From an optimization exercise on the open Yosys and OpenROAD flow, aimed at a short achievable clock period; shortcuts taken in it are not production practice.
Where RTL was checked, it was by simulation tests only, not by an equivalence proof against the original.
Some runs may be left out. An edit can pass the tests and still lose a function that they never use.
Only the layout flow was run in run 2; the RTL was not checked for function there.
No activity file was given, so power comes from the tool's default toggle rates.

`flow/design.v`:
```
`timescale 1ns / 1ps
module KSAdd(a, b, cin, s, co);
parameter N = 16;
input [N-1:0] a, b;
input cin;
output [N-1:0] s;
output co;
localparam L = (N < 2) ? 1 : (N < 4) ? 2 : (N < 8) ? 3 : (N < 16) ? 4 : (N < 32) ? 5 : 6;
wire [N-1:0] p = a ^ b;
wire [N:0] g [0:L];
wire [N:0] q [0:L];
assign g[0] = {a & b, cin};
assign q[0] = {p, 1'b0};
genvar k, i;
generate
    for (k = 0; k < L; k = k + 1) begin : g_lvl
        for (i = 0; i <= N; i = i + 1) begin : g_pos
            if (i >= (1 << k)) begin : g_cmb
                assign g[k+1][i] = g[k][i] | (q[k][i] & g[k][i - (1 << k)]);
                assign q[k+1][i] = q[k][i] & q[k][i - (1 << k)];
            end else begin : g_cpy
                assign g[k+1][i] = g[k][i];
                assign q[k+1][i] = q[k][i];
            end
        end
    end
endgenerate
assign s = p ^ g[L][N-1:0];
assign co = g[L][N];
endmodule
module ALU(A, B, ALU_ctrl, kill, yc, al, sl, ah0, ah1, sh0, sh1,
           s_al, s_sl, s_ah0, s_ah1, s_sh0, s_sh1,
           shl, shr, sl0, sl1, sr0, sr1, cs, ch0, ch1, kc, x1, x0);
input [31:0] A, B;
input [5:0] ALU_ctrl;
input kill;
output [31:0] yc;
output [15:0] al, sl, ah0, ah1, sh0, sh1;
output s_al, s_sl, s_ah0, s_ah1, s_sh0, s_sh1;
output [31:0] shl, shr;
output sl0, sl1, sr0, sr1;
output cs, ch0, ch1, kc, x1, x0;
wire [18:0] o;
genvar n;
generate
    for (n = 0; n < 19; n = n + 1) begin : g_dec
        assign o[n] = ~kill & (ALU_ctrl == n);
    end
endgenerate
wire [31:0] nB = ~B;
wire add_c, add_c0, add_c1, sub_c1;
KSAdd #(16) u_al(.a(A[15:0]), .b(B[15:0]), .cin(1'b0), .s(al), .co(add_c));
KSAdd #(16) u_sl(.a(A[15:0]), .b(nB[15:0]), .cin(1'b1), .s(sl), .co(cs));
KSAdd #(16) u_ah0(.a(A[31:16]), .b(B[31:16]), .cin(1'b0), .s(ah0), .co(add_c0));
KSAdd #(16) u_ah1(.a(A[31:16]), .b(B[31:16]), .cin(1'b1), .s(ah1), .co(add_c1));
KSAdd #(16) u_sh0(.a(A[31:16]), .b(nB[31:16]), .cin(1'b0), .s(sh0), .co(ch0));
KSAdd #(16) u_sh1(.a(A[31:16]), .b(nB[31:16]), .cin(1'b1), .s(sh1), .co(ch1));
assign s_al = o[1];
assign s_sl = o[2];
assign s_ah0 = o[1] & ~add_c;
assign s_ah1 = o[1] & add_c;
assign s_sh0 = o[2] & ~cs;
assign s_sh1 = o[2] & cs;
assign yc = {32{o[3]}} & (A & B)
          | {32{o[4]}} & (A | B)
          | {32{o[5]}} & (A ^ B)
          | {32{o[9]}} & {A[30:0], A[31]}
          | {32{o[10]}} & {A[0], A[31:1]}
          | {32{o[14]}} & 32'hFFFFFFFE;
wire eq = (A == B);
wire sd = A[31] ^ B[31];
wire s_ugt = o[11] | o[15] | (o[12] & ~sd);
wire s_nugt = o[14] | o[18] | (o[13] & ~sd);
assign kc = (o[12] & sd & B[31]) | (o[13] & sd & ~B[31]) | (s_nugt & eq);
assign x1 = (s_ugt & ~eq) | o[17];
assign x0 = s_nugt | o[16];
wire big = |B[31:5];
assign shl = A << B[3:0];
assign shr = A >> B[3:0];
assign sl0 = o[6] & ~big & ~B[4];
assign sl1 = o[6] & ~big & B[4];
assign sr0 = (o[7] | o[8]) & ~big & ~B[4];
assign sr1 = (o[7] | o[8]) & ~big & B[4];
endmodule
module ALU_fin(yc, al, sl, ah0, ah1, sh0, sh1, s_al, s_sl, s_ah0, s_ah1, s_sh0, s_sh1,
               shl, shr, sl0, sl1, sr0, sr1, cs, ch0, ch1, kc, x1, x0, Y);
input [31:0] yc;
input [15:0] al, sl, ah0, ah1, sh0, sh1;
input s_al, s_sl, s_ah0, s_ah1, s_sh0, s_sh1;
input [31:0] shl, shr;
input sl0, sl1, sr0, sr1;
input cs, ch0, ch1, kc, x1, x0;
output [31:0] Y;
wire ge = cs ? ch1 : ch0;
wire cmp = kc | (ge ? x1 : x0);
wire [31:0] ysh = {32{sl0}} & shl | {32{sl1}} & {shl[15:0], 16'd0}
                | {32{sr0}} & shr | {32{sr1}} & {16'd0, shr[31:16]};
wire [15:0] yadd_l = {16{s_al}} & al | {16{s_sl}} & sl;
wire [15:0] yadd_h = {16{s_ah0}} & ah0 | {16{s_ah1}} & ah1
                   | {16{s_sh0}} & sh0 | {16{s_sh1}} & sh1;
assign Y = yc | ysh | {yadd_h, yadd_l[15:1], yadd_l[0] | cmp};
endmodule
`timescale 1ns / 1ps
module Reg_File(sel, data, dout);
parameter N = 32;
parameter W = 32;
input [N-1:0] sel;
input [N*W-1:0] data;
output [W-1:0] dout;
genvar b, j;
generate
    for (b = 0; b < W; b = b + 1) begin : g_bit
        wire [N-1:0] t;
        for (j = 0; j < N; j = j + 1) begin : g_term
            assign t[j] = sel[j] & data[W*j + b];
        end
        assign dout[b] = |t;
    end
endgenerate
endmodule
`timescale 1ns / 1ps
module R_triadic(P, OUT, temp, clk, rst, p5);
input clk, rst, p5;
input [3:0] P;
input [7:0] temp;
output [15:0] OUT;
reg [31:0] IR;
reg [31:0] rd_oh, nrd, rs1_nf, rs2_nf, m2, m3;
reg f_a, f_b, e_a2, e_a3;
reg [31:0] RFile [31:0];
reg [31:0] yc;
reg [15:0] al, sl, ah0, ah1, sh0, sh1;
reg s_al, s_sl, s_ah0, s_ah1, s_sh0, s_sh1;
reg [31:0] shl, shr;
reg sl0, sl1, sr0, sr1;
reg cs, ch0, ch1, kc, x1, x0;
wire [31:0] Y, Yo;
ALU_fin fin_y(.yc(yc), .al(al), .sl(sl), .ah0(ah0), .ah1(ah1), .sh0(sh0), .sh1(sh1),
              .s_al(s_al), .s_sl(s_sl), .s_ah0(s_ah0), .s_ah1(s_ah1), .s_sh0(s_sh0), .s_sh1(s_sh1),
              .shl(shl), .shr(shr), .sl0(sl0), .sl1(sl1), .sr0(sr0), .sr1(sr1),
              .cs(cs), .ch0(ch0), .ch1(ch1), .kc(kc), .x1(x1), .x0(x0), .Y(Y));
ALU_fin fin_o(.yc(yc), .al(al), .sl(sl), .ah0(ah0), .ah1(ah1), .sh0(sh0), .sh1(sh1),
              .s_al(s_al), .s_sl(s_sl), .s_ah0(s_ah0), .s_ah1(s_ah1), .s_sh0(s_sh0), .s_sh1(s_sh1),
              .shl(shl), .shr(shr), .sl0(sl0), .sl1(sl1), .sr0(sr0), .sr1(sr1),
              .cs(cs), .ch0(ch0), .ch1(ch1), .kc(kc), .x1(x1), .x0(x0), .Y(Yo));
assign OUT = p5 ? Yo[15:0] : Yo[31:16];
reg [31:0] IR_n;
always @* begin
    IR_n = IR;
    if (rst)
        IR_n = 32'd0;
    else if (P[0])
        IR_n[7:0] = temp;
    else if (P[1])
        IR_n[15:8] = temp;
    else if (P[2])
        IR_n[23:16] = temp;
    else if (P[3])
        IR_n[31:24] = temp;
end
wire [1023:0] Rc;
genvar j;
generate
    for (j = 0; j < 32; j = j + 1) begin : g_rf
        assign Rc[32*j +: 32] = RFile[j];
        always @(posedge clk) begin
            if (rst)
                RFile[j] <= j;
            else if (rd_oh[j])
                RFile[j] <= Y;
        end
    end
endgenerate
wire ld2 = ~P[0] & ~P[1] & P[2];
wire ld3 = ~P[0] & ~P[1] & ~P[2] & P[3];
wire ldn = ~ld2 & ~ld3;
wire [31:0] g32 = {32{ld2}} & (32'd1 << temp[4:0]);
wire [7:0] g8 = {8{ld2}} & (8'd1 << temp[7:5]);
wire [3:0] g4 = {4{ld3}} & (4'd1 << temp[1:0]);
wire fwd_a = ldn & f_a | ld2 & e_a2 & (temp[7:5] == IR[13:11])
           | ld3 & e_a3 & (temp[1:0] == IR[15:14]);
wire fwd_b = ~ld2 & f_b | ld2 & (temp[4:0] == IR[15:11]);
wire [31:0] sel_a, sel_b;
generate
    for (j = 0; j < 32; j = j + 1) begin : g_sel
        assign sel_a[j] = (ldn & rs1_nf[j]) | (g8[j % 8] & m2[j]) | (g4[j / 8] & m3[j]);
        assign sel_b[j] = (~ld2 & rs2_nf[j]) | (g32[j] & nrd[j]);
    end
endgenerate
wire [31:0] A_n, B_n;
Reg_File #(33, 32) rd_a(.sel({fwd_a, sel_a}), .data({Y, Rc}), .dout(A_n));
Reg_File #(33, 32) rd_b(.sel({fwd_b, sel_b}), .data({Y, Rc}), .dout(B_n));
wire [5:0] op_n = P[0] ? temp[5:0] : IR[5:0];
wire [31:0] yc_n, shl_n, shr_n;
wire [15:0] al_n, sl_n, ah0_n, ah1_n, sh0_n, sh1_n;
wire s_al_n, s_sl_n, s_ah0_n, s_ah1_n, s_sh0_n, s_sh1_n;
wire sl0_n, sl1_n, sr0_n, sr1_n, cs_n, ch0_n, ch1_n, kc_n, x1_n, x0_n;
ALU Alu(.A(A_n), .B(B_n), .ALU_ctrl(op_n), .kill(rst),
        .yc(yc_n), .al(al_n), .sl(sl_n), .ah0(ah0_n), .ah1(ah1_n), .sh0(sh0_n), .sh1(sh1_n),
        .s_al(s_al_n), .s_sl(s_sl_n), .s_ah0(s_ah0_n), .s_ah1(s_ah1_n),
        .s_sh0(s_sh0_n), .s_sh1(s_sh1_n),
        .shl(shl_n), .shr(shr_n), .sl0(sl0_n), .sl1(sl1_n), .sr0(sr0_n), .sr1(sr1_n),
        .cs(cs_n), .ch0(ch0_n), .ch1(ch1_n), .kc(kc_n), .x1(x1_n), .x0(x0_n));
generate
    for (j = 0; j < 32; j = j + 1) begin : g_oh
        always @(posedge clk) begin
            rd_oh[j] <= (IR_n[15:11] == j);
            nrd[j] <= (IR_n[15:11] != j);
            rs1_nf[j] <= (IR_n[25:21] == j) & (IR_n[15:11] != j);
            rs2_nf[j] <= (IR_n[20:16] == j) & (IR_n[15:11] != j);
            m2[j] <= (IR_n[25:24] == j / 8) & (IR_n[15:11] != j);
            m3[j] <= (IR_n[23:21] == j % 8) & (IR_n[15:11] != j);
        end
    end
endgenerate
always @(posedge clk) begin
    IR <= IR_n;
    f_a <= (IR_n[25:21] == IR_n[15:11]);
    f_b <= (IR_n[20:16] == IR_n[15:11]);
    e_a2 <= (IR_n[25:24] == IR_n[15:14]);
    e_a3 <= (IR_n[23:21] == IR_n[13:11]);
    yc <= yc_n;
    al <= al_n;
    sl <= sl_n;
    ah0 <= ah0_n;
    ah1 <= ah1_n;
    sh0 <= sh0_n;
    sh1 <= sh1_n;
    s_al <= s_al_n;
    s_sl <= s_sl_n;
    s_ah0 <= s_ah0_n;
    s_ah1 <= s_ah1_n;
    s_sh0 <= s_sh0_n;
    s_sh1 <= s_sh1_n;
    shl <= shl_n;
    shr <= shr_n;
    sl0 <= sl0_n;
    sl1 <= sl1_n;
    sr0 <= sr0_n;
    sr1 <= sr1_n;
    cs <= cs_n;
    ch0 <= ch0_n;
    ch1 <= ch1_n;
    kc <= kc_n;
    x1 <= x1_n;
    x0 <= x0_n;
end
endmodule
```
`flow/run.sh`:
```
#!/bin/bash
# synth_recipe.tcl (not shown) runs the flow's synth.tcl, then flattens the netlist and writes it again
# the make line also repeats each setting of config.mk as NAME=value (left out here)
make -C /OpenROAD-flow-scripts/flow DESIGN_CONFIG=/design/flow/config.mk WORK_HOME=/design/flow/orfs CLKGATE_MAP_FILE= SYNTH_SCRIPT=/design/flow/synth_recipe.tcl finish
```
`flow/config.mk`:
```
export PLATFORM = sky130hd
export DESIGN_NAME = R_triadic
export DESIGN_NICKNAME = R_triadic
export VERILOG_FILES = /design/flow/design.v
export SDC_FILE = /design/flow/constraint.sdc
export NUM_CORES = 4
export LEC_CHECK = 0
export ABC_CLOCK_PERIOD_IN_PS = 100
export CAP_MARGIN = 20
export CORE_MARGIN = 2
export CORE_UTILIZATION = 30
export PLACE_DENSITY = 0.45
export SETUP_SLACK_MARGIN = 5
export SLEW_MARGIN = 20
export SYNTH_HIERARCHICAL = 1
```
`flow/constraint.sdc`:
```
create_clock -name core_clock -period 9.0 [get_ports {clk}]
set_input_delay 1.8000 -clock core_clock [delete_from_list [all_inputs] [get_ports {clk}]]
set_output_delay 1.8000 -clock core_clock [all_outputs]
set_load 0.01 [all_outputs]
```
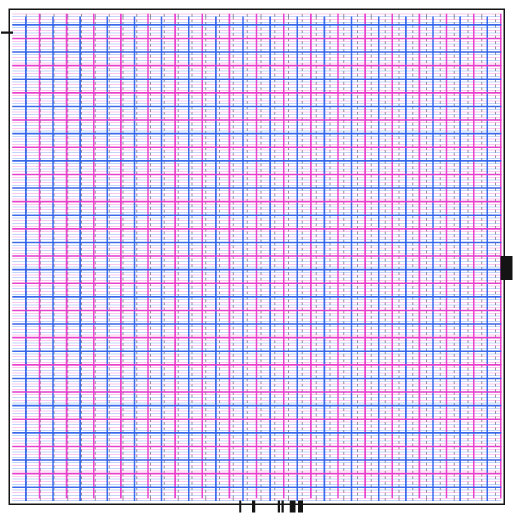
**Above:** run 1 (floorplan with the power grid).
(1 px per um) Pins as bars on the die edge. Tap cells in grey.
colour	net
magenta	VDD
blue	VSS
met4 straps	36
rows	179

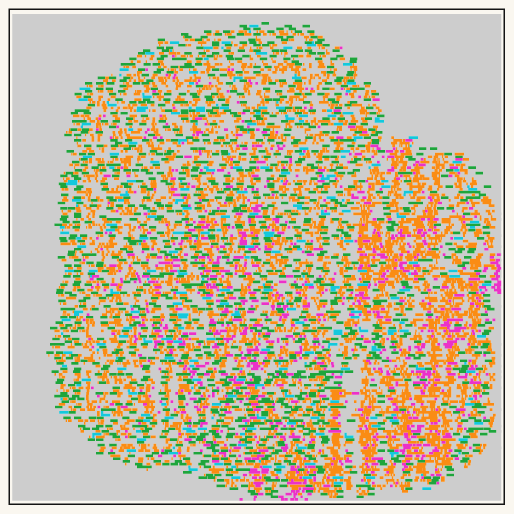
**Above:** run 1 (placed cells, one colour a class).
(1 px per um) Fill, decap, tap and diode cells in grey.
colour	class	cells	share of their area
green	sequential cells	1,449	32%
cyan	clock drivers and dummy loads	314	6.3%
orange	remaining logic cells	5,598	50%
magenta	remaining buffers and delay cells	1,019	12%

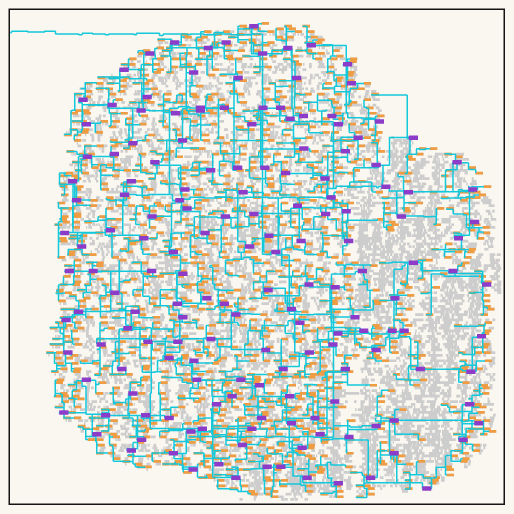
**Above:** run 1 (clock network drawn from the DEF).
(1 px per um)
[orange] flip-flops | count: 1,449
[purple] clock-net drivers | count: 167
[cyan] clock wires | length: 21.7 mm
flops lie	widely spread
clk latency of the worst-skew pair: 890 ps
Clk. pwr: 7.35 mW
clock power share: 42.2%
post-route clock skew: 70.3 ps

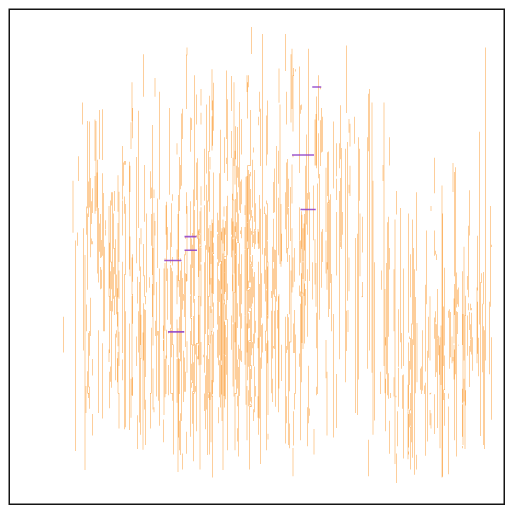
**Above:** run 1 (metal layers overlaid).
(1 px per um) Only two layers are drawn.
colour	layer	wire length
purple	M5	93.2 um
orange	M4	41.2 mm
final wirelength: 432,000 um
Total GRT Usage: 34.0%
routed len/inst: 37.3 um

==> summary.md, run 1 <==
| Metric | Value |
|---|---|
| Most frequent cells in the layout | dfxtp_1 (1,412), nor2_1 (1,088), mux2i_1 (1,074), a22oi_1 (970), buf_4 (589) |
| CP max stage cell | nand4_1 |
| Met1 usage | 40.6% |
| CTS tree | done |
| Hold-fix buffers, CTS | 0 |
| R2R Path Start | sl1 |
| Synth-to-layout area growth | 34.1% |
| Final hold violations | 0 |
| Lkg Pwr | 34.2 nW |
| Core Util, Final | 40.5% |
| Crit path capture | x1 |
| Die height | 494 um |
| First-pass GRT wire length | 577,000 um |
| Status | timing/DRC/antenna clean |
| Post-route design area | 96,400 sq um |
| Unrepaired setup endpoints after global routing | yes |
| Req. time, crit path | 9750 ps |
| Met3 Usage GRT | 11.1% |
| Antenna-violating nets left | 0 |
| Die area | 244,000 sq um |
| Initial antenna violation count | 28 |
| Vias per cell | 6.30 |
| Fmax | 0.166 GHz |
| Worst setup EP type | register |
| CP dominant cell by count | buf_6 |
| Routability cong. | 0.921 |
| Syn Std Cell Area | 71,900 sq um |
| VDD IR max | 0.194 mV |
| # IOs | 31 |
| Starting DRT DRC Count | 10.9k |
| Start point of the critical path | P[0] |
| Nets | 8,417 |
| Total CTS buffers | 167 |
| Largest net degree at the start of global routing | 226 |
| Slew @ Worst Pin | 1320 ps |
| Die Span X | 494 um |
| Slew HR | 12.1% |
| DR vias | 72.9k |
| Avg Cell Area, Syn | 9.31 sq um |
| Initial Util | 30.2% |
| Setup TNS | 0 ps |
| IO Port Bufs | 30 |
| HPWL after DPL | 242,000 um |
| Drt pass-1 iters | 10 |
| Most common cell after layout, fill and taps aside | dfxtp_1 |
| Rows | 179 |
| Instance area at placement | 77,500 sq um |
| WP data arrival | 6770 ps |
| CTS sink cnt | 1,449 |
| Max_cap viols | 0 |
| Met2 GRT Util | 50.3% |
| RR Endpoint | ah1[12] |
| Clock root cell | clkbuf_16 |
| Vias in the first global route | 67.1k |
| CP startpoint kind | input port |
| Share of cells above drive strength 1 | 28.4% |
| Most used routing layer | met2 |
| Core box area | 238,000 sq um |
| Final setup viols | 0 |
| Worst-path clk slew | 60 ps |
| Post-Synthesis Cells | 7,726 |
| Worst min path class | reg2reg |
| Fin crit period | 6010 ps |
| GRT overflow | 0 |
| Max H-tree Level | 4 |
| Final Max Tran Viols | 0 |
| WS Path Type | in2reg |
| Tcrit/Tclk final | 66.8% |
| Crit path largest cell delay | 430 ps |
| # DRC | 0 |
| CTS max path bufs | 3 |
| YS warnings | 9 |
| CP max FO | 7 |
| PwrDens | 181 nW/um^2 |
| R2R setup slack | 3950 ps |
| Reg2Reg Depth | 16 |
[run 1: critical path: cells and delay by family]
| family | cells | cell delay, ps |
|---|---|---|
| adder cells (fa/ha/maj) | 1 | 200 |
| buffers and inverters | 15 | 2030 |
| AO/OA/AOI/OAI | 3 | 670 |
| AND/OR/NAND/NOR | 8 | 2020 |
[run 1: registers in the layout (all words and copies together), names as in the netlist, 21 cells and up]
signal and cells:
yc 32, shr 32, nrd 32, rs1_nf 32
m2 32, m3 32, rs2_nf 32, shl 32
IR 21, rd_oh 32, RFile 1024
[run 1: layout make-up]
type                       count  area (sq um)
clock buffer                 241          4900
fill                       23000        142000
timing repair inverter         1          20.0
clock inverter                73           895
timing repair buffer        1019         11100
multi-input combinational   5480         45700
tap                         3167          3960
antenna                       17          42.5
inverter                     117           626
sequential                  1449         29100
[run 1: worst min-delay path by stage]
stage | slack, ps | endpoint | cells past startpoint | from
finish | 510 | RFile[31][3] | 2 | RFile[31][3]
global route | 530 | RFile[15][0] | 2 | RFile[15][0]
CTS | 500 | RFile[31][3] | 2 | RFile[31][3]
detailed placement | 490 | RFile[31][3] | 2 | RFile[31][3]
global placement | 480 | RFile[29][3] | 2 | RFile[29][3]
floorplan | 460 | RFile[20][2] | 2 | RFile[20][2]
[run 1: layer usage]
metal,vias up,share of wire (%)
met1,36200,37
met2,5186,42
met4,14,9.5
met5,-,0.022
li1,29800,-
met3,1637,11
[run 1: what timing repair did]
| action | 4_1_cts | 5_1_grt |
|---|---|---|
| endpoints found under the hold margin | 0 | 0 |
| setup buffers | 515 | 140 |
| pin swaps | 355 | 253 |
| endpoints found under the setup margin | 379 | 443 |
| gates cloned | 43 | 2 |
| gates resized for setup | 1040 | 348 |
[run 1: report_power, final]
group / internal (mW) / total [mW] / switching (mW)
registers: 6.66 / 7.01 / 0.351
logic: 1.25 / 3.05 / 1.79
clock network: 4.24 / 7.35 / 3.11
[run 1: per-stage QoR]
stage	std cells	hold slack, ps	setup WS [ps]	total power, mW
after floorplan	7736	464	3310	8.29
after global placement	10500	478	626	9.21
after detailed placement	10500	487	480	9.21
after CTS	11400	503	3160	17.1
after global routing	11500	527	2980	17.8
final	11600	505	2990	17.4
--- run 2 (diff from run 1) ---
==> flow/design.v (replaced) <==
`timescale 1ns / 1ps
module ALU(A, B, ALU_ctrl, Y);
input [31:0]A, B;
input [5:0]ALU_ctrl;
output reg [31:0]Y;
reg signed [31:0] AA, BB;
always@* begin
    AA = A; BB = B;
    case(ALU_ctrl)
        1:  Y = A + B;               
        2:  Y = A - B;               
        3:  Y = A & B;               
        4:  Y = A | B;               
        5:  Y = A ^ B;               
        6:  Y = A << B;      
        7:  Y = A >> B;     
        8:  Y = A >>> B;    
        9:  Y = {A[30:0],A[31]};     
        10: Y = {A[0], A[31:1]};     
        11: Y = (A[31])? ( (B[31])? (A>B): 1) : ( (B[31])? 0: (A>B) );           
        12: Y = (AA>BB)? 1:0;                                                    
        13: Y = (AA<=BB)? 1:0;                                                   
        14: Y = ~( (A[31])? ( (B[31])? (A>B): 1) : ( (B[31])? 0: (A>B) ) );      
        15:  Y = (A>B)? 1:0;         
        16:  Y = (A<B)? 1:0;         
        17:  Y = (A>=B)? 1:0;        
        18:  Y = (A<=B)? 1:0;        
        default: Y = 32'd0;
    endcase
end
endmodule
`timescale 1ns / 1ps
module Reg_File(WE, RD, RS1, RS2, Din, Dout_1, Dout_2, clk, rst);
input WE;
input clk;
input rst;
input[4:0] RD, RS1, RS2;
input [31:0]Din;
output [31:0] Dout_1, Dout_2;
reg [31:0] RFile[31:0];
integer i;
    assign Dout_1 = RFile[RS1];
    assign Dout_2 = RFile[RS2];
    always@(posedge clk)
    begin
        if(rst == 1'b1)
            begin
                for (i = 0; i < 32; i = i + 1)
                    RFile[i] <= i;
            end
        else if(WE == 1'b1)
            begin
                RFile[RD] <= Din;
            end
    end
endmodule
`timescale 1ns / 1ps
module R_triadic(P, OUT, temp, clk, rst, p5);
input clk,rst,p5;
input[3:0]P;
reg [31:0] IR;
output reg [15:0] OUT;
 wire [31:0]Y;
input [7:0]temp;
wire [31:0] dout1, dout2;
always @(posedge clk)
    begin
    if (rst) begin
        IR <= 32'd0;
    end
    else if (P[0]) begin
        IR[7:0] <= temp;
    end
    else if (P[1]) begin
        IR[15:8] <= temp;
    end
    else if (P[2]) begin
        IR[23:16] <= temp;
    end
    else if (P[3]) begin
        IR[31:24] <= temp;
    end
    end
always @*
    begin
    if (p5) begin
      OUT = Y[15:0];
      end
    else begin
      OUT = Y[31:16];
    end
    end
Reg_File reg_32_32( .WE(1'b1),.RD(IR[15:11]), .RS1(IR[25:21]), .RS2(IR[20:16]), .Dout_1(dout1), .Dout_2(dout2), .clk(clk), .rst(rst), .Din(Y) );
ALU Alu(.A(dout1),  .B(dout2), .ALU_ctrl(IR[5:0]), .Y(Y) );
endmodule
==> flow/config.mk (replaced) <==
export PLATFORM = sky130hd
export DESIGN_NAME = R_triadic
export DESIGN_NICKNAME = R_triadic
export VERILOG_FILES = /design/flow/design.v
export SDC_FILE = /design/flow/constraint.sdc
export NUM_CORES = 4
export LEC_CHECK = 0
export CAP_MARGIN = 20
export CORE_MARGIN = 2
export CORE_UTILIZATION = 40
export SLEW_MARGIN = 20
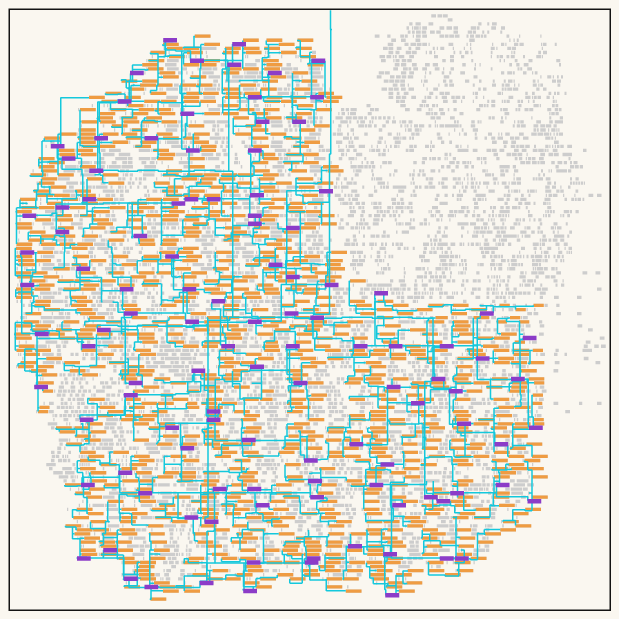
**Above:** run 2 (clock network drawn from the DEF).
(1.5 px per um)
[purple] clock-net drivers | count: 114
[orange] flip-flops | count: 1,050
[cyan] clock wires | length: 13,400 um
routed clock nets	115
clk latency of the worst-skew pair: 810 ps
clock power share: 30.3%

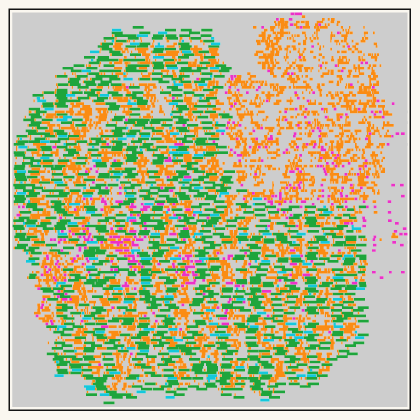
**Above:** run 2 (placed cells, one colour a class).
(1 px per um) Fill, decap, tap and diode cells in grey.
colour	class	cells	share of their area
green	sequential cells	1,050	46%
orange	remaining logic cells	3,861	43%
magenta	remaining buffers and delay cells	419	5.4%
cyan	clock drivers and dummy loads	210	5.3%
Seq area share: 44.1%
core box area: 156,000 sq um

==> summary.md, run 2 <==
| Metric | Value |
|---|---|
| Area contributors post-synth | edfxtp_1 (49%), mux2i_1 (11%), mux4_2 (9.3%), nor2_1 (6.8%), a22oi_1 (3.9%) |
| Fmax | 0.112 GHz (-32%) |
| Ys async rst share | 0% |
| Netlist cell types | 88 |
| CP max FO | 12 (+5) |
| Share of cells above drive strength 1 | 18.5% (-9.9 points) |
| Crit path largest cell delay | 540 ps (+110 ps) |
| Die height | 400 um (-19%) |
| Vias in the first global route | 49.9k (-26%) |
| Sw frac | 37.2% (+7.1 points) |
| CP dominant cell by count | buf_4 |
| Synth Area in XOR/XNOR | 0.112% |
| CTS sink cnt | 1,050 (-28%) |
| Total CTS buffers | 114 (-32%) |
| Syn Std Cell Area | 62,600 sq um (-13%) |
| PwrDens | 217 nW/um^2 (+20%) |
| Tcrit/Tclk final | 98.8% (+32 points) |
| Avg Cell Area, Syn | 11.5 sq um (+24%) |
| Critical path's top delay family | buffers and inverters |
| WP data arrival | 7100 ps (+330 ps) |
| Post-Synthesis Cells | 5,425 (-30%) |
| Status | timing/DRC/antenna clean |
| Hold-critical path endpoint | IR[19] |
| Post-Synth Adder-Cell Area | 2.02% |
| Unrepaired setup endpoints after global routing | no |
| Worst setup EP type | primary output |
| CP max stage cell | clkdlybuf4s50_1 |
| Worst-path clk slew | 60 ps (about the same) |
| Initial Util | 40.2% (+10 points) |
| CTS tree | done |
| Post-Layout Cell Count | 7,603 (-34%) |
| Nets | 5,561 (-34%) |
| Req. time, crit path | 7200 ps (-2550 ps) |
| Fin crit period | 8900 ps (+2880 ps) |
| Reg2Reg Depth | 24 (+8) |
| Main synth FF type | edfxtp_1 |
| Antenna-violating nets left | 0 (unchanged) |
| Max H-tree Level | 3 (-1) |
| # DRC | 0 (unchanged) |
| Drt pass-1 iters | 9 (-1) |
| Reg with most FFs | reg_32_32.RFile |
| Lkg Pwr | 23.5 nW (-31%) |
| R2R setup slack | 2460 ps (-1490 ps) |
| Routed len/inst | 38.1 um (+2.2%) |
| Most common cell after layout, fill and taps aside | nor2_1 |
| Switching Power | 5.74 mW (+9.2%) |
| WS Path Type | reg2out |
| Final wirelength | 290,000 um (-33%) |
| Cell with the most instances after synthesis | nor2_1 |
| HPWL after DPL | 187,000 um (-23%) |
| Final setup viols | 0 (unchanged) |
| GRT overflow | 0 (unchanged) |
| CP startpoint kind | register |
| Post-synthesis sequential area ratio | 50.0% |
| Rows | 145 (-19%) |
| Crit-path cells | buf_16, buf_4, nor2_1, buf_4, nand3_1, nand4_1, buf_4, ha_1, inv_1, fa_1, nor3b_1, o31ai_2, a31oi_1, nor3_1, o21ai_1, buf_4, a21oi_1, o21a_1, mux2_2, a211o_1, a2111oi_4, buf_4, mux2i_1, clkdlybuf4s50_1 |
| Vias per cell | 6.90 (+9.5%) |
| IO Port Bufs | 30 (unchanged) |
| YS warnings | 3 (-6) |
| Die Span X | 400 um (-19%) |
| Worst hold path depth | 2 (unchanged) |
| Post-synth top area share | 49.1% |
| RR Endpoint | reg_32_32.RFile[3][0] |
| Clock root cell | clkbuf_16 |
| Largest family of logic cells by synthesized area | multiplexers |
| Max FFs per register | 1,024 (unchanged) |
| Compound-Gate Fraction of Synth Area | 10.4% |
| Largest net degree at the start of global routing | 67 (-70%) |
| Flop pwr share | 37.1% (-3.2 points) |
| Simple-gate area share of the yosys netlist | 12.4% |
| Final Max Tran Viols | 0 (unchanged) |
| Synth top cells by count | nor2_1 (1,134), edfxtp_1 (1,024), mux2i_1 (676) |
| Worst min path class | reg2reg |
| Number of synthesized flops with an enable pin | 1,024 |
| Initial antenna violation count | 12 (-57%) |
| Max_cap viols | 0 (unchanged) |
| #FFs+latches synth | 1,050 |
| Post-route clock skew | 78.5 ps (+8.18 ps) |
| Combinational Power Share | 32.6% (+15 points) |
| First-pass GRT wire length | 396,000 um (-31%) |
| Internal | 9.68 mW (-20%) |
| Hold Path Origin | IR[19] |
| Most frequent cells in the layout | nor2_1 (1,113), edfxtp_1 (1,024), mux2i_1 (676), buf_4 (350), a22oi_1 (324) |
| Worst path bufs/invs | 8 (-7) |
| Die area | 160,000 sq um (-34%) |
| Total GRT Usage | 35.5% (+1.5 points) |
| Setup TNS | 0 ps (unchanged) |
| Cell taking the most area after synthesis | edfxtp_1 |
| Mux cell area share after synthesis | 20.8% |
| CTS max path bufs | 3 (unchanged) |
| Slew @ Worst Pin | 1150 ps (-169 ps) |
| Synth-to-layout area growth | 13.3% |
| Starting DRT DRC Count | 9,371 (-14%) |
| Routability cong. | 0.979 (+6.3%) |
| # IOs | 31 (unchanged) |
| Cell total after placement | 7,340 (-30%) |
| DR vias | 52.4k (-28%) |
| VDD IR max | 0.187 mV (-3.2%) |
| Slew HR | 23.4% (+11 points) |
| Fin Hold WS | 518 ps (+12.9 ps) |
| Final hold violations | 0 (unchanged) |
-- run 2: worst min-delay path: cells and delay by family (launching register included) --
family	cells	cell delay (ps)
flip-flops	1	310
multiplexers	1	60
AND/OR/NAND/NOR	1	100
-- run 2: routing by layer --
metal  global-route usage, %  part of all wire, %  vias up
met5                       0                0.036        -
met4                    20.2                  7.0       16
met3                    11.8                   15     1021
met2                    51.1                   42     4669
met1                    46.7                   37    26100
li1                        -                    -    20700
-- run 2: logic make-up (layout without fill, tap and decap cells) --
family	Yosys count	in the layout
and+or+nand+nor	1783	1783
DFF	1050	1050
muxes	973	973
AOI/OAI and AO/OA	903	903
buffers and inverters	608	723
adders and majority gates	100	100
xor gates and xnor gates	8	8
other	0	5
-- run 2: power groups by stage --
stage          sequential, mW  clock (mW)  combinational [mW]
2_1_floorplan            5.74           0                2.72
3_3_place_gp             5.80           0                4.78
3_5_place_dp             5.81           0                4.75
4_1_cts                  5.71        4.67                4.80
5_1_grt                  5.73        4.86                5.21
6_report                 5.71        4.67                5.03
-- run 2: how the worst max path moves through the flow --
stage | startpoint | to | cells after the start
finish | register | OUT[0] | 24
CTS | IR[22] | OUT[0] | 19
detailed placement | register | OUT[13] | 21
global route | register | OUT[0] | 23
global placement | register | OUT[13] | 21
floorplan | register | OUT[0] | 25
-- run 2: stage by stage --
| stage | worst slack, ps | instance area, sq um | util [%] | power (mW) |
|---|---|---|---|---|
| after floorplan | 1580 | 62600 | - | 8.47 |
| after global placement | 187 | 66600 | 42.7 | 10.6 |
| after detailed placement | 257 | 66600 | 42.7 | 10.6 |
| after CTS | 0.269 | 70500 | 45.2 | 15.2 |
| after global routing | 6.93 | 70900 | 45.5 | 15.8 |
| final | 105 | 71000 | 45.5 | 15.4 |
-- run 2: what timing repair did --
action,4_1_cts,5_1_grt
endpoints found under the setup margin,13,11
gates resized for setup,17,38
gates cloned,0,2
pin swaps,4,7
buffers inserted,15,31
hold buffers,0,0
-- run 2: area by class of cell --
cell class	count	area, sq um
clock inverter	60	652
timing repair buffer	419	3690
inverter	94	353
fill	14100	84900
sequential	1050	31300
tap	2058	2570
clock buffer	150	3000
multi-input combinational	3767	29400
antenna	5	12.5
--- run 3 (changed files replaced; the others as in run 2) ---
==> flow/design.v <==
`timescale 1ns / 1ps
module KSPre(a, b, cin, p, G, P);
parameter N = 32;
parameter LV = 3;
input [N-1:0] a, b;
input cin;
output [N-1:0] p;
output [N:0] G, P;
assign p = a ^ b;
wire [N:0] g [0:LV];
wire [N:0] q [0:LV];
assign g[0] = {a & b, cin};
assign q[0] = {p, 1'b0};
genvar k, i;
generate
    for (k = 0; k < LV; k = k + 1) begin : g_lvl
        for (i = 0; i <= N; i = i + 1) begin : g_pos
            if (i >= (1 << k)) begin : g_cmb
                assign g[k+1][i] = g[k][i] | (q[k][i] & g[k][i - (1 << k)]);
                assign q[k+1][i] = q[k][i] & q[k][i - (1 << k)];
            end else begin : g_cpy
                assign g[k+1][i] = g[k][i];
                assign q[k+1][i] = q[k][i];
            end
        end
    end
endgenerate
assign G = g[LV];
assign P = q[LV];
endmodule
module KSPost(p, G, P, s, co);
parameter N = 32;
parameter LV = 3;    
parameter L = 6;     
input [N-1:0] p;
input [N:0] G, P;
output [N-1:0] s;
output co;
wire [N:0] g [LV:L];
wire [N:0] q [LV:L];
assign g[LV] = G;
assign q[LV] = P;
genvar k, i;
generate
    for (k = LV; k < L; k = k + 1) begin : g_lvl
        for (i = 0; i <= N; i = i + 1) begin : g_pos
            if (i >= (1 << k)) begin : g_cmb
                assign g[k+1][i] = g[k][i] | (q[k][i] & g[k][i - (1 << k)]);
                assign q[k+1][i] = q[k][i] & q[k][i - (1 << k)];
            end else begin : g_cpy
                assign g[k+1][i] = g[k][i];
                assign q[k+1][i] = q[k][i];
            end
        end
    end
endgenerate
assign s = p ^ g[L][N-1:0];
assign co = g[L][N];
endmodule
module OpSel(sa, sb, Yf, a_cur, na_l2, na_l3, b_cur, b_l2, A, B);
input [3:0] sa;      
input [2:0] sb;      
input [31:0] Yf, a_cur, na_l2, na_l3, b_cur, b_l2;
output [31:0] A, B;
wire [31:0] ta0, ta1, ta2, ta3, tb0, tb1, tb2;
GND2 #(32) u_ta0(.a({32{sa[0]}}), .b(Yf), .y(ta0));
GND2 #(32) u_ta1(.a({32{sa[1]}}), .b(a_cur), .y(ta1));
GORNB #(32) u_ta2(.a(na_l2), .b({32{sa[2]}}), .y(ta2));
GORNB #(32) u_ta3(.a(na_l3), .b({32{sa[3]}}), .y(ta3));
GND4 #(32) u_a(.a(ta0), .b(ta1), .c(ta2), .d(ta3), .y(A));
GND2 #(32) u_tb0(.a({32{sb[0]}}), .b(Yf), .y(tb0));
GND2 #(32) u_tb1(.a({32{sb[1]}}), .b(b_cur), .y(tb1));
GND2 #(32) u_tb2(.a({32{sb[2]}}), .b(b_l2), .y(tb2));
GND3 #(32) u_b(.a(tb0), .b(tb1), .c(tb2), .y(B));
endmodule
module ALU(a_cur, na_l2, na_l3, b_cur, b_l2, Yf, sa, sb, ALU_ctrl, kill,
           yc, pa, Ga, Pa, ps, Gs, Ps, s_add, s_sub,
           shl, shr, sl0, sl1, sr0, sr1, kc, x1, x0);
input [31:0] a_cur, na_l2, na_l3, b_cur, b_l2, Yf;    
input [3:0] sa;      
input [2:0] sb;      
input [5:0] ALU_ctrl;
input kill;
output [31:0] yc;
output [31:0] pa, ps;
output [32:0] Ga, Pa, Gs, Ps;
output s_add, s_sub;
output [31:0] shl, shr;
output sl0, sl1, sr0, sr1;
output kc, x1, x0;
wire [31:0] A, B, Ax, Bx;
OpSel u_opa(.sa(sa), .sb(sb), .Yf(Yf), .a_cur(a_cur), .na_l2(na_l2), .na_l3(na_l3),
            .b_cur(b_cur), .b_l2(b_l2), .A(Ax), .B(Bx));
OpSel u_opb(.sa(sa), .sb(sb), .Yf(Yf), .a_cur(a_cur), .na_l2(na_l2), .na_l3(na_l3),
            .b_cur(b_cur), .b_l2(b_l2), .A(A), .B(B));
wire [18:0] o;
genvar n;
generate
    for (n = 0; n < 19; n = n + 1) begin : g_dec
        assign o[n] = ~kill & (ALU_ctrl == n);
    end
endgenerate
KSPre #(32, 3) u_add(.a(Ax), .b(Bx), .cin(1'b0), .p(pa), .G(Ga), .P(Pa));
KSPre #(32, 3) u_sub(.a(Ax), .b(~Bx), .cin(1'b1), .p(ps), .G(Gs), .P(Ps));
assign s_add = o[1];
assign s_sub = o[2];
assign yc = {32{o[3]}} & (A & B)
          | {32{o[4]}} & (A | B)
          | {32{o[5]}} & (A ^ B)
          | {32{o[9]}} & {A[30:0], A[31]}
          | {32{o[10]}} & {A[0], A[31:1]}
          | {32{o[14]}} & 32'hFFFFFFFE;
wire eq = (A == B);
wire sd = A[31] ^ B[31];
wire s_ugt = o[11] | o[15] | (o[12] & ~sd);
wire s_nugt = o[14] | o[18] | (o[13] & ~sd);
assign kc = (o[12] & sd & B[31]) | (o[13] & sd & ~B[31]) | (s_nugt & eq);
assign x1 = (s_ugt & ~eq) | o[17];
assign x0 = s_nugt | o[16];
wire [2:0] bigc = {|b_l2[31:5], |b_cur[31:5], |Yf[31:5]};
wire big = |(sb & bigc);
assign shl = A << B[3:0];
assign shr = A >> B[3:0];
assign sl0 = o[6] & ~big & ~B[4];
assign sl1 = o[6] & ~big & B[4];
assign sr0 = (o[7] | o[8]) & ~big & ~B[4];
assign sr1 = (o[7] | o[8]) & ~big & B[4];
endmodule
module ALU_fin(yc, pa, Ga, Pa, ps, Gs, Ps, s_add, s_sub,
               shl, shr, sl0, sl1, sr0, sr1, kc, x1, x0, Y);
input [31:0] yc;
input [31:0] pa, ps;
input [32:0] Ga, Pa, Gs, Ps;
input s_add, s_sub;
input [31:0] shl, shr;
input sl0, sl1, sr0, sr1;
input kc, x1, x0;
output [31:0] Y;
wire [31:0] sum, dif;
wire co_add, ge;
KSPost #(32, 3, 6) u_add(.p(pa), .G(Ga), .P(Pa), .s(sum), .co(co_add));
KSPost #(32, 3, 6) u_sub(.p(ps), .G(Gs), .P(Ps), .s(dif), .co(ge));
wire cmp = kc | (ge ? x1 : x0);
wire [31:0] ysh = {32{sl0}} & shl | {32{sl1}} & {shl[15:0], 16'd0}
                | {32{sr0}} & shr | {32{sr1}} & {16'd0, shr[31:16]};
assign Y = yc | ysh | {32{s_add}} & sum | {32{s_sub}} & dif | {31'd0, cmp};
endmodule
`timescale 1ns / 1ps
module Reg_File(sel, data, dout);
parameter N = 32;
parameter W = 32;
parameter INV = 0;
input [N-1:0] sel;
input [N*W-1:0] data;
output [W-1:0] dout;
wire [W*N/2-1:0] t1;
genvar i;
generate
    for (i = 0; i < N / 2; i = i + 1) begin : g_t1
        GA22OI #(W) u(.a({W{sel[2*i]}}), .b(data[W*(2*i) +: W]),
                      .c({W{sel[2*i+1]}}), .d(data[W*(2*i+1) +: W]), .y(t1[W*i +: W]));
    end
    if (N == 32) begin : g_n32
        wire [4*W-1:0] t2;
        for (i = 0; i < 4; i = i + 1) begin : g_t2
            GND4 #(W) u(.a(t1[W*(4*i) +: W]), .b(t1[W*(4*i+1) +: W]),
                        .c(t1[W*(4*i+2) +: W]), .d(t1[W*(4*i+3) +: W]), .y(t2[W*i +: W]));
        end
        if (INV) begin : g_inv
            GNR4 #(W) u(.a(t2[0 +: W]), .b(t2[W +: W]), .c(t2[2*W +: W]), .d(t2[3*W +: W]), .y(dout));
        end else begin : g_true
            wire [2*W-1:0] t3;
            GNR2 #(W) u0(.a(t2[0 +: W]), .b(t2[W +: W]), .y(t3[0 +: W]));
            GNR2 #(W) u1(.a(t2[2*W +: W]), .b(t2[3*W +: W]), .y(t3[W +: W]));
            GND2 #(W) u2(.a(t3[0 +: W]), .b(t3[W +: W]), .y(dout));
        end
    end else if (N == 8) begin : g_n8
        if (INV) begin : g_inv
            wire [2*W-1:0] t2;
            GND2 #(W) u0(.a(t1[0 +: W]), .b(t1[W +: W]), .y(t2[0 +: W]));
            GND2 #(W) u1(.a(t1[2*W +: W]), .b(t1[3*W +: W]), .y(t2[W +: W]));
            GNR2 #(W) u2(.a(t2[0 +: W]), .b(t2[W +: W]), .y(dout));
        end else begin : g_true
            GND4 #(W) u(.a(t1[0 +: W]), .b(t1[W +: W]), .c(t1[2*W +: W]), .d(t1[3*W +: W]), .y(dout));
        end
    end else begin : g_n4
        if (INV) begin : g_inv
            GAN2 #(W) u(.a(t1[0 +: W]), .b(t1[W +: W]), .y(dout));
        end else begin : g_true
            GND2 #(W) u(.a(t1[0 +: W]), .b(t1[W +: W]), .y(dout));
        end
    end
endgenerate
endmodule
module GA22OI(a, b, c, d, y);
parameter W = 32;
input [W-1:0] a, b, c, d;
output [W-1:0] y;
assign y = ~((a & b) | (c & d));
endmodule
module GND2(a, b, y);
parameter W = 32;
input [W-1:0] a, b;
output [W-1:0] y;
assign y = ~(a & b);
endmodule
module GND3(a, b, c, y);
parameter W = 32;
input [W-1:0] a, b, c;
output [W-1:0] y;
assign y = ~(a & b & c);
endmodule
module GND4(a, b, c, d, y);
parameter W = 32;
input [W-1:0] a, b, c, d;
output [W-1:0] y;
assign y = ~(a & b & c & d);
endmodule
module GNR2(a, b, y);
parameter W = 32;
input [W-1:0] a, b;
output [W-1:0] y;
assign y = ~(a | b);
endmodule
module GNR4(a, b, c, d, y);
parameter W = 32;
input [W-1:0] a, b, c, d;
output [W-1:0] y;
assign y = ~(a | b | c | d);
endmodule
module GAN2(a, b, y);
parameter W = 32;
input [W-1:0] a, b;
output [W-1:0] y;
assign y = a & b;
endmodule
module GORNB(a, b, y);
parameter W = 32;
input [W-1:0] a, b;
output [W-1:0] y;
assign y = a | ~b;
endmodule
`timescale 1ns / 1ps
module R_triadic(P, OUT, temp, clk, rst, p5);
input clk, rst, p5;
input [3:0] P;
input [7:0] temp;
output [15:0] OUT;
reg [31:0] IR;
reg [31:0] rs1_oh, rs2_oh, rd_oh;
reg [3:0] rs1_hi;    
reg [7:0] rs1_lo;    
reg f_a, f_b, e_a2, e_a3;
reg [31:0] RFile [31:0];
reg [31:0] yc;
reg [31:0] pa, ps;
reg [32:0] Ga, Pa, Gs, Ps;
reg s_add, s_sub;
reg [31:0] shl, shr;
reg sl0, sl1, sr0, sr1;
reg kc, x1, x0;
wire [31:0] Y, Yo;
ALU_fin fin_y(.yc(yc), .pa(pa), .Ga(Ga), .Pa(Pa), .ps(ps), .Gs(Gs), .Ps(Ps),
              .s_add(s_add), .s_sub(s_sub),
              .shl(shl), .shr(shr), .sl0(sl0), .sl1(sl1), .sr0(sr0), .sr1(sr1),
              .kc(kc), .x1(x1), .x0(x0), .Y(Y));
ALU_fin fin_o(.yc(yc), .pa(pa), .Ga(Ga), .Pa(Pa), .ps(ps), .Gs(Gs), .Ps(Ps),
              .s_add(s_add), .s_sub(s_sub),
              .shl(shl), .shr(shr), .sl0(sl0), .sl1(sl1), .sr0(sr0), .sr1(sr1),
              .kc(kc), .x1(x1), .x0(x0), .Y(Yo));
wire [15:0] o_lo, o_hi;
GND2 #(16) u_olo(.a({16{p5}}), .b(Yo[15:0]), .y(o_lo));      
GORNB #(16) u_ohi(.a({16{p5}}), .b(Yo[31:16]), .y(o_hi));    
GND2 #(16) u_out(.a(o_lo), .b(o_hi), .y(OUT));
reg [31:0] IR_n;
always @* begin
    IR_n = IR;
    if (rst)
        IR_n = 32'd0;
    else if (P[0])
        IR_n[7:0] = temp;
    else if (P[1])
        IR_n[15:8] = temp;
    else if (P[2])
        IR_n[23:16] = temp;
    else if (P[3])
        IR_n[31:24] = temp;
end
wire [1023:0] Rc;
genvar j;
generate
    for (j = 0; j < 32; j = j + 1) begin : g_rf
        assign Rc[32*j +: 32] = RFile[j];
        always @(posedge clk) begin
            if (rst)
                RFile[j] <= j;
            else if (rd_oh[j])
                RFile[j] <= Y;
        end
    end
endgenerate
wire ld2 = ~P[0] & ~P[1] & P[2];
wire ld3 = ~P[0] & ~P[1] & ~P[2] & P[3];
wire ldn = ~ld2 & ~ld3;
wire [31:0] t32 = 32'd1 << temp[4:0];
wire [7:0] t8 = 8'd1 << temp[7:5];
wire [3:0] t4 = 4'd1 << temp[1:0];
wire [31:0] a_cur, b_cur, b_l2, na_l2, na_l3;
Reg_File #(32, 32, 0) rd_a(.sel(rs1_oh), .data(Rc), .dout(a_cur));
Reg_File #(32, 32, 0) rd_b(.sel(rs2_oh), .data(Rc), .dout(b_cur));
Reg_File #(32, 32, 0) rd_bl(.sel(t32), .data(Rc), .dout(b_l2));
wire [255:0] a8;
wire [127:0] a4;
genvar k;
generate
    for (k = 0; k < 8; k = k + 1) begin : g_a8
        Reg_File #(4, 32, 0) rd(.sel(rs1_hi),
            .data({Rc[32*(24+k) +: 32], Rc[32*(16+k) +: 32], Rc[32*(8+k) +: 32], Rc[32*k +: 32]}),
            .dout(a8[32*k +: 32]));
    end
    for (k = 0; k < 4; k = k + 1) begin : g_a4
        Reg_File #(8, 32, 0) rd(.sel(rs1_lo), .data(Rc[256*k +: 256]), .dout(a4[32*k +: 32]));
    end
endgenerate
Reg_File #(8, 32, 1) rd_al2(.sel(t8), .data(a8), .dout(na_l2));
Reg_File #(4, 32, 1) rd_al3(.sel(t4), .data(a4), .dout(na_l3));
wire fwd_a = ldn & f_a | ld2 & e_a2 & (temp[7:5] == IR[13:11])
           | ld3 & e_a3 & (temp[1:0] == IR[15:14]);
wire fwd_b = ~ld2 & f_b | ld2 & (temp[4:0] == IR[15:11]);
wire [5:0] op_n = P[0] ? temp[5:0] : IR[5:0];
wire [31:0] yc_n, shl_n, shr_n, pa_n, ps_n;
wire [32:0] Ga_n, Pa_n, Gs_n, Ps_n;
wire s_add_n, s_sub_n, sl0_n, sl1_n, sr0_n, sr1_n, kc_n, x1_n, x0_n;
ALU Alu(.a_cur(a_cur), .na_l2(na_l2), .na_l3(na_l3), .b_cur(b_cur), .b_l2(b_l2), .Yf(Y),
        .sa({ld3 & ~fwd_a, ld2 & ~fwd_a, ldn & ~fwd_a, fwd_a}),
        .sb({ld2 & ~fwd_b, ~ld2 & ~fwd_b, fwd_b}), .ALU_ctrl(op_n), .kill(rst),
        .yc(yc_n), .pa(pa_n), .Ga(Ga_n), .Pa(Pa_n), .ps(ps_n), .Gs(Gs_n), .Ps(Ps_n),
        .s_add(s_add_n), .s_sub(s_sub_n),
        .shl(shl_n), .shr(shr_n), .sl0(sl0_n), .sl1(sl1_n), .sr0(sr0_n), .sr1(sr1_n),
        .kc(kc_n), .x1(x1_n), .x0(x0_n));
generate
    for (j = 0; j < 32; j = j + 1) begin : g_oh
        always @(posedge clk) begin
            rd_oh[j] <= (IR_n[15:11] == j);
            rs1_oh[j] <= (IR_n[25:21] == j);
            rs2_oh[j] <= (IR_n[20:16] == j);
        end
    end
endgenerate
always @(posedge clk) begin
    IR <= IR_n;
    rs1_hi <= 4'd1 << IR_n[25:24];
    rs1_lo <= 8'd1 << IR_n[23:21];
    f_a <= (IR_n[25:21] == IR_n[15:11]);
    f_b <= (IR_n[20:16] == IR_n[15:11]);
    e_a2 <= (IR_n[25:24] == IR_n[15:14]);
    e_a3 <= (IR_n[23:21] == IR_n[13:11]);
    yc <= yc_n;
    pa <= pa_n;
    Ga <= Ga_n;
    Pa <= Pa_n;
    ps <= ps_n;
    Gs <= Gs_n;
    Ps <= Ps_n;
    s_add <= s_add_n;
    s_sub <= s_sub_n;
    shl <= shl_n;
    shr <= shr_n;
    sl0 <= sl0_n;
    sl1 <= sl1_n;
    sr0 <= sr0_n;
    sr1 <= sr1_n;
    kc <= kc_n;
    x1 <= x1_n;
    x0 <= x0_n;
end
endmodule
==> flow/config.mk <==
export PLATFORM = sky130hd
export DESIGN_NAME = R_triadic
export DESIGN_NICKNAME = R_triadic
export VERILOG_FILES = /design/flow/design.v
export SDC_FILE = /design/flow/constraint.sdc
export NUM_CORES = 4
export LEC_CHECK = 0
export ABC_CLOCK_PERIOD_IN_PS = 4000
export CAP_MARGIN = 20
export CELL_PAD_IN_SITES_DETAIL_PLACEMENT = 1
export CELL_PAD_IN_SITES_GLOBAL_PLACEMENT = 1
export CORE_MARGIN = 2
export CORE_UTILIZATION = 30
export PLACE_DENSITY = 0.45
export SETUP_SLACK_MARGIN = 5
export SLEW_MARGIN = 20
export SYNTH_HIERARCHICAL = 1
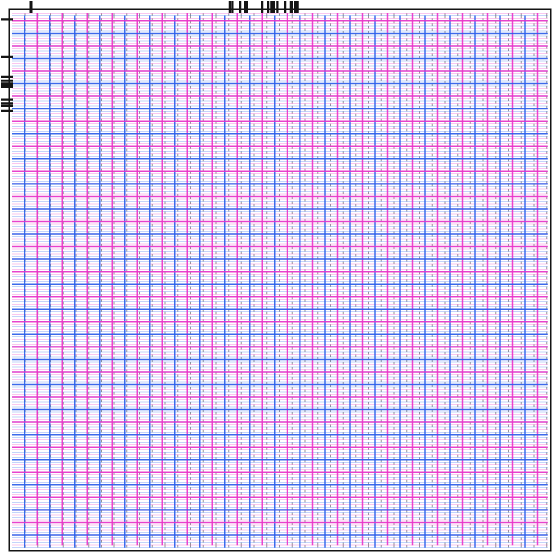
**Above:** run 3 (floorplan with the power grid).
Pins as bars on the die edge. Tap cells in grey.
colour	net
magenta	VDD
blue	VSS
met1 rails	214
met4 straps	42

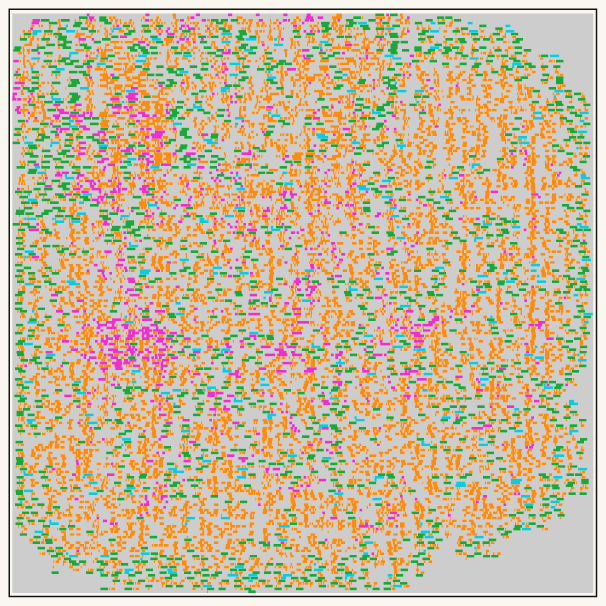
**Above:** run 3 (placed cells, one colour a class).
(1 px per um) Fill, decap, tap and diode cells in grey.
colour	class	cells	share of their area
cyan	clock drivers and dummy loads	350	5.4%
green	sequential cells	1,440	24%
magenta	remaining buffers and delay cells	965	9.4%
orange	remaining logic cells	8,460	61%

==> summary.md, run 3 <==
| Metric | Value |
|---|---|
| First-pass GRT wire length | 1,030,000 um (+160%) |
| Post-Synthesis Cells | 10.4k (+91%) |
| Instance area at placement | 111,000 sq um (+67%) |
| # IOs | 31 (unchanged) |
| Status | timing/DRC/antenna clean |
| Vias in the first global route | 105k (+110%) |
| Worst-path clk slew | 60 ps (about the same) |
| Routed len/inst | 50.1 um (+31%) |
| Rows | 213 (+47%) |
| Max_cap viols | 0 (unchanged) |
| Core Util, Final | 38.4% (-7.1 points) |
| Max H-tree Level | 4 (+1) |
| Post-route design area | 129,000 sq um (+82%) |
| Core box area | 337,000 sq um (+120%) |
| Die height | 586 um (+47%) |
| Vias per cell | 6.90 (about the same) |
| Final setup viols | 0 (unchanged) |
| Routability cong. | 0.968 (-1.1%) |
| CP startpoint kind | register |
| HPWL after DPL | 499,000 um (+170%) |
| Synth-to-layout area growth | 27.3% |
| Largest net degree at the start of global routing | 168 (+150%) |
| Setup TNS | 0 ps (unchanged) |
| Antenna-violating nets left | 0 (unchanged) |
| Final Max Tran Viols | 0 (unchanged) |
| Clk latency of the worst-skew pair | 970 ps (+160 ps) |
| # DRC | 0 (unchanged) |
| CTS tree | done |
| Total CTS buffers | 191 (+68%) |
| Most frequent cells in the layout | a22oi_2 (2,764), dfxtp_1 (1,281), nor2_1 (1,230), mux2i_1 (1,045), nand2_1 (867) |
| Total GRT Usage | 44.3% (+8.8 points) |
| Starting DRT DRC Count | 13.9k (+49%) |
| Drt pass-1 iters | 9 (unchanged) |
| Final wirelength | 789,000 um (+170%) |
| Lkg Pwr | 40.8 nW (+74%) |
| PwrDens | 150 nW/um^2 (-31%) |
| Die Span X | 586 um (+47%) |
| Worst setup EP type | register |
| Post-Layout Cell Count | 15.8k (+110%) |
| Fin crit period | 4780 ps (-4110 ps) |
| Tcrit/Tclk final | 53.2% (-46 points) |
| Initial Util | 30.2% (-10 points) |
| CTS sink cnt | 1,440 (+37%) |
| Reg with most FFs | RFile |
| WS Path Type | reg2reg |
| Final hold violations | 0 (unchanged) |
| Cell total after placement | 14.8k (+100%) |
| CP max FO | 72 (+60) |
| Worst min path class | reg2reg |
| Slew @ Worst Pin | 1340 ps (+193 ps) |
| Max FFs per register | 1,024 (unchanged) |
| Register area | 29,400 sq um (-6.2%) |
[run 3: power by group]
| group | switching [mW] | total (mW) | internal [mW] |
|---|---|---|---|
| clock | 3.54 | 8.44 | 4.90 |
| combinational | 2.64 | 3.96 | 1.32 |
| sequential | 0.419 | 6.98 | 6.56 |
| total | 6.60 | 19.4 | 12.8 |
[run 3: path summary, 6_finish.rpt]
kind	slack (ps)	depth (start not counted)	endpoint	from
setup reg to reg	4220	14	x1	rs1_lo[2]
hold reg to reg	590	2	IR[17]	IR[17]
hold / removal	590	2	IR[17]	IR[17]
setup / recovery	4220	14	x1	rs1_lo[2]
[run 3: what timing repair did]
item                                   in CTS  in global routing
gates cloned                               32                  7
gates resized for setup                   888                446
setup buffers                             366                173
pin swaps                                 314                418
setup endpoints to repair                 297                225
endpoints found under the hold margin       0                  0
[run 3: layout make-up]
type / count / area share (%)
Clock inverter: 80 / 0.881
Inverter: 132 / 0.416
Timing Repair Buffer: 965 / 8.97
Timing Repair inverter: 2 / 0.0136
Tap cell: 4515 / 4.37
Sequential cell: 1440 / 22.7
Antenna cell: 39 / 0.0755
Clock buffer: 270 / 4.25
Multi-Input combinational cell: 8326 / 58.3
[run 3: per-layer routing]
metal  up-vias  global-route usage [%]  wire length [um]
met5         -                   0.364               359
met4        23                    33.9             72200
met3      2619                    17.5             94300
met2      7968                    61.6            314000
met1     56300                    54.1            309000
li1      41900                       -                 -
[run 3: stage by stage]
stage | hold WS, ps | setup WS [ps]
after global placement | 583 | 598
final | 595 | 4220
after global routing | 671 | 4430
after CTS | 591 | 4440
after floorplan | 527 | 3290
after detailed placement | 583 | 481
[run 3: worst max-delay path: stages (launching register included)]
cell      delay (ps)
dfxtp_4          520
buf_12           260
a22oi_2          420
nand4_1          130
a22oi_2          270
and2_1           250
nand2b_1         140
nand4_1          280
buf_12           240
inv_1             90
ha_4             250
nor4_4           560
nand4_1          360
nor2_4           320
o32ai_2          130
--- run 4 (diff from run 3) ---
--- a/flow/design.v
+++ b/flow/design.v
@@ -58,24 +58,24 @@
 assign co = g[L][N];
 endmodule
-module OpSel(sa, sb, Yf, a_cur, na_l2, na_l3, b_cur, b_l2, A, B);
+module OpSel(sa, sb, Yf, na_cur, na_l2, na_l3, nb_cur, nb_l2, A, B);
 input [3:0] sa;      
 input [2:0] sb;      
-input [31:0] Yf, a_cur, na_l2, na_l3, b_cur, b_l2;
+input [31:0] Yf, na_cur, na_l2, na_l3, nb_cur, nb_l2;
 output [31:0] A, B;
 wire [31:0] ta0, ta1, ta2, ta3, tb0, tb1, tb2;
 GND2 #(32) u_ta0(.a({32{sa[0]}}), .b(Yf), .y(ta0));
-GND2 #(32) u_ta1(.a({32{sa[1]}}), .b(a_cur), .y(ta1));
+GORNB #(32) u_ta1(.a(na_cur), .b({32{sa[1]}}), .y(ta1));
 GORNB #(32) u_ta2(.a(na_l2), .b({32{sa[2]}}), .y(ta2));
 GORNB #(32) u_ta3(.a(na_l3), .b({32{sa[3]}}), .y(ta3));
 GND4 #(32) u_a(.a(ta0), .b(ta1), .c(ta2), .d(ta3), .y(A));
 GND2 #(32) u_tb0(.a({32{sb[0]}}), .b(Yf), .y(tb0));
-GND2 #(32) u_tb1(.a({32{sb[1]}}), .b(b_cur), .y(tb1));
-GND2 #(32) u_tb2(.a({32{sb[2]}}), .b(b_l2), .y(tb2));
+GORNB #(32) u_tb1(.a(nb_cur), .b({32{sb[1]}}), .y(tb1));
+GORNB #(32) u_tb2(.a(nb_l2), .b({32{sb[2]}}), .y(tb2));
 GND3 #(32) u_b(.a(tb0), .b(tb1), .c(tb2), .y(B));
 endmodule
-module ALU(a_cur, na_l2, na_l3, b_cur, b_l2, Yf, sa, sb, ALU_ctrl, kill,
+module ALU(na_cur, na_l2, na_l3, nb_cur, nb_l2, Yf, sa, sb, ALU_ctrl, kill,
            yc, pa, Ga, Pa, ps, Gs, Ps, s_add, s_sub,
            shl, shr, sl0, sl1, sr0, sr1, kc, x1, x0);
-input [31:0] a_cur, na_l2, na_l3, b_cur, b_l2, Yf;    
+input [31:0] na_cur, na_l2, na_l3, nb_cur, nb_l2, Yf;    
 input [3:0] sa;      
 input [2:0] sb;      
@@ -90,8 +90,8 @@
 output kc, x1, x0;
 wire [31:0] A, B, Ax, Bx;
-OpSel u_opa(.sa(sa), .sb(sb), .Yf(Yf), .a_cur(a_cur), .na_l2(na_l2), .na_l3(na_l3),
-            .b_cur(b_cur), .b_l2(b_l2), .A(Ax), .B(Bx));
-OpSel u_opb(.sa(sa), .sb(sb), .Yf(Yf), .a_cur(a_cur), .na_l2(na_l2), .na_l3(na_l3),
-            .b_cur(b_cur), .b_l2(b_l2), .A(A), .B(B));
+OpSel u_opa(.sa(sa), .sb(sb), .Yf(Yf), .na_cur(na_cur), .na_l2(na_l2), .na_l3(na_l3),
+            .nb_cur(nb_cur), .nb_l2(nb_l2), .A(Ax), .B(Bx));
+OpSel u_opb(.sa(sa), .sb(sb), .Yf(Yf), .na_cur(na_cur), .na_l2(na_l2), .na_l3(na_l3),
+            .nb_cur(nb_cur), .nb_l2(nb_l2), .A(A), .B(B));
 wire [18:0] o;
 genvar n;
@@ -118,5 +118,5 @@
 assign x1 = (s_ugt & ~eq) | o[17];
 assign x0 = s_nugt | o[16];
-wire [2:0] bigc = {|b_l2[31:5], |b_cur[31:5], |Yf[31:5]};
+wire [2:0] bigc = {~&nb_l2[31:5], ~&nb_cur[31:5], |Yf[31:5]};
 wire big = |(sb & bigc);
 assign shl = A << B[3:0];
@@ -170,8 +170,5 @@
             GNR4 #(W) u(.a(t2[0 +: W]), .b(t2[W +: W]), .c(t2[2*W +: W]), .d(t2[3*W +: W]), .y(dout));
         end else begin : g_true
-            wire [2*W-1:0] t3;
-            GNR2 #(W) u0(.a(t2[0 +: W]), .b(t2[W +: W]), .y(t3[0 +: W]));
-            GNR2 #(W) u1(.a(t2[2*W +: W]), .b(t2[3*W +: W]), .y(t3[W +: W]));
-            GND2 #(W) u2(.a(t3[0 +: W]), .b(t3[W +: W]), .y(dout));
+            GOR4 #(W) u(.a(t2[0 +: W]), .b(t2[W +: W]), .c(t2[2*W +: W]), .d(t2[3*W +: W]), .y(dout));
         end
     end else if (N == 8) begin : g_n8
@@ -229,4 +226,10 @@
 assign y = ~(a | b | c | d);
 endmodule
+module GOR4(a, b, c, d, y);
+parameter W = 32;
+input [W-1:0] a, b, c, d;
+output [W-1:0] y;
+assign y = a | b | c | d;
+endmodule
 module GAN2(a, b, y);
 parameter W = 32;
@@ -269,8 +272,5 @@
               .shl(shl), .shr(shr), .sl0(sl0), .sl1(sl1), .sr0(sr0), .sr1(sr1),
               .kc(kc), .x1(x1), .x0(x0), .Y(Yo));
-wire [15:0] o_lo, o_hi;
-GND2 #(16) u_olo(.a({16{p5}}), .b(Yo[15:0]), .y(o_lo));      
-GORNB #(16) u_ohi(.a({16{p5}}), .b(Yo[31:16]), .y(o_hi));    
-GND2 #(16) u_out(.a(o_lo), .b(o_hi), .y(OUT));
+assign OUT = p5 ? Yo[15:0] : Yo[31:16];
 reg [31:0] IR_n;
 always @* begin
@@ -306,8 +306,8 @@
 wire [7:0] t8 = 8'd1 << temp[7:5];
 wire [3:0] t4 = 4'd1 << temp[1:0];
-wire [31:0] a_cur, b_cur, b_l2, na_l2, na_l3;
-Reg_File #(32, 32, 0) rd_a(.sel(rs1_oh), .data(Rc), .dout(a_cur));
-Reg_File #(32, 32, 0) rd_b(.sel(rs2_oh), .data(Rc), .dout(b_cur));
-Reg_File #(32, 32, 0) rd_bl(.sel(t32), .data(Rc), .dout(b_l2));
+wire [31:0] na_cur, nb_cur, nb_l2, na_l2, na_l3;
+Reg_File #(32, 32, 1) rd_a(.sel(rs1_oh), .data(Rc), .dout(na_cur));
+Reg_File #(32, 32, 1) rd_b(.sel(rs2_oh), .data(Rc), .dout(nb_cur));
+Reg_File #(32, 32, 1) rd_bl(.sel(t32), .data(Rc), .dout(nb_l2));
 wire [255:0] a8;
 wire [127:0] a4;
@@ -332,5 +332,5 @@
 wire [32:0] Ga_n, Pa_n, Gs_n, Ps_n;
 wire s_add_n, s_sub_n, sl0_n, sl1_n, sr0_n, sr1_n, kc_n, x1_n, x0_n;
-ALU Alu(.a_cur(a_cur), .na_l2(na_l2), .na_l3(na_l3), .b_cur(b_cur), .b_l2(b_l2), .Yf(Y),
+ALU Alu(.na_cur(na_cur), .na_l2(na_l2), .na_l3(na_l3), .nb_cur(nb_cur), .nb_l2(nb_l2), .Yf(Y),
         .sa({ld3 & ~fwd_a, ld2 & ~fwd_a, ldn & ~fwd_a, fwd_a}),
         .sb({ld2 & ~fwd_b, ~ld2 & ~fwd_b, fwd_b}), .ALU_ctrl(op_n), .kill(rst),
--- a/flow/config.mk
+++ b/flow/config.mk
@@ -7,5 +7,5 @@
 export LEC_CHECK = 0
 export ABC_CLOCK_PERIOD_IN_PS = 4000
-export CAP_MARGIN = 20
+export CAP_MARGIN = 40
 export CELL_PAD_IN_SITES_DETAIL_PLACEMENT = 1
 export CELL_PAD_IN_SITES_GLOBAL_PLACEMENT = 1
@@ -14,4 +14,4 @@
 export PLACE_DENSITY = 0.45
 export SETUP_SLACK_MARGIN = 5
-export SLEW_MARGIN = 20
+export SLEW_MARGIN = 40
 export SYNTH_HIERARCHICAL = 1
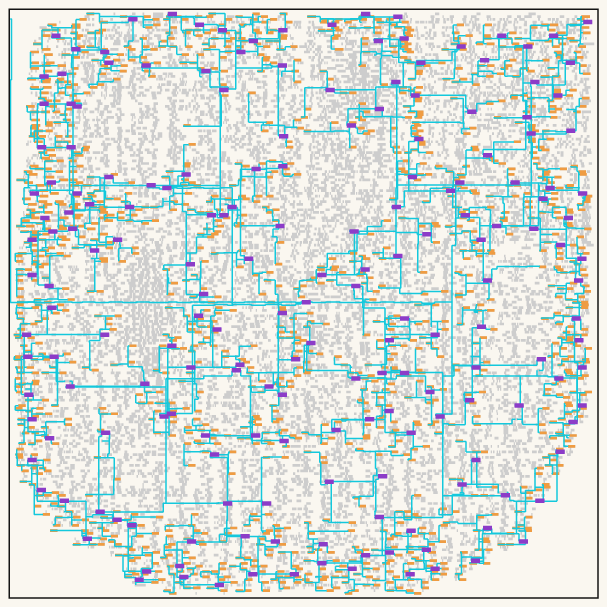
**Above:** run 4 (clock network drawn from the DEF).
(1 px per um)
[purple] clock-net drivers | count: 190
[cyan] clock wires | length: 26.8 mm
[orange] flip-flops | count: 1,440
flops lie	widely spread
routed clock nets	191
clk latency of the worst-skew pair: 1000 ps
clock power share: 45.4%
Clk. pwr: 8.66 mW
post-route clock skew: 63.0 ps

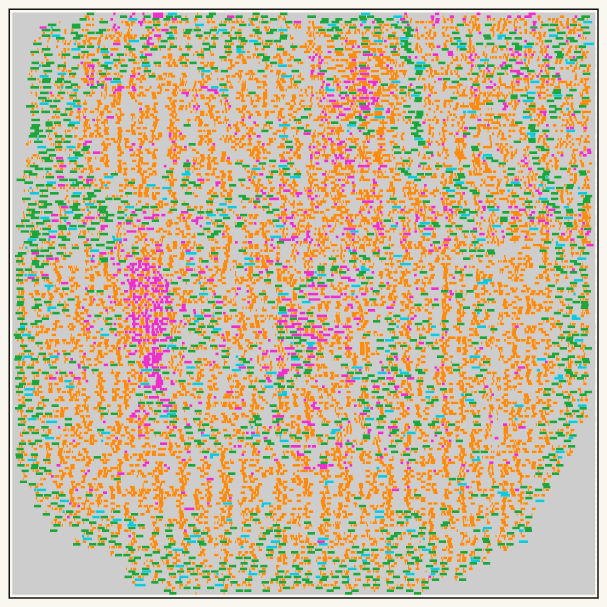
**Above:** run 4 (placed cells, one colour a class).
(1 px per um) Fill, decap, tap and diode cells in grey.
colour	class	cells	share of their area
cyan	clock drivers and dummy loads	349	5.5%
orange	remaining logic cells	8,233	61%
green	sequential cells	1,440	23%
magenta	remaining buffers and delay cells	1,017	9.9%

==> summary.md, run 4 <==
| Metric | Value |
|---|---|
| Status | timing/DRC/antenna clean |
| Tcrit/Tclk final | 51.9% (-1.2 points) |
| IO Port Bufs | 30 |
| Fin crit period | 4670 ps (-110 ps) |
| Synth-to-layout area growth | 28.1% |
| R2R setup slack | 4330 ps (+110 ps) |
| CP startpoint kind | register |
| Worst hold path depth | 2 (unchanged) |
| Core box area | 339,000 sq um (+0.79%) |
| Total GRT Usage | 43.7% (-0.51 points) |
| Worst min path class | reg2reg |
| Drt pass-1 iters | 9 (unchanged) |
| Die Span X | 587 um (+0.28%) |
| Hold-critical path endpoint | RFile[27][31] |
| Max_cap viols | 0 (unchanged) |
| Antenna-violating nets left | 0 (unchanged) |
| Hold Path Origin | RFile[27][31] |
| CTS tree | done |
| Die height | 587 um (+0.28%) |
| CTS sink cnt | 1,440 (unchanged) |
| Lkg Pwr | 41.1 nW (+0.56%) |
| Core Util, Final | 38.5% (+0.15 points) |
| RR Endpoint | yc[12] |
| Routed len/inst | 50.7 um (+1.2%) |
| HPWL after DPL | 512,000 um (+2.6%) |
| # DRC | 0 (unchanged) |
| PwrDens | 146 nW/um^2 (-2.6%) |
| Starting DRT DRC Count | 14.6k (+4.5%) |
| Worst path bufs/invs | 4 (+1) |
| Max FFs per register | 1,024 (unchanged) |
| First-pass GRT wire length | 1,030,000 um (+0.15%) |
| Final setup viols | 0 (unchanged) |
| Clock root cell | clkbuf_16 |
| Setup TNS | 0 ps (unchanged) |
| Final Max Tran Viols | 0 (unchanged) |
| Crit-path cells | buf_6, buf_8, a22oi_2, nand4_1, a22oi_2, and2_1, nand2b_1, nand4_1, buf_4, inv_1, ha_4, a222oi_1, o2111ai_2 |
| Reg2Reg Depth | 13 (-1) |
| CP max FO | 28 (-61%) |
| Post-Synthesis Cells | 10.2k (-2.1%) |
| R2R Path Start | rs1_lo[0] |
| Final wirelength | 791,000 um (+0.14%) |
| Slew @ Worst Pin | 1020 ps (-317 ps) |
| Initial Util | 30.1% (-0.066 points) |
| WS Path Type | reg2reg |
| Critical path's top delay family | buffers and inverters |
| Routability cong. | 0.980 (+1.2%) |
| Reg with most FFs | RFile |
| Max H-tree Level | 4 (unchanged) |
| Rows | 214 (+0.47%) |
| Instance area at placement | 113,000 sq um (+1.4%) |
| Post-route design area | 131,000 sq um (+1.2%) |
| Vias in the first global route | 105k (+0.52%) |
| Final hold violations | 0 (unchanged) |
| Fin Hold WS | 649 ps (+53.9 ps) |
| Most frequent cells in the layout | a22oi_2 (2,765), dfxtp_1 (1,281), nor2_1 (1,082), mux2i_1 (1,040), nand4_1 (648) |
| Worst setup EP type | register |
| CP max stage cell | dfxtp_4 |
| Largest net degree at the start of global routing | 173 (+3.0%) |
==> run 4: layout make-up <==
class	instances	area [sq um]
fillers	36900	208000
multi-input cells	8099	75900
flip-flops and latches	1440	29300
repair buffers	1017	12300
well taps	4536	5680
clock buffers	253	5340
clock inverters	96	1480
inverters	132	558
diodes	32	80.1
repair inverters	2	17.5
==> run 4: repair_timing <==
action	in CTS	in global routing
endpoints found under the hold margin	0	0
pin swaps	430	303
hold buffers	0	0
cloned	40	5
resized for setup	981	243
setup buffers	380	147
setup endpoints to repair	403	561
==> run 4: per-layer routing <==
layer  part of all wire [%]  vias up  global-route usage (%)
met5                   0.12        -                   0.274
met2                     40     8124                    61.8
met4                    8.4       29                    30.4
li1                       -    41600                       -
met1                     40    56500                    54.3
met3                     12     2677                    16.8
==> run 4: worst max path at each step <==
stage               startpoint  endpoint  slack (ps)  cells after the start
floorplan              temp[1]   shl[19]        3260                     13
global placement       temp[1]        x1        1180                     17
detailed placement     temp[3]        x1        1390                     17
CTS                      Ps[8]    OUT[0]        4510                      7
global route           temp[1]        x1        4390                     22
finish               rs1_lo[0]    yc[12]        4330                     13
==> run 4: through the flow <==
step | cells | worst slack, ps | total power, mW
4_1_cts | 15400 | 4510 | 18.9
2_1_floorplan | 10200 | 3260 | 8.43
3_3_place_gp | 14600 | 1180 | 9.68
6_report | 15600 | 4330 | 19.1
3_5_place_dp | 14600 | 1390 | 9.72
5_1_grt | 15600 | 4390 | 19.5
==> run 4: power breakdown <==
part           leakage [nW]  switching [mW]  internal (mW)  total, mW
clock network          3.32            3.54           5.12       8.66
registers              11.7           0.397           6.55       6.95
logic                  26.0            2.26           1.23       3.48
total                  41.1            6.20           12.9       19.1
==> run 4: worst register-to-register path: stages (launching register included) <==
cell and delay (ps):
dfxtp_4 800, buf_6 460, buf_8 500, a22oi_2 250, nand4_1 330, a22oi_2 190
and2_1 230, nand2b_1 150, nand4_1 110, buf_4 280, inv_1 130, ha_4 260
a222oi_1 320, o2111ai_2 390
==> run 5: a larger rewrite; changed files in full <==
==> flow/design.v <==
`timescale 1ns / 1ps
module KSPre(a, b, cin, p, G, P);
parameter N = 32;
parameter LV = 3;
input [N-1:0] a, b;
input cin;
output [N-1:0] p;
output [N:0] G, P;
assign p = a ^ b;
wire [N:0] g [0:LV];
wire [N:0] q [0:LV];
assign g[0] = {a & b, cin};
assign q[0] = {p, 1'b0};
genvar k, i;
generate
    for (k = 0; k < LV; k = k + 1) begin : g_lvl
        for (i = 0; i <= N; i = i + 1) begin : g_pos
            if (i >= (1 << k)) begin : g_cmb
                assign g[k+1][i] = g[k][i] | (q[k][i] & g[k][i - (1 << k)]);
                assign q[k+1][i] = q[k][i] & q[k][i - (1 << k)];
            end else begin : g_cpy
                assign g[k+1][i] = g[k][i];
                assign q[k+1][i] = q[k][i];
            end
        end
    end
endgenerate
assign G = g[LV];
assign P = q[LV];
endmodule
module KSPost(p, G, P, s, co);
parameter N = 32;
parameter LV = 3;    
parameter L = 6;     
input [N-1:0] p;
input [N:0] G, P;
output [N-1:0] s;
output co;
wire [N:0] g [LV:L];
wire [N:0] q [LV:L];
assign g[LV] = G;
assign q[LV] = P;
genvar k, i;
generate
    for (k = LV; k < L; k = k + 1) begin : g_lvl
        for (i = 0; i <= N; i = i + 1) begin : g_pos
            if (i >= (1 << k)) begin : g_cmb
                assign g[k+1][i] = g[k][i] | (q[k][i] & g[k][i - (1 << k)]);
                assign q[k+1][i] = q[k][i] & q[k][i - (1 << k)];
            end else begin : g_cpy
                assign g[k+1][i] = g[k][i];
                assign q[k+1][i] = q[k][i];
            end
        end
    end
endgenerate
assign s = p ^ g[L][N-1:0];
assign co = g[L][N];
endmodule
module KSCo(G, P, co);
parameter N = 32;
parameter LV = 3;
parameter L = 6;
input [N:0] G, P;
output co;
wire [N:0] g [LV:L];
wire [N:0] q [LV:L];
assign g[LV] = G;
assign q[LV] = P;
genvar k, i;
generate
    for (k = LV; k < L; k = k + 1) begin : g_lvl
        for (i = 0; i <= N; i = i + 1) begin : g_pos
            if (i >= (1 << k)) begin : g_cmb
                assign g[k+1][i] = g[k][i] | (q[k][i] & g[k][i - (1 << k)]);
                assign q[k+1][i] = q[k][i] & q[k][i - (1 << k)];
            end else begin : g_cpy
                assign g[k+1][i] = g[k][i];
                assign q[k+1][i] = q[k][i];
            end
        end
    end
endgenerate
assign co = g[L][N];
endmodule
module OpSel(sa, sb, Yf, a_cur, na_l2, na_l3, b_cur, b_l2, A, B);
input [3:0] sa;      
input [2:0] sb;      
input [31:0] Yf, a_cur, na_l2, na_l3, b_cur, b_l2;
output [31:0] A, B;
wire [31:0] ta0, ta1, ta2, ta3, tb0, tb1, tb2;
GND2 #(32) u_ta0(.a({32{sa[0]}}), .b(Yf), .y(ta0));
GND2 #(32) u_ta1(.a({32{sa[1]}}), .b(a_cur), .y(ta1));
GORNB #(32) u_ta2(.a(na_l2), .b({32{sa[2]}}), .y(ta2));
GORNB #(32) u_ta3(.a(na_l3), .b({32{sa[3]}}), .y(ta3));
GND4 #(32) u_a(.a(ta0), .b(ta1), .c(ta2), .d(ta3), .y(A));
GND2 #(32) u_tb0(.a({32{sb[0]}}), .b(Yf), .y(tb0));
GND2 #(32) u_tb1(.a({32{sb[1]}}), .b(b_cur), .y(tb1));
GND2 #(32) u_tb2(.a({32{sb[2]}}), .b(b_l2), .y(tb2));
GND3 #(32) u_b(.a(tb0), .b(tb1), .c(tb2), .y(B));
endmodule
module ALU(a_cur, na_l2, na_l3, b_cur, b_l2, Yf, sa, sb, big_cur, big_l2, ALU_ctrl, kill,
           yc, pa, Ga, Pa, ps, Gs, Ps, Gr, Pr, s_add, s_sub,
           shl, shr, sl0, sl1, sr0, sr1, kc, su, sn, o16, o17);
input [31:0] a_cur, na_l2, na_l3, b_cur, b_l2, Yf;    
input big_cur, big_l2;
input [3:0] sa;      
input [2:0] sb;      
input [5:0] ALU_ctrl;
input kill;
output [31:0] yc;
output [31:0] pa, ps;
output [32:0] Ga, Pa, Gs, Ps, Gr, Pr;
output s_add, s_sub;
output [31:0] shl, shr;
output sl0, sl1, sr0, sr1;
output kc, su, sn, o16, o17;
wire [31:0] A, B, Ax, Bx;
OpSel u_opa(.sa(sa), .sb(sb), .Yf(Yf), .a_cur(a_cur), .na_l2(na_l2), .na_l3(na_l3),
            .b_cur(b_cur), .b_l2(b_l2), .A(Ax), .B(Bx));
OpSel u_opb(.sa(sa), .sb(sb), .Yf(Yf), .a_cur(a_cur), .na_l2(na_l2), .na_l3(na_l3),
            .b_cur(b_cur), .b_l2(b_l2), .A(A), .B(B));
wire [18:0] o;
genvar n;
generate
    for (n = 0; n < 19; n = n + 1) begin : g_dec
        assign o[n] = ~kill & (ALU_ctrl == n);
    end
endgenerate
KSPre #(32, 3) u_add(.a(Ax), .b(Bx), .cin(1'b0), .p(pa), .G(Ga), .P(Pa));
KSPre #(32, 3) u_sub(.a(Ax), .b(~Bx), .cin(1'b1), .p(ps), .G(Gs), .P(Ps));
wire [31:0] pr;
KSPre #(32, 3) u_rev(.a(Bx), .b(~Ax), .cin(1'b1), .p(pr), .G(Gr), .P(Pr));
assign s_add = o[1];
assign s_sub = o[2];
assign yc = {32{o[3]}} & (A & B)
          | {32{o[4]}} & (A | B)
          | {32{o[5]}} & (A ^ B)
          | {32{o[9]}} & {A[30:0], A[31]}
          | {32{o[10]}} & {A[0], A[31:1]}
          | {32{o[14]}} & 32'hFFFFFFFE;
wire sd = A[31] ^ B[31];
assign su = o[11] | o[15] | (o[12] & ~sd);
assign sn = o[14] | o[18] | (o[13] & ~sd);
assign kc = (o[12] & sd & B[31]) | (o[13] & sd & ~B[31]);
assign o16 = o[16];
assign o17 = o[17];
wire [2:0] bigc = {big_l2, big_cur, |Yf[31:5]};
wire big = |(sb & bigc);
assign shl = A << B[3:0];
assign shr = A >> B[3:0];
assign sl0 = o[6] & ~big & ~B[4];
assign sl1 = o[6] & ~big & B[4];
assign sr0 = (o[7] | o[8]) & ~big & ~B[4];
assign sr1 = (o[7] | o[8]) & ~big & B[4];
endmodule
module ALU_fin(yc, pa, Ga, Pa, ps, Gs, Ps, Gr, Pr, s_add, s_sub,
               shl, shr, sl0, sl1, sr0, sr1, kc, su, sn, o16, o17, Y);
input [31:0] yc;
input [31:0] pa, ps;
input [32:0] Ga, Pa, Gs, Ps, Gr, Pr;
input s_add, s_sub;
input [31:0] shl, shr;
input sl0, sl1, sr0, sr1;
input kc, su, sn, o16, o17;
output [31:0] Y;
wire [31:0] sum, dif;
wire co_add, ge;
KSPost #(32, 3, 6) u_add(.p(pa), .G(Ga), .P(Pa), .s(sum), .co(co_add));
KSPost #(32, 3, 6) u_sub(.p(ps), .G(Gs), .P(Ps), .s(dif), .co(ge));
wire le;
KSCo #(32, 3, 6) u_rev(.G(Gr), .P(Pr), .co(le));
wire cmp = kc | (le ? sn : su) | (ge ? o17 : o16);
wire [31:0] ysh = {32{sl0}} & shl | {32{sl1}} & {shl[15:0], 16'd0}
                | {32{sr0}} & shr | {32{sr1}} & {16'd0, shr[31:16]};
assign Y = yc | ysh | {32{s_add}} & sum | {32{s_sub}} & dif | {31'd0, cmp};
endmodule
`timescale 1ns / 1ps
module Reg_File(sel, data, dout);
parameter N = 32;
parameter W = 32;
parameter INV = 0;
input [N-1:0] sel;
input [N*W-1:0] data;
output [W-1:0] dout;
wire [W*N/2-1:0] t1;
genvar i;
generate
    for (i = 0; i < N / 2; i = i + 1) begin : g_t1
        GA22OI #(W) u(.a({W{sel[2*i]}}), .b(data[W*(2*i) +: W]),
                      .c({W{sel[2*i+1]}}), .d(data[W*(2*i+1) +: W]), .y(t1[W*i +: W]));
    end
    if (N == 32) begin : g_n32
        wire [4*W-1:0] t2;
        for (i = 0; i < 4; i = i + 1) begin : g_t2
            GND4 #(W) u(.a(t1[W*(4*i) +: W]), .b(t1[W*(4*i+1) +: W]),
                        .c(t1[W*(4*i+2) +: W]), .d(t1[W*(4*i+3) +: W]), .y(t2[W*i +: W]));
        end
        if (INV) begin : g_inv
            GNR4 #(W) u(.a(t2[0 +: W]), .b(t2[W +: W]), .c(t2[2*W +: W]), .d(t2[3*W +: W]), .y(dout));
        end else begin : g_true
            wire [2*W-1:0] t3;
            GNR2 #(W) u0(.a(t2[0 +: W]), .b(t2[W +: W]), .y(t3[0 +: W]));
            GNR2 #(W) u1(.a(t2[2*W +: W]), .b(t2[3*W +: W]), .y(t3[W +: W]));
            GND2 #(W) u2(.a(t3[0 +: W]), .b(t3[W +: W]), .y(dout));
        end
    end else if (N == 8) begin : g_n8
        if (INV) begin : g_inv
            wire [2*W-1:0] t2;
            GND2 #(W) u0(.a(t1[0 +: W]), .b(t1[W +: W]), .y(t2[0 +: W]));
            GND2 #(W) u1(.a(t1[2*W +: W]), .b(t1[3*W +: W]), .y(t2[W +: W]));
            GNR2 #(W) u2(.a(t2[0 +: W]), .b(t2[W +: W]), .y(dout));
        end else begin : g_true
            GND4 #(W) u(.a(t1[0 +: W]), .b(t1[W +: W]), .c(t1[2*W +: W]), .d(t1[3*W +: W]), .y(dout));
        end
    end else begin : g_n4
        if (INV) begin : g_inv
            GAN2 #(W) u(.a(t1[0 +: W]), .b(t1[W +: W]), .y(dout));
        end else begin : g_true
            GND2 #(W) u(.a(t1[0 +: W]), .b(t1[W +: W]), .y(dout));
        end
    end
endgenerate
endmodule
module GA22OI(a, b, c, d, y);
parameter W = 32;
input [W-1:0] a, b, c, d;
output [W-1:0] y;
assign y = ~((a & b) | (c & d));
endmodule
module GND2(a, b, y);
parameter W = 32;
input [W-1:0] a, b;
output [W-1:0] y;
assign y = ~(a & b);
endmodule
module GND3(a, b, c, y);
parameter W = 32;
input [W-1:0] a, b, c;
output [W-1:0] y;
assign y = ~(a & b & c);
endmodule
module GND4(a, b, c, d, y);
parameter W = 32;
input [W-1:0] a, b, c, d;
output [W-1:0] y;
assign y = ~(a & b & c & d);
endmodule
module GNR2(a, b, y);
parameter W = 32;
input [W-1:0] a, b;
output [W-1:0] y;
assign y = ~(a | b);
endmodule
module GNR4(a, b, c, d, y);
parameter W = 32;
input [W-1:0] a, b, c, d;
output [W-1:0] y;
assign y = ~(a | b | c | d);
endmodule
module GAN2(a, b, y);
parameter W = 32;
input [W-1:0] a, b;
output [W-1:0] y;
assign y = a & b;
endmodule
module GORNB(a, b, y);
parameter W = 32;
input [W-1:0] a, b;
output [W-1:0] y;
assign y = a | ~b;
endmodule
`timescale 1ns / 1ps
module R_triadic(P, OUT, temp, clk, rst, p5);
input clk, rst, p5;
input [3:0] P;
input [7:0] temp;
output [15:0] OUT;
reg [31:0] IR;
reg [31:0] rs1_oh, rs2_oh, rd_oh;
reg [3:0] rs1_hi;    
reg [7:0] rs1_lo;    
reg f_a, f_b, e_a2, e_a3;
reg [31:0] RFile [31:0];
reg [31:0] bigR;
reg [31:0] yc;
reg [31:0] pa, ps;
reg [32:0] Ga, Pa, Gs, Ps;
reg s_add, s_sub;
reg [31:0] shl, shr;
reg sl0, sl1, sr0, sr1;
reg [32:0] Gr, Pr;
reg kc, su, sn, o16, o17;
wire [31:0] Y, Yo;
ALU_fin fin_y(.yc(yc), .pa(pa), .Ga(Ga), .Pa(Pa), .ps(ps), .Gs(Gs), .Ps(Ps),
              .s_add(s_add), .s_sub(s_sub),
              .shl(shl), .shr(shr), .sl0(sl0), .sl1(sl1), .sr0(sr0), .sr1(sr1),
              .Gr(Gr), .Pr(Pr), .kc(kc), .su(su), .sn(sn), .o16(o16), .o17(o17), .Y(Y));
ALU_fin fin_o(.yc(yc), .pa(pa), .Ga(Ga), .Pa(Pa), .ps(ps), .Gs(Gs), .Ps(Ps),
              .s_add(s_add), .s_sub(s_sub),
              .shl(shl), .shr(shr), .sl0(sl0), .sl1(sl1), .sr0(sr0), .sr1(sr1),
              .Gr(Gr), .Pr(Pr), .kc(kc), .su(su), .sn(sn), .o16(o16), .o17(o17), .Y(Yo));
wire [15:0] o_lo, o_hi;
GND2 #(16) u_olo(.a({16{p5}}), .b(Yo[15:0]), .y(o_lo));      
GORNB #(16) u_ohi(.a({16{p5}}), .b(Yo[31:16]), .y(o_hi));    
GND2 #(16) u_out(.a(o_lo), .b(o_hi), .y(OUT));
reg [31:0] IR_n;
always @* begin
    IR_n = IR;
    if (rst)
        IR_n = 32'd0;
    else if (P[0])
        IR_n[7:0] = temp;
    else if (P[1])
        IR_n[15:8] = temp;
    else if (P[2])
        IR_n[23:16] = temp;
    else if (P[3])
        IR_n[31:24] = temp;
end
wire [1023:0] Rc;
genvar j;
generate
    for (j = 0; j < 32; j = j + 1) begin : g_rf
        assign Rc[32*j +: 32] = RFile[j];
        always @(posedge clk) begin
            if (rst)
                RFile[j] <= j;
            else if (rd_oh[j])
                RFile[j] <= Y;
        end
        always @(posedge clk) begin
            if (rst)
                bigR[j] <= 1'b0;
            else if (rd_oh[j])
                bigR[j] <= |Y[31:5];
        end
    end
endgenerate
wire ld2 = ~P[0] & ~P[1] & P[2];
wire ld3 = ~P[0] & ~P[1] & ~P[2] & P[3];
wire ldn = ~ld2 & ~ld3;
wire [31:0] t32 = 32'd1 << temp[4:0];
wire [7:0] t8 = 8'd1 << temp[7:5];
wire [3:0] t4 = 4'd1 << temp[1:0];
wire [31:0] a_cur, b_cur, b_l2, na_l2, na_l3;
Reg_File #(32, 32, 0) rd_a(.sel(rs1_oh), .data(Rc), .dout(a_cur));
Reg_File #(32, 32, 0) rd_b(.sel(rs2_oh), .data(Rc), .dout(b_cur));
Reg_File #(32, 32, 0) rd_bl(.sel(t32), .data(Rc), .dout(b_l2));
wire [255:0] a8;
wire [127:0] a4;
genvar k;
generate
    for (k = 0; k < 8; k = k + 1) begin : g_a8
        Reg_File #(4, 32, 0) rd(.sel(rs1_hi),
            .data({Rc[32*(24+k) +: 32], Rc[32*(16+k) +: 32], Rc[32*(8+k) +: 32], Rc[32*k +: 32]}),
            .dout(a8[32*k +: 32]));
    end
    for (k = 0; k < 4; k = k + 1) begin : g_a4
        Reg_File #(8, 32, 0) rd(.sel(rs1_lo), .data(Rc[256*k +: 256]), .dout(a4[32*k +: 32]));
    end
endgenerate
Reg_File #(8, 32, 1) rd_al2(.sel(t8), .data(a8), .dout(na_l2));
Reg_File #(4, 32, 1) rd_al3(.sel(t4), .data(a4), .dout(na_l3));
wire big_cur = |(rs2_oh & bigR);
wire big_l2 = |(t32 & bigR);
wire fwd_a = ldn & f_a | ld2 & e_a2 & (temp[7:5] == IR[13:11])
           | ld3 & e_a3 & (temp[1:0] == IR[15:14]);
wire fwd_b = ~ld2 & f_b | ld2 & (temp[4:0] == IR[15:11]);
wire [5:0] op_n = P[0] ? temp[5:0] : IR[5:0];
wire [31:0] yc_n, shl_n, shr_n, pa_n, ps_n;
wire [32:0] Ga_n, Pa_n, Gs_n, Ps_n;
wire [32:0] Gr_n, Pr_n;
wire s_add_n, s_sub_n, sl0_n, sl1_n, sr0_n, sr1_n, kc_n, su_n, sn_n, o16_n, o17_n;
ALU Alu(.a_cur(a_cur), .na_l2(na_l2), .na_l3(na_l3), .b_cur(b_cur), .b_l2(b_l2), .Yf(Y),
        .sa({ld3 & ~fwd_a, ld2 & ~fwd_a, ldn & ~fwd_a, fwd_a}),
        .sb({ld2 & ~fwd_b, ~ld2 & ~fwd_b, fwd_b}), .big_cur(big_cur), .big_l2(big_l2), .ALU_ctrl(op_n), .kill(rst),
        .yc(yc_n), .pa(pa_n), .Ga(Ga_n), .Pa(Pa_n), .ps(ps_n), .Gs(Gs_n), .Ps(Ps_n),
        .s_add(s_add_n), .s_sub(s_sub_n),
        .shl(shl_n), .shr(shr_n), .sl0(sl0_n), .sl1(sl1_n), .sr0(sr0_n), .sr1(sr1_n),
        .Gr(Gr_n), .Pr(Pr_n), .kc(kc_n), .su(su_n), .sn(sn_n), .o16(o16_n), .o17(o17_n));
generate
    for (j = 0; j < 32; j = j + 1) begin : g_oh
        always @(posedge clk) begin
            rd_oh[j] <= (IR_n[15:11] == j);
            rs1_oh[j] <= (IR_n[25:21] == j);
            rs2_oh[j] <= (IR_n[20:16] == j);
        end
    end
endgenerate
always @(posedge clk) begin
    IR <= IR_n;
    rs1_hi <= 4'd1 << IR_n[25:24];
    rs1_lo <= 8'd1 << IR_n[23:21];
    f_a <= (IR_n[25:21] == IR_n[15:11]);
    f_b <= (IR_n[20:16] == IR_n[15:11]);
    e_a2 <= (IR_n[25:24] == IR_n[15:14]);
    e_a3 <= (IR_n[23:21] == IR_n[13:11]);
    yc <= yc_n;
    pa <= pa_n;
    Ga <= Ga_n;
    Pa <= Pa_n;
    ps <= ps_n;
    Gs <= Gs_n;
    Ps <= Ps_n;
    s_add <= s_add_n;
    s_sub <= s_sub_n;
    shl <= shl_n;
    shr <= shr_n;
    sl0 <= sl0_n;
    sl1 <= sl1_n;
    sr0 <= sr0_n;
    sr1 <= sr1_n;
    Gr <= Gr_n;
    Pr <= Pr_n;
    kc <= kc_n;
    su <= su_n;
    sn <= sn_n;
    o16 <= o16_n;
    o17 <= o17_n;
end
endmodule
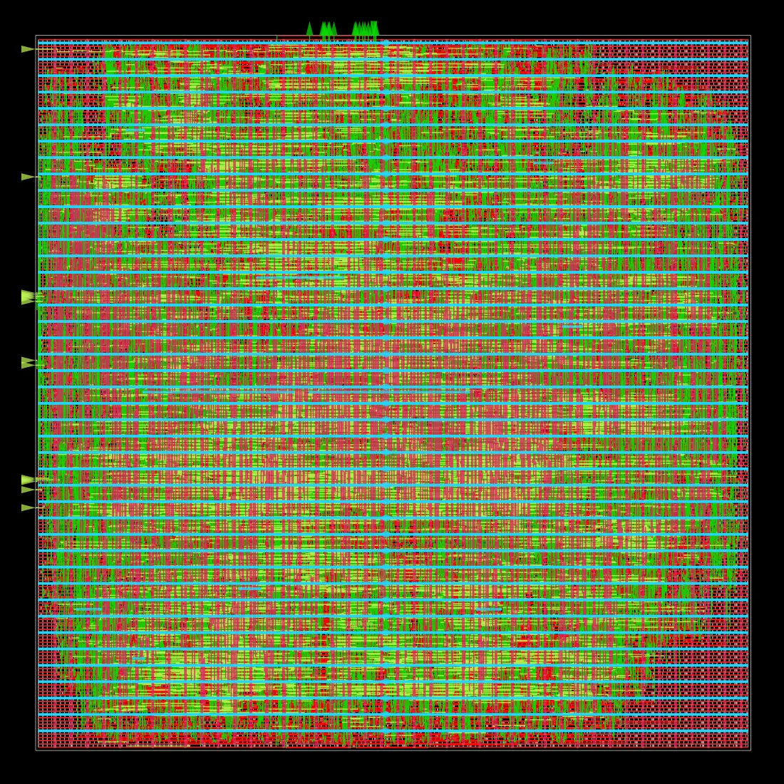
**Above:** run 5 (final layout).
Die Span X: 594 um
Post-Layout Cell Count: 16.5k
post-route design area: 137,000 sq um

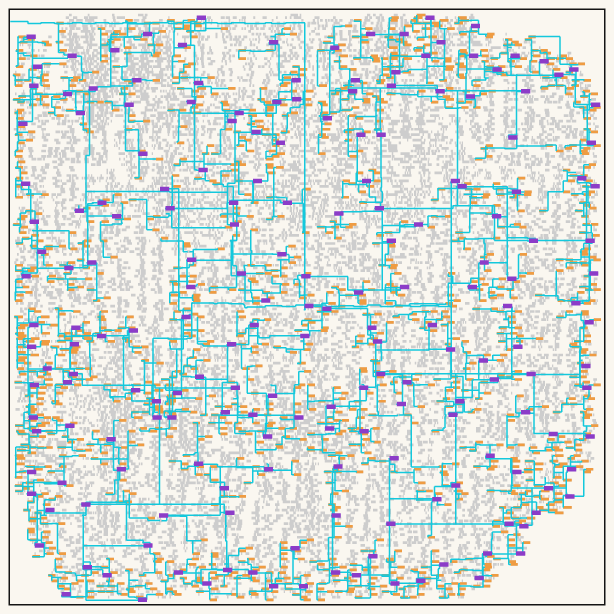
**Above:** run 5 (clock network drawn from the DEF).
(1 px per um)
[cyan] clock wires | length: 27.8 mm
[purple] clock-net drivers | count: 196
[orange] flip-flops | count: 1,483
flops lie	widely spread
routed clock nets	197
clock power share: 41.3%
clk latency of the worst-skew pair: 1010 ps
Clk. pwr: 8.58 mW

==> summary.md, run 5 <==
| Metric | Value |
|---|---|
| Antenna-violating nets left | 0 (unchanged) |
| Most frequent cells in the layout | a22oi_2 (2,773), dfxtp_1 (1,301), nor2_1 (1,294), mux2i_1 (1,061), nand2_1 (859) |
| Tcrit/Tclk final | 53.3% (+1.4 points) |
| IO Port Bufs | 30 (unchanged) |
| Critical path's top delay family | compound AO/OA/AOI/OAI gates |
| Met1 usage | 56.8% (+2.5 points) |
| Met2 GRT Util | 62.2% (+0.45 points) |
| Max_cap viols | 0 (unchanged) |
| Most used routing layer | met2 |
| Max FFs per register | 1,024 (unchanged) |
| Synth-to-layout area growth | 31.5% |
| Post-route clock skew | 92.9 ps (+29.9 ps) |
| Fill cell count | 37.6k (+2.1%) |
| PwrDens | 151 nW/um^2 (+3.6%) |
| CP max FO | 2 (-93%) |
| Final Max Tran Viols | 0 (unchanged) |
| Post-Synthesis Cells | 10.8k (+6.7%) |
| Crit-path cells | a21o_1, a21oi_1, o21ai_1, mux2i_1, nand3_1, nand2_1, nand2_2, buf_6 |
| Core box area | 346,000 sq um (+2.0%) |
| Worst path bufs/invs | 1 (-3) |
| CTS sink cnt | 1,483 (+3.0%) |
| Routability cong. | 0.984 (+0.47%) |
| WS Path Type | reg2out |
| Setup TNS | 0 ps (unchanged) |
| Cell total after placement | 15.4k (+4.8%) |
| # DRC | 0 (unchanged) |
| Fin crit period | 4800 ps (+123 ps) |
| Drt pass-1 iters | 9 (unchanged) |
| Total GRT Usage | 44.9% (+1.2 points) |
| First-pass GRT wire length | 1,080,000 um (+4.8%) |
| Vias in the first global route | 110k (+4.7%) |
| Reg with most FFs | RFile |
| Status | timing/DRC/antenna clean |
| Initial Util | 30.2% (+0.061 points) |
| Largest net degree at the start of global routing | 182 (+5.2%) |
| Max H-tree Level | 4 (unchanged) |
| Final setup viols | 0 (unchanged) |
| Final hold violations | 0 (unchanged) |
| CP startpoint kind | register |
| Met3 Usage GRT | 15.9% (-0.91 points) |
| Core Util, Final | 39.6% (+1.1 points) |
| Final wirelength | 835,000 um (+5.6%) |
| Clock root cell | clkbuf_16 |
| Hold-fix buffers, CTS | 0 (unchanged) |
| CTS tree | done |
| Rows | 216 (+0.93%) |
| Lkg Pwr | 44.1 nW (+7.5%) |
| Routed len/inst | 50.5 um (-0.41%) |
| Slew @ Worst Pin | 1030 ps (+9.97 ps) |
| Starting DRT DRC Count | 15.7k (+7.9%) |
## run 5: per-stage QoR
step           hold slack, ps  setup WS (ps)  power [mW]  instance area, sq um
6_report                  517           4200        20.8                137000
5_1_grt                   532           4230        21.1                137000
4_1_cts                   509           4120        20.2                132000
3_5_place_dp              501           1590        10.8                115000
3_3_place_gp              490           1440        10.7                114000
2_1_floorplan             471           2290        8.88                106000
## run 5: cell type report
class	instances	area, sq um	area share, %
repair buffers	1235	15200	11.1
clock buffers	276	5650	4.12
flip-flops and latches	1483	30300	22.1
inverters	166	764	0.557
multi-input cells	8681	78400	57.2
clock inverters	82	1060	0.770
repair inverters	1	8.76	0.00638
diodes	40	100	0.0729
well taps	4578	5730	4.17
## run 5: metal layers
| metal | vias to the layer above | share of wire (%) |
|---|---|---|
| li1 | 44000 | - |
| met1 | 59700 | 40 |
| met2 | 8612 | 39 |
| met3 | 2700 | 12 |
| met4 | 20 | 9.1 |
| met5 | - | 0.052 |
## run 5: power breakdown
part	total, mW	internal (mW)	switching (mW)	leakage (nW)
Sequential	7.28	6.80	0.481	12.1
Clock	8.58	4.98	3.60	3.28
Combinational	4.90	1.67	3.23	28.7
Total	20.8	13.5	7.31	44.1
## run 5: final timing paths
path              startpoint        to  slack [ps]  cells past startpoint
setup / recovery       Gr[0]    OUT[0]        4200                      8
hold / removal      bigR[23]  bigR[23]         520                      2
hold reg to reg     bigR[23]  bigR[23]         520                      2
setup reg to reg   rs1_lo[5]    shr[7]        4620                     13
## run 5: worst reg2reg max path: cells and delay by family, from the launching register on
kind | cells | cell delay [ps]
buffers and inverters | 4 | 670
AND/OR/NAND/NOR | 4 | 1170
flip-flops | 1 | 340
multiplexers | 2 | 810
AO/OA/AOI/OAI | 3 | 1230
## run 5: repair_timing
item | CTS | global route
pin swaps | 445 | 512
gates cloned | 40 | 13
setup endpoints to repair | 315 | 234
setup buffers | 479 | 249
resized for setup | 1227 | 595
--- run 6 (diff from run 5) ---
--- a/flow/config.mk
+++ b/flow/config.mk
@@ -11,6 +11,6 @@
 export CELL_PAD_IN_SITES_GLOBAL_PLACEMENT = 1
 export CORE_MARGIN = 2
-export CORE_UTILIZATION = 30
-export PLACE_DENSITY = 0.45
+export CORE_UTILIZATION = 40
+export PLACE_DENSITY = 0.55
 export SETUP_SLACK_MARGIN = 5
 export SLEW_MARGIN = 40
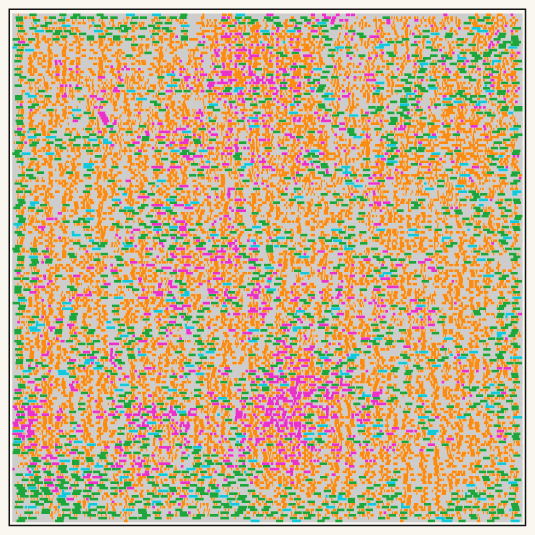
**Above:** run 6 (placed cells, one colour a class).
(1 px per um) Fill, decap, tap and diode cells in grey.
colour	class	cells	share of their area
orange	remaining logic cells	8,850	60%
green	sequential cells	1,483	23%
magenta	remaining buffers and delay cells	1,306	12%
cyan	clock drivers and dummy loads	343	5.1%
Core Util, Final: 52.6%
core box area: 259,000 sq um
Rows: 187
Seq area share: 22.1%

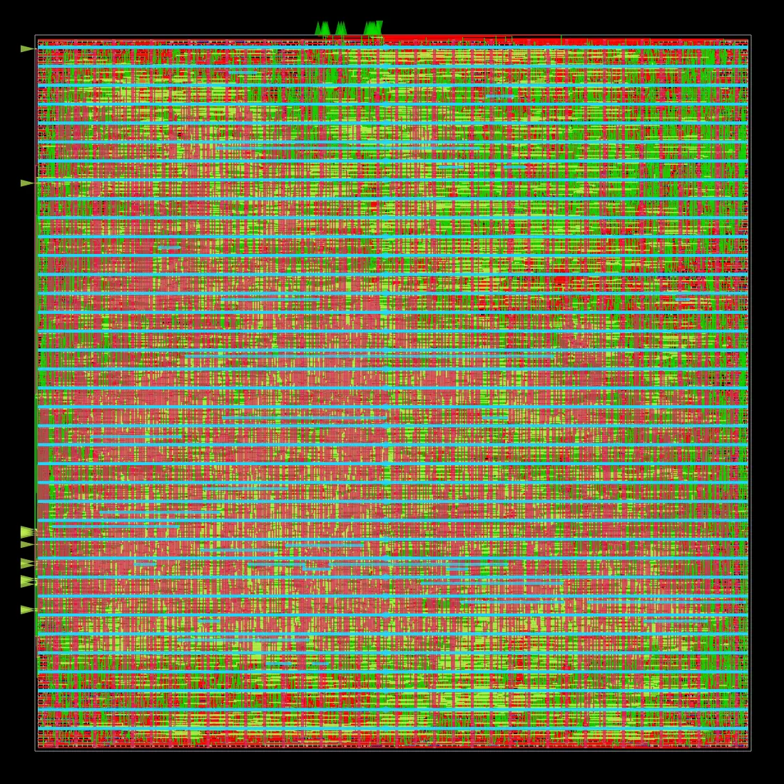
**Above:** run 6 (final layout).
Die Span X: 515 um
die area: 265,000 sq um
final wirelength: 789,000 um

==> summary.md, run 6 <==
| Metric | Value |
|---|---|
| Final hold violations | 0 (unchanged) |
| Synth-to-layout area growth | 30.8% |
| Setup TNS | 0 ps (unchanged) |
| Fin Hold WS | 511 ps (-6.41 ps) |
| Most frequent cells in the layout | a22oi_2 (2,779), dfxtp_1 (1,311), nor2_1 (1,310), mux2i_1 (1,063), nand2_1 (849) |
| Fin crit period | 4790 ps (-2.11 ps) |
| Max FFs per register | 1,024 (unchanged) |
| Post-Layout Cell Count | 15.4k (-6.8%) |
| Clk latency of the worst-skew pair | 980 ps (-30 ps) |
| Antenna-violating nets left | 0 (unchanged) |
| WS Path Type | reg2out |
| Routed len/inst | 51.2 um (+1.4%) |
| Starting DRT DRC Count | 19.3k (+23%) |
| Reg with most FFs | RFile |
| # IOs | 31 |
| Setup WS post-layout | 4210 ps (+2.11 ps) |
| Max_cap viols | 0 (unchanged) |
| Slew @ Worst Pin | 1170 ps (+132 ps) |
| Final Max Tran Viols | 0 (unchanged) |
| Initial Util | 40.2% (+10 points) |
| CTS sink cnt | 1,483 (unchanged) |
| Final setup viols | 0 (unchanged) |
| Pre-CTS WS | 1920 ps (+324 ps) |
| Lkg Pwr | 44.5 nW (+0.89%) |
| Post-route clock skew | 76.8 ps (-16.1 ps) |
| Largest net degree at the start of global routing | 144 (-21%) |
| Req. time, crit path | 7200 ps |
| CTS tree | done |
| IO Port Bufs | 30 (unchanged) |
| Routability cong. | 1.00 (+1.8%) |
| Cell total after placement | 14.1k (-8.0%) |
| Max H-tree Level | 4 (unchanged) |
| Tot Pwr | 20.7 mW (-0.30%) |
| Worst-path clk slew | 60 ps |
| Post-Synthesis Cells | 10.8k (unchanged) |
| Tcrit/Tclk final | 53.3% (about the same) |
| First-pass GRT wire length | 1,020,000 um (-5.5%) |
| Drt pass-1 iters | 10 (+1) |
| Total GRT Usage | 55.9% (+11 points) |
| Crit-path cells | buf_4, a21o_1, a21oi_2, xnor2_1, a22oi_1, nand3_1, nand2b_1, nand2_4, buf_6 |
| # DRC | 0 (unchanged) |
| Clock root cell | clkbuf_16 |
| PwrDens | 152 nW/um^2 (+0.19%) |
| Vias in the first global route | 113k (+2.2%) |
| CP max FO | 5 (+3) |
| Status | timing/DRC/antenna clean |
## run 6: power by group
| group | internal, mW | total [mW] | switching [mW] |
|---|---|---|---|
| clock | 5.18 | 8.68 | 3.50 |
| sequential | 6.80 | 7.26 | 0.460 |
| combinational | 1.67 | 4.77 | 3.09 |
| total | 13.6 | 20.7 | 7.05 |
## run 6: worst paths after layout
check / start / endpoint / slack (ps) / cells past startpoint
worst max-delay path: Gs[0] / OUT[0] / 4210 / 9
worst min-delay path: bigR[12] / bigR[12] / 510 / 2
worst max register to register: rs1_lo[1] / yc[4] / 4540 / 14
worst min register to register: bigR[12] / bigR[12] / 510 / 2
## run 6: layout make-up
class                           count  area, sq um
Sequential cell                  1483        30200
Inverter                          166          776
Timing Repair inverter              1         8.76
Multi-Input combinational cell   8683        78100
Tap cell                         3402         4260
Clock buffer                      261         5530
Antenna cell                       37         92.6
Timing Repair Buffer             1306        16300
Clock inverter                     82         1260
Fill cell                       27600       123000
## run 6: repair_timing
| item | CTS | global route |
|---|---|---|
| endpoints found under the hold margin | 0 | 0 |
| cloned | 50 | 21 |
| setup endpoints to repair | 395 | 292 |
| gates resized for setup | 1179 | 659 |
| hold buffers | 0 | 0 |
| pin swaps | 321 | 481 |
| setup buffers | 543 | 281 |
## run 6: routing by layer
layer  share of wire (%)  up-vias  global-route usage, %
li1                    -    44100                      -
met1                  36    60100                   65.0
met2                  37    11400                   73.3
met3                  16     4414                   29.8
met4                  11       58                   48.1
met5                0.23        -                   3.96
## run 6: critical path, delay by kind of cell, from the launching register on
kind                      cells  cell delay, ps
AOI/OAI and AO/OA             3             490
and+or+nand+nor               3             330
buffers and inverters         2             290
xor gates and xnor gates      1             620
DFF                           1             340
## run 6: metrics by stage
step                      util, %  instance area (sq um)
final                        52.6                 137000
after CTS                    50.3                 130000
after floorplan                 -                 106000
after global routing         52.6                 136000
after global placement       43.2                 112000
after detailed placement     43.4                 113000

[what the ideal ports hide]
Ports are ideal in the flow. The routed layouts listed here were re-timed in OpenROAD.
Step 1 assumes that a clkbuf_16 drives the clock port and a buf_2 every other input.
Step 2 adds t to the input delays and takes it off the output delays; t is the mean of the earliest and latest rising clock arrival at the registers after step 1. Input paths then give back, and output paths get back, about the clock's delay inside the block.
a / b / c = ideal / step 1 / step 2; a / b = the first two.
run	t (ns)	setup WS [ns]	worst setup path after step 2	worst register clock-pin slew, ns	worst data-port slew with drivers (ns)
run 1	0.952	2.987 / 3.055 / 2.103	input to register	0.07 / 0.07	0.05
run 2	0.831	0.105 / 0.044 / 0.875	register to output	0.07 / 0.07	0.05
run 3	1.057	4.216 / 4.216 / 3.227	input to register	0.07 / 0.07	0.08
run 4	1.070	4.326 / 4.326 / 3.331	input to register	0.07 / 0.07	0.08
run 5	1.089	4.203 / 4.077 / 3.628	input to register	0.08 / 0.08	0.08
run 6	1.052	4.205 / 4.090 / 3.484	input to register	0.08 / 0.08	0.21
After both steps setup and hold are still met in every run listed. The setup slack of run 4, which loses most, moves by 0.000 ns with the drivers and by -0.995 ns with both steps.
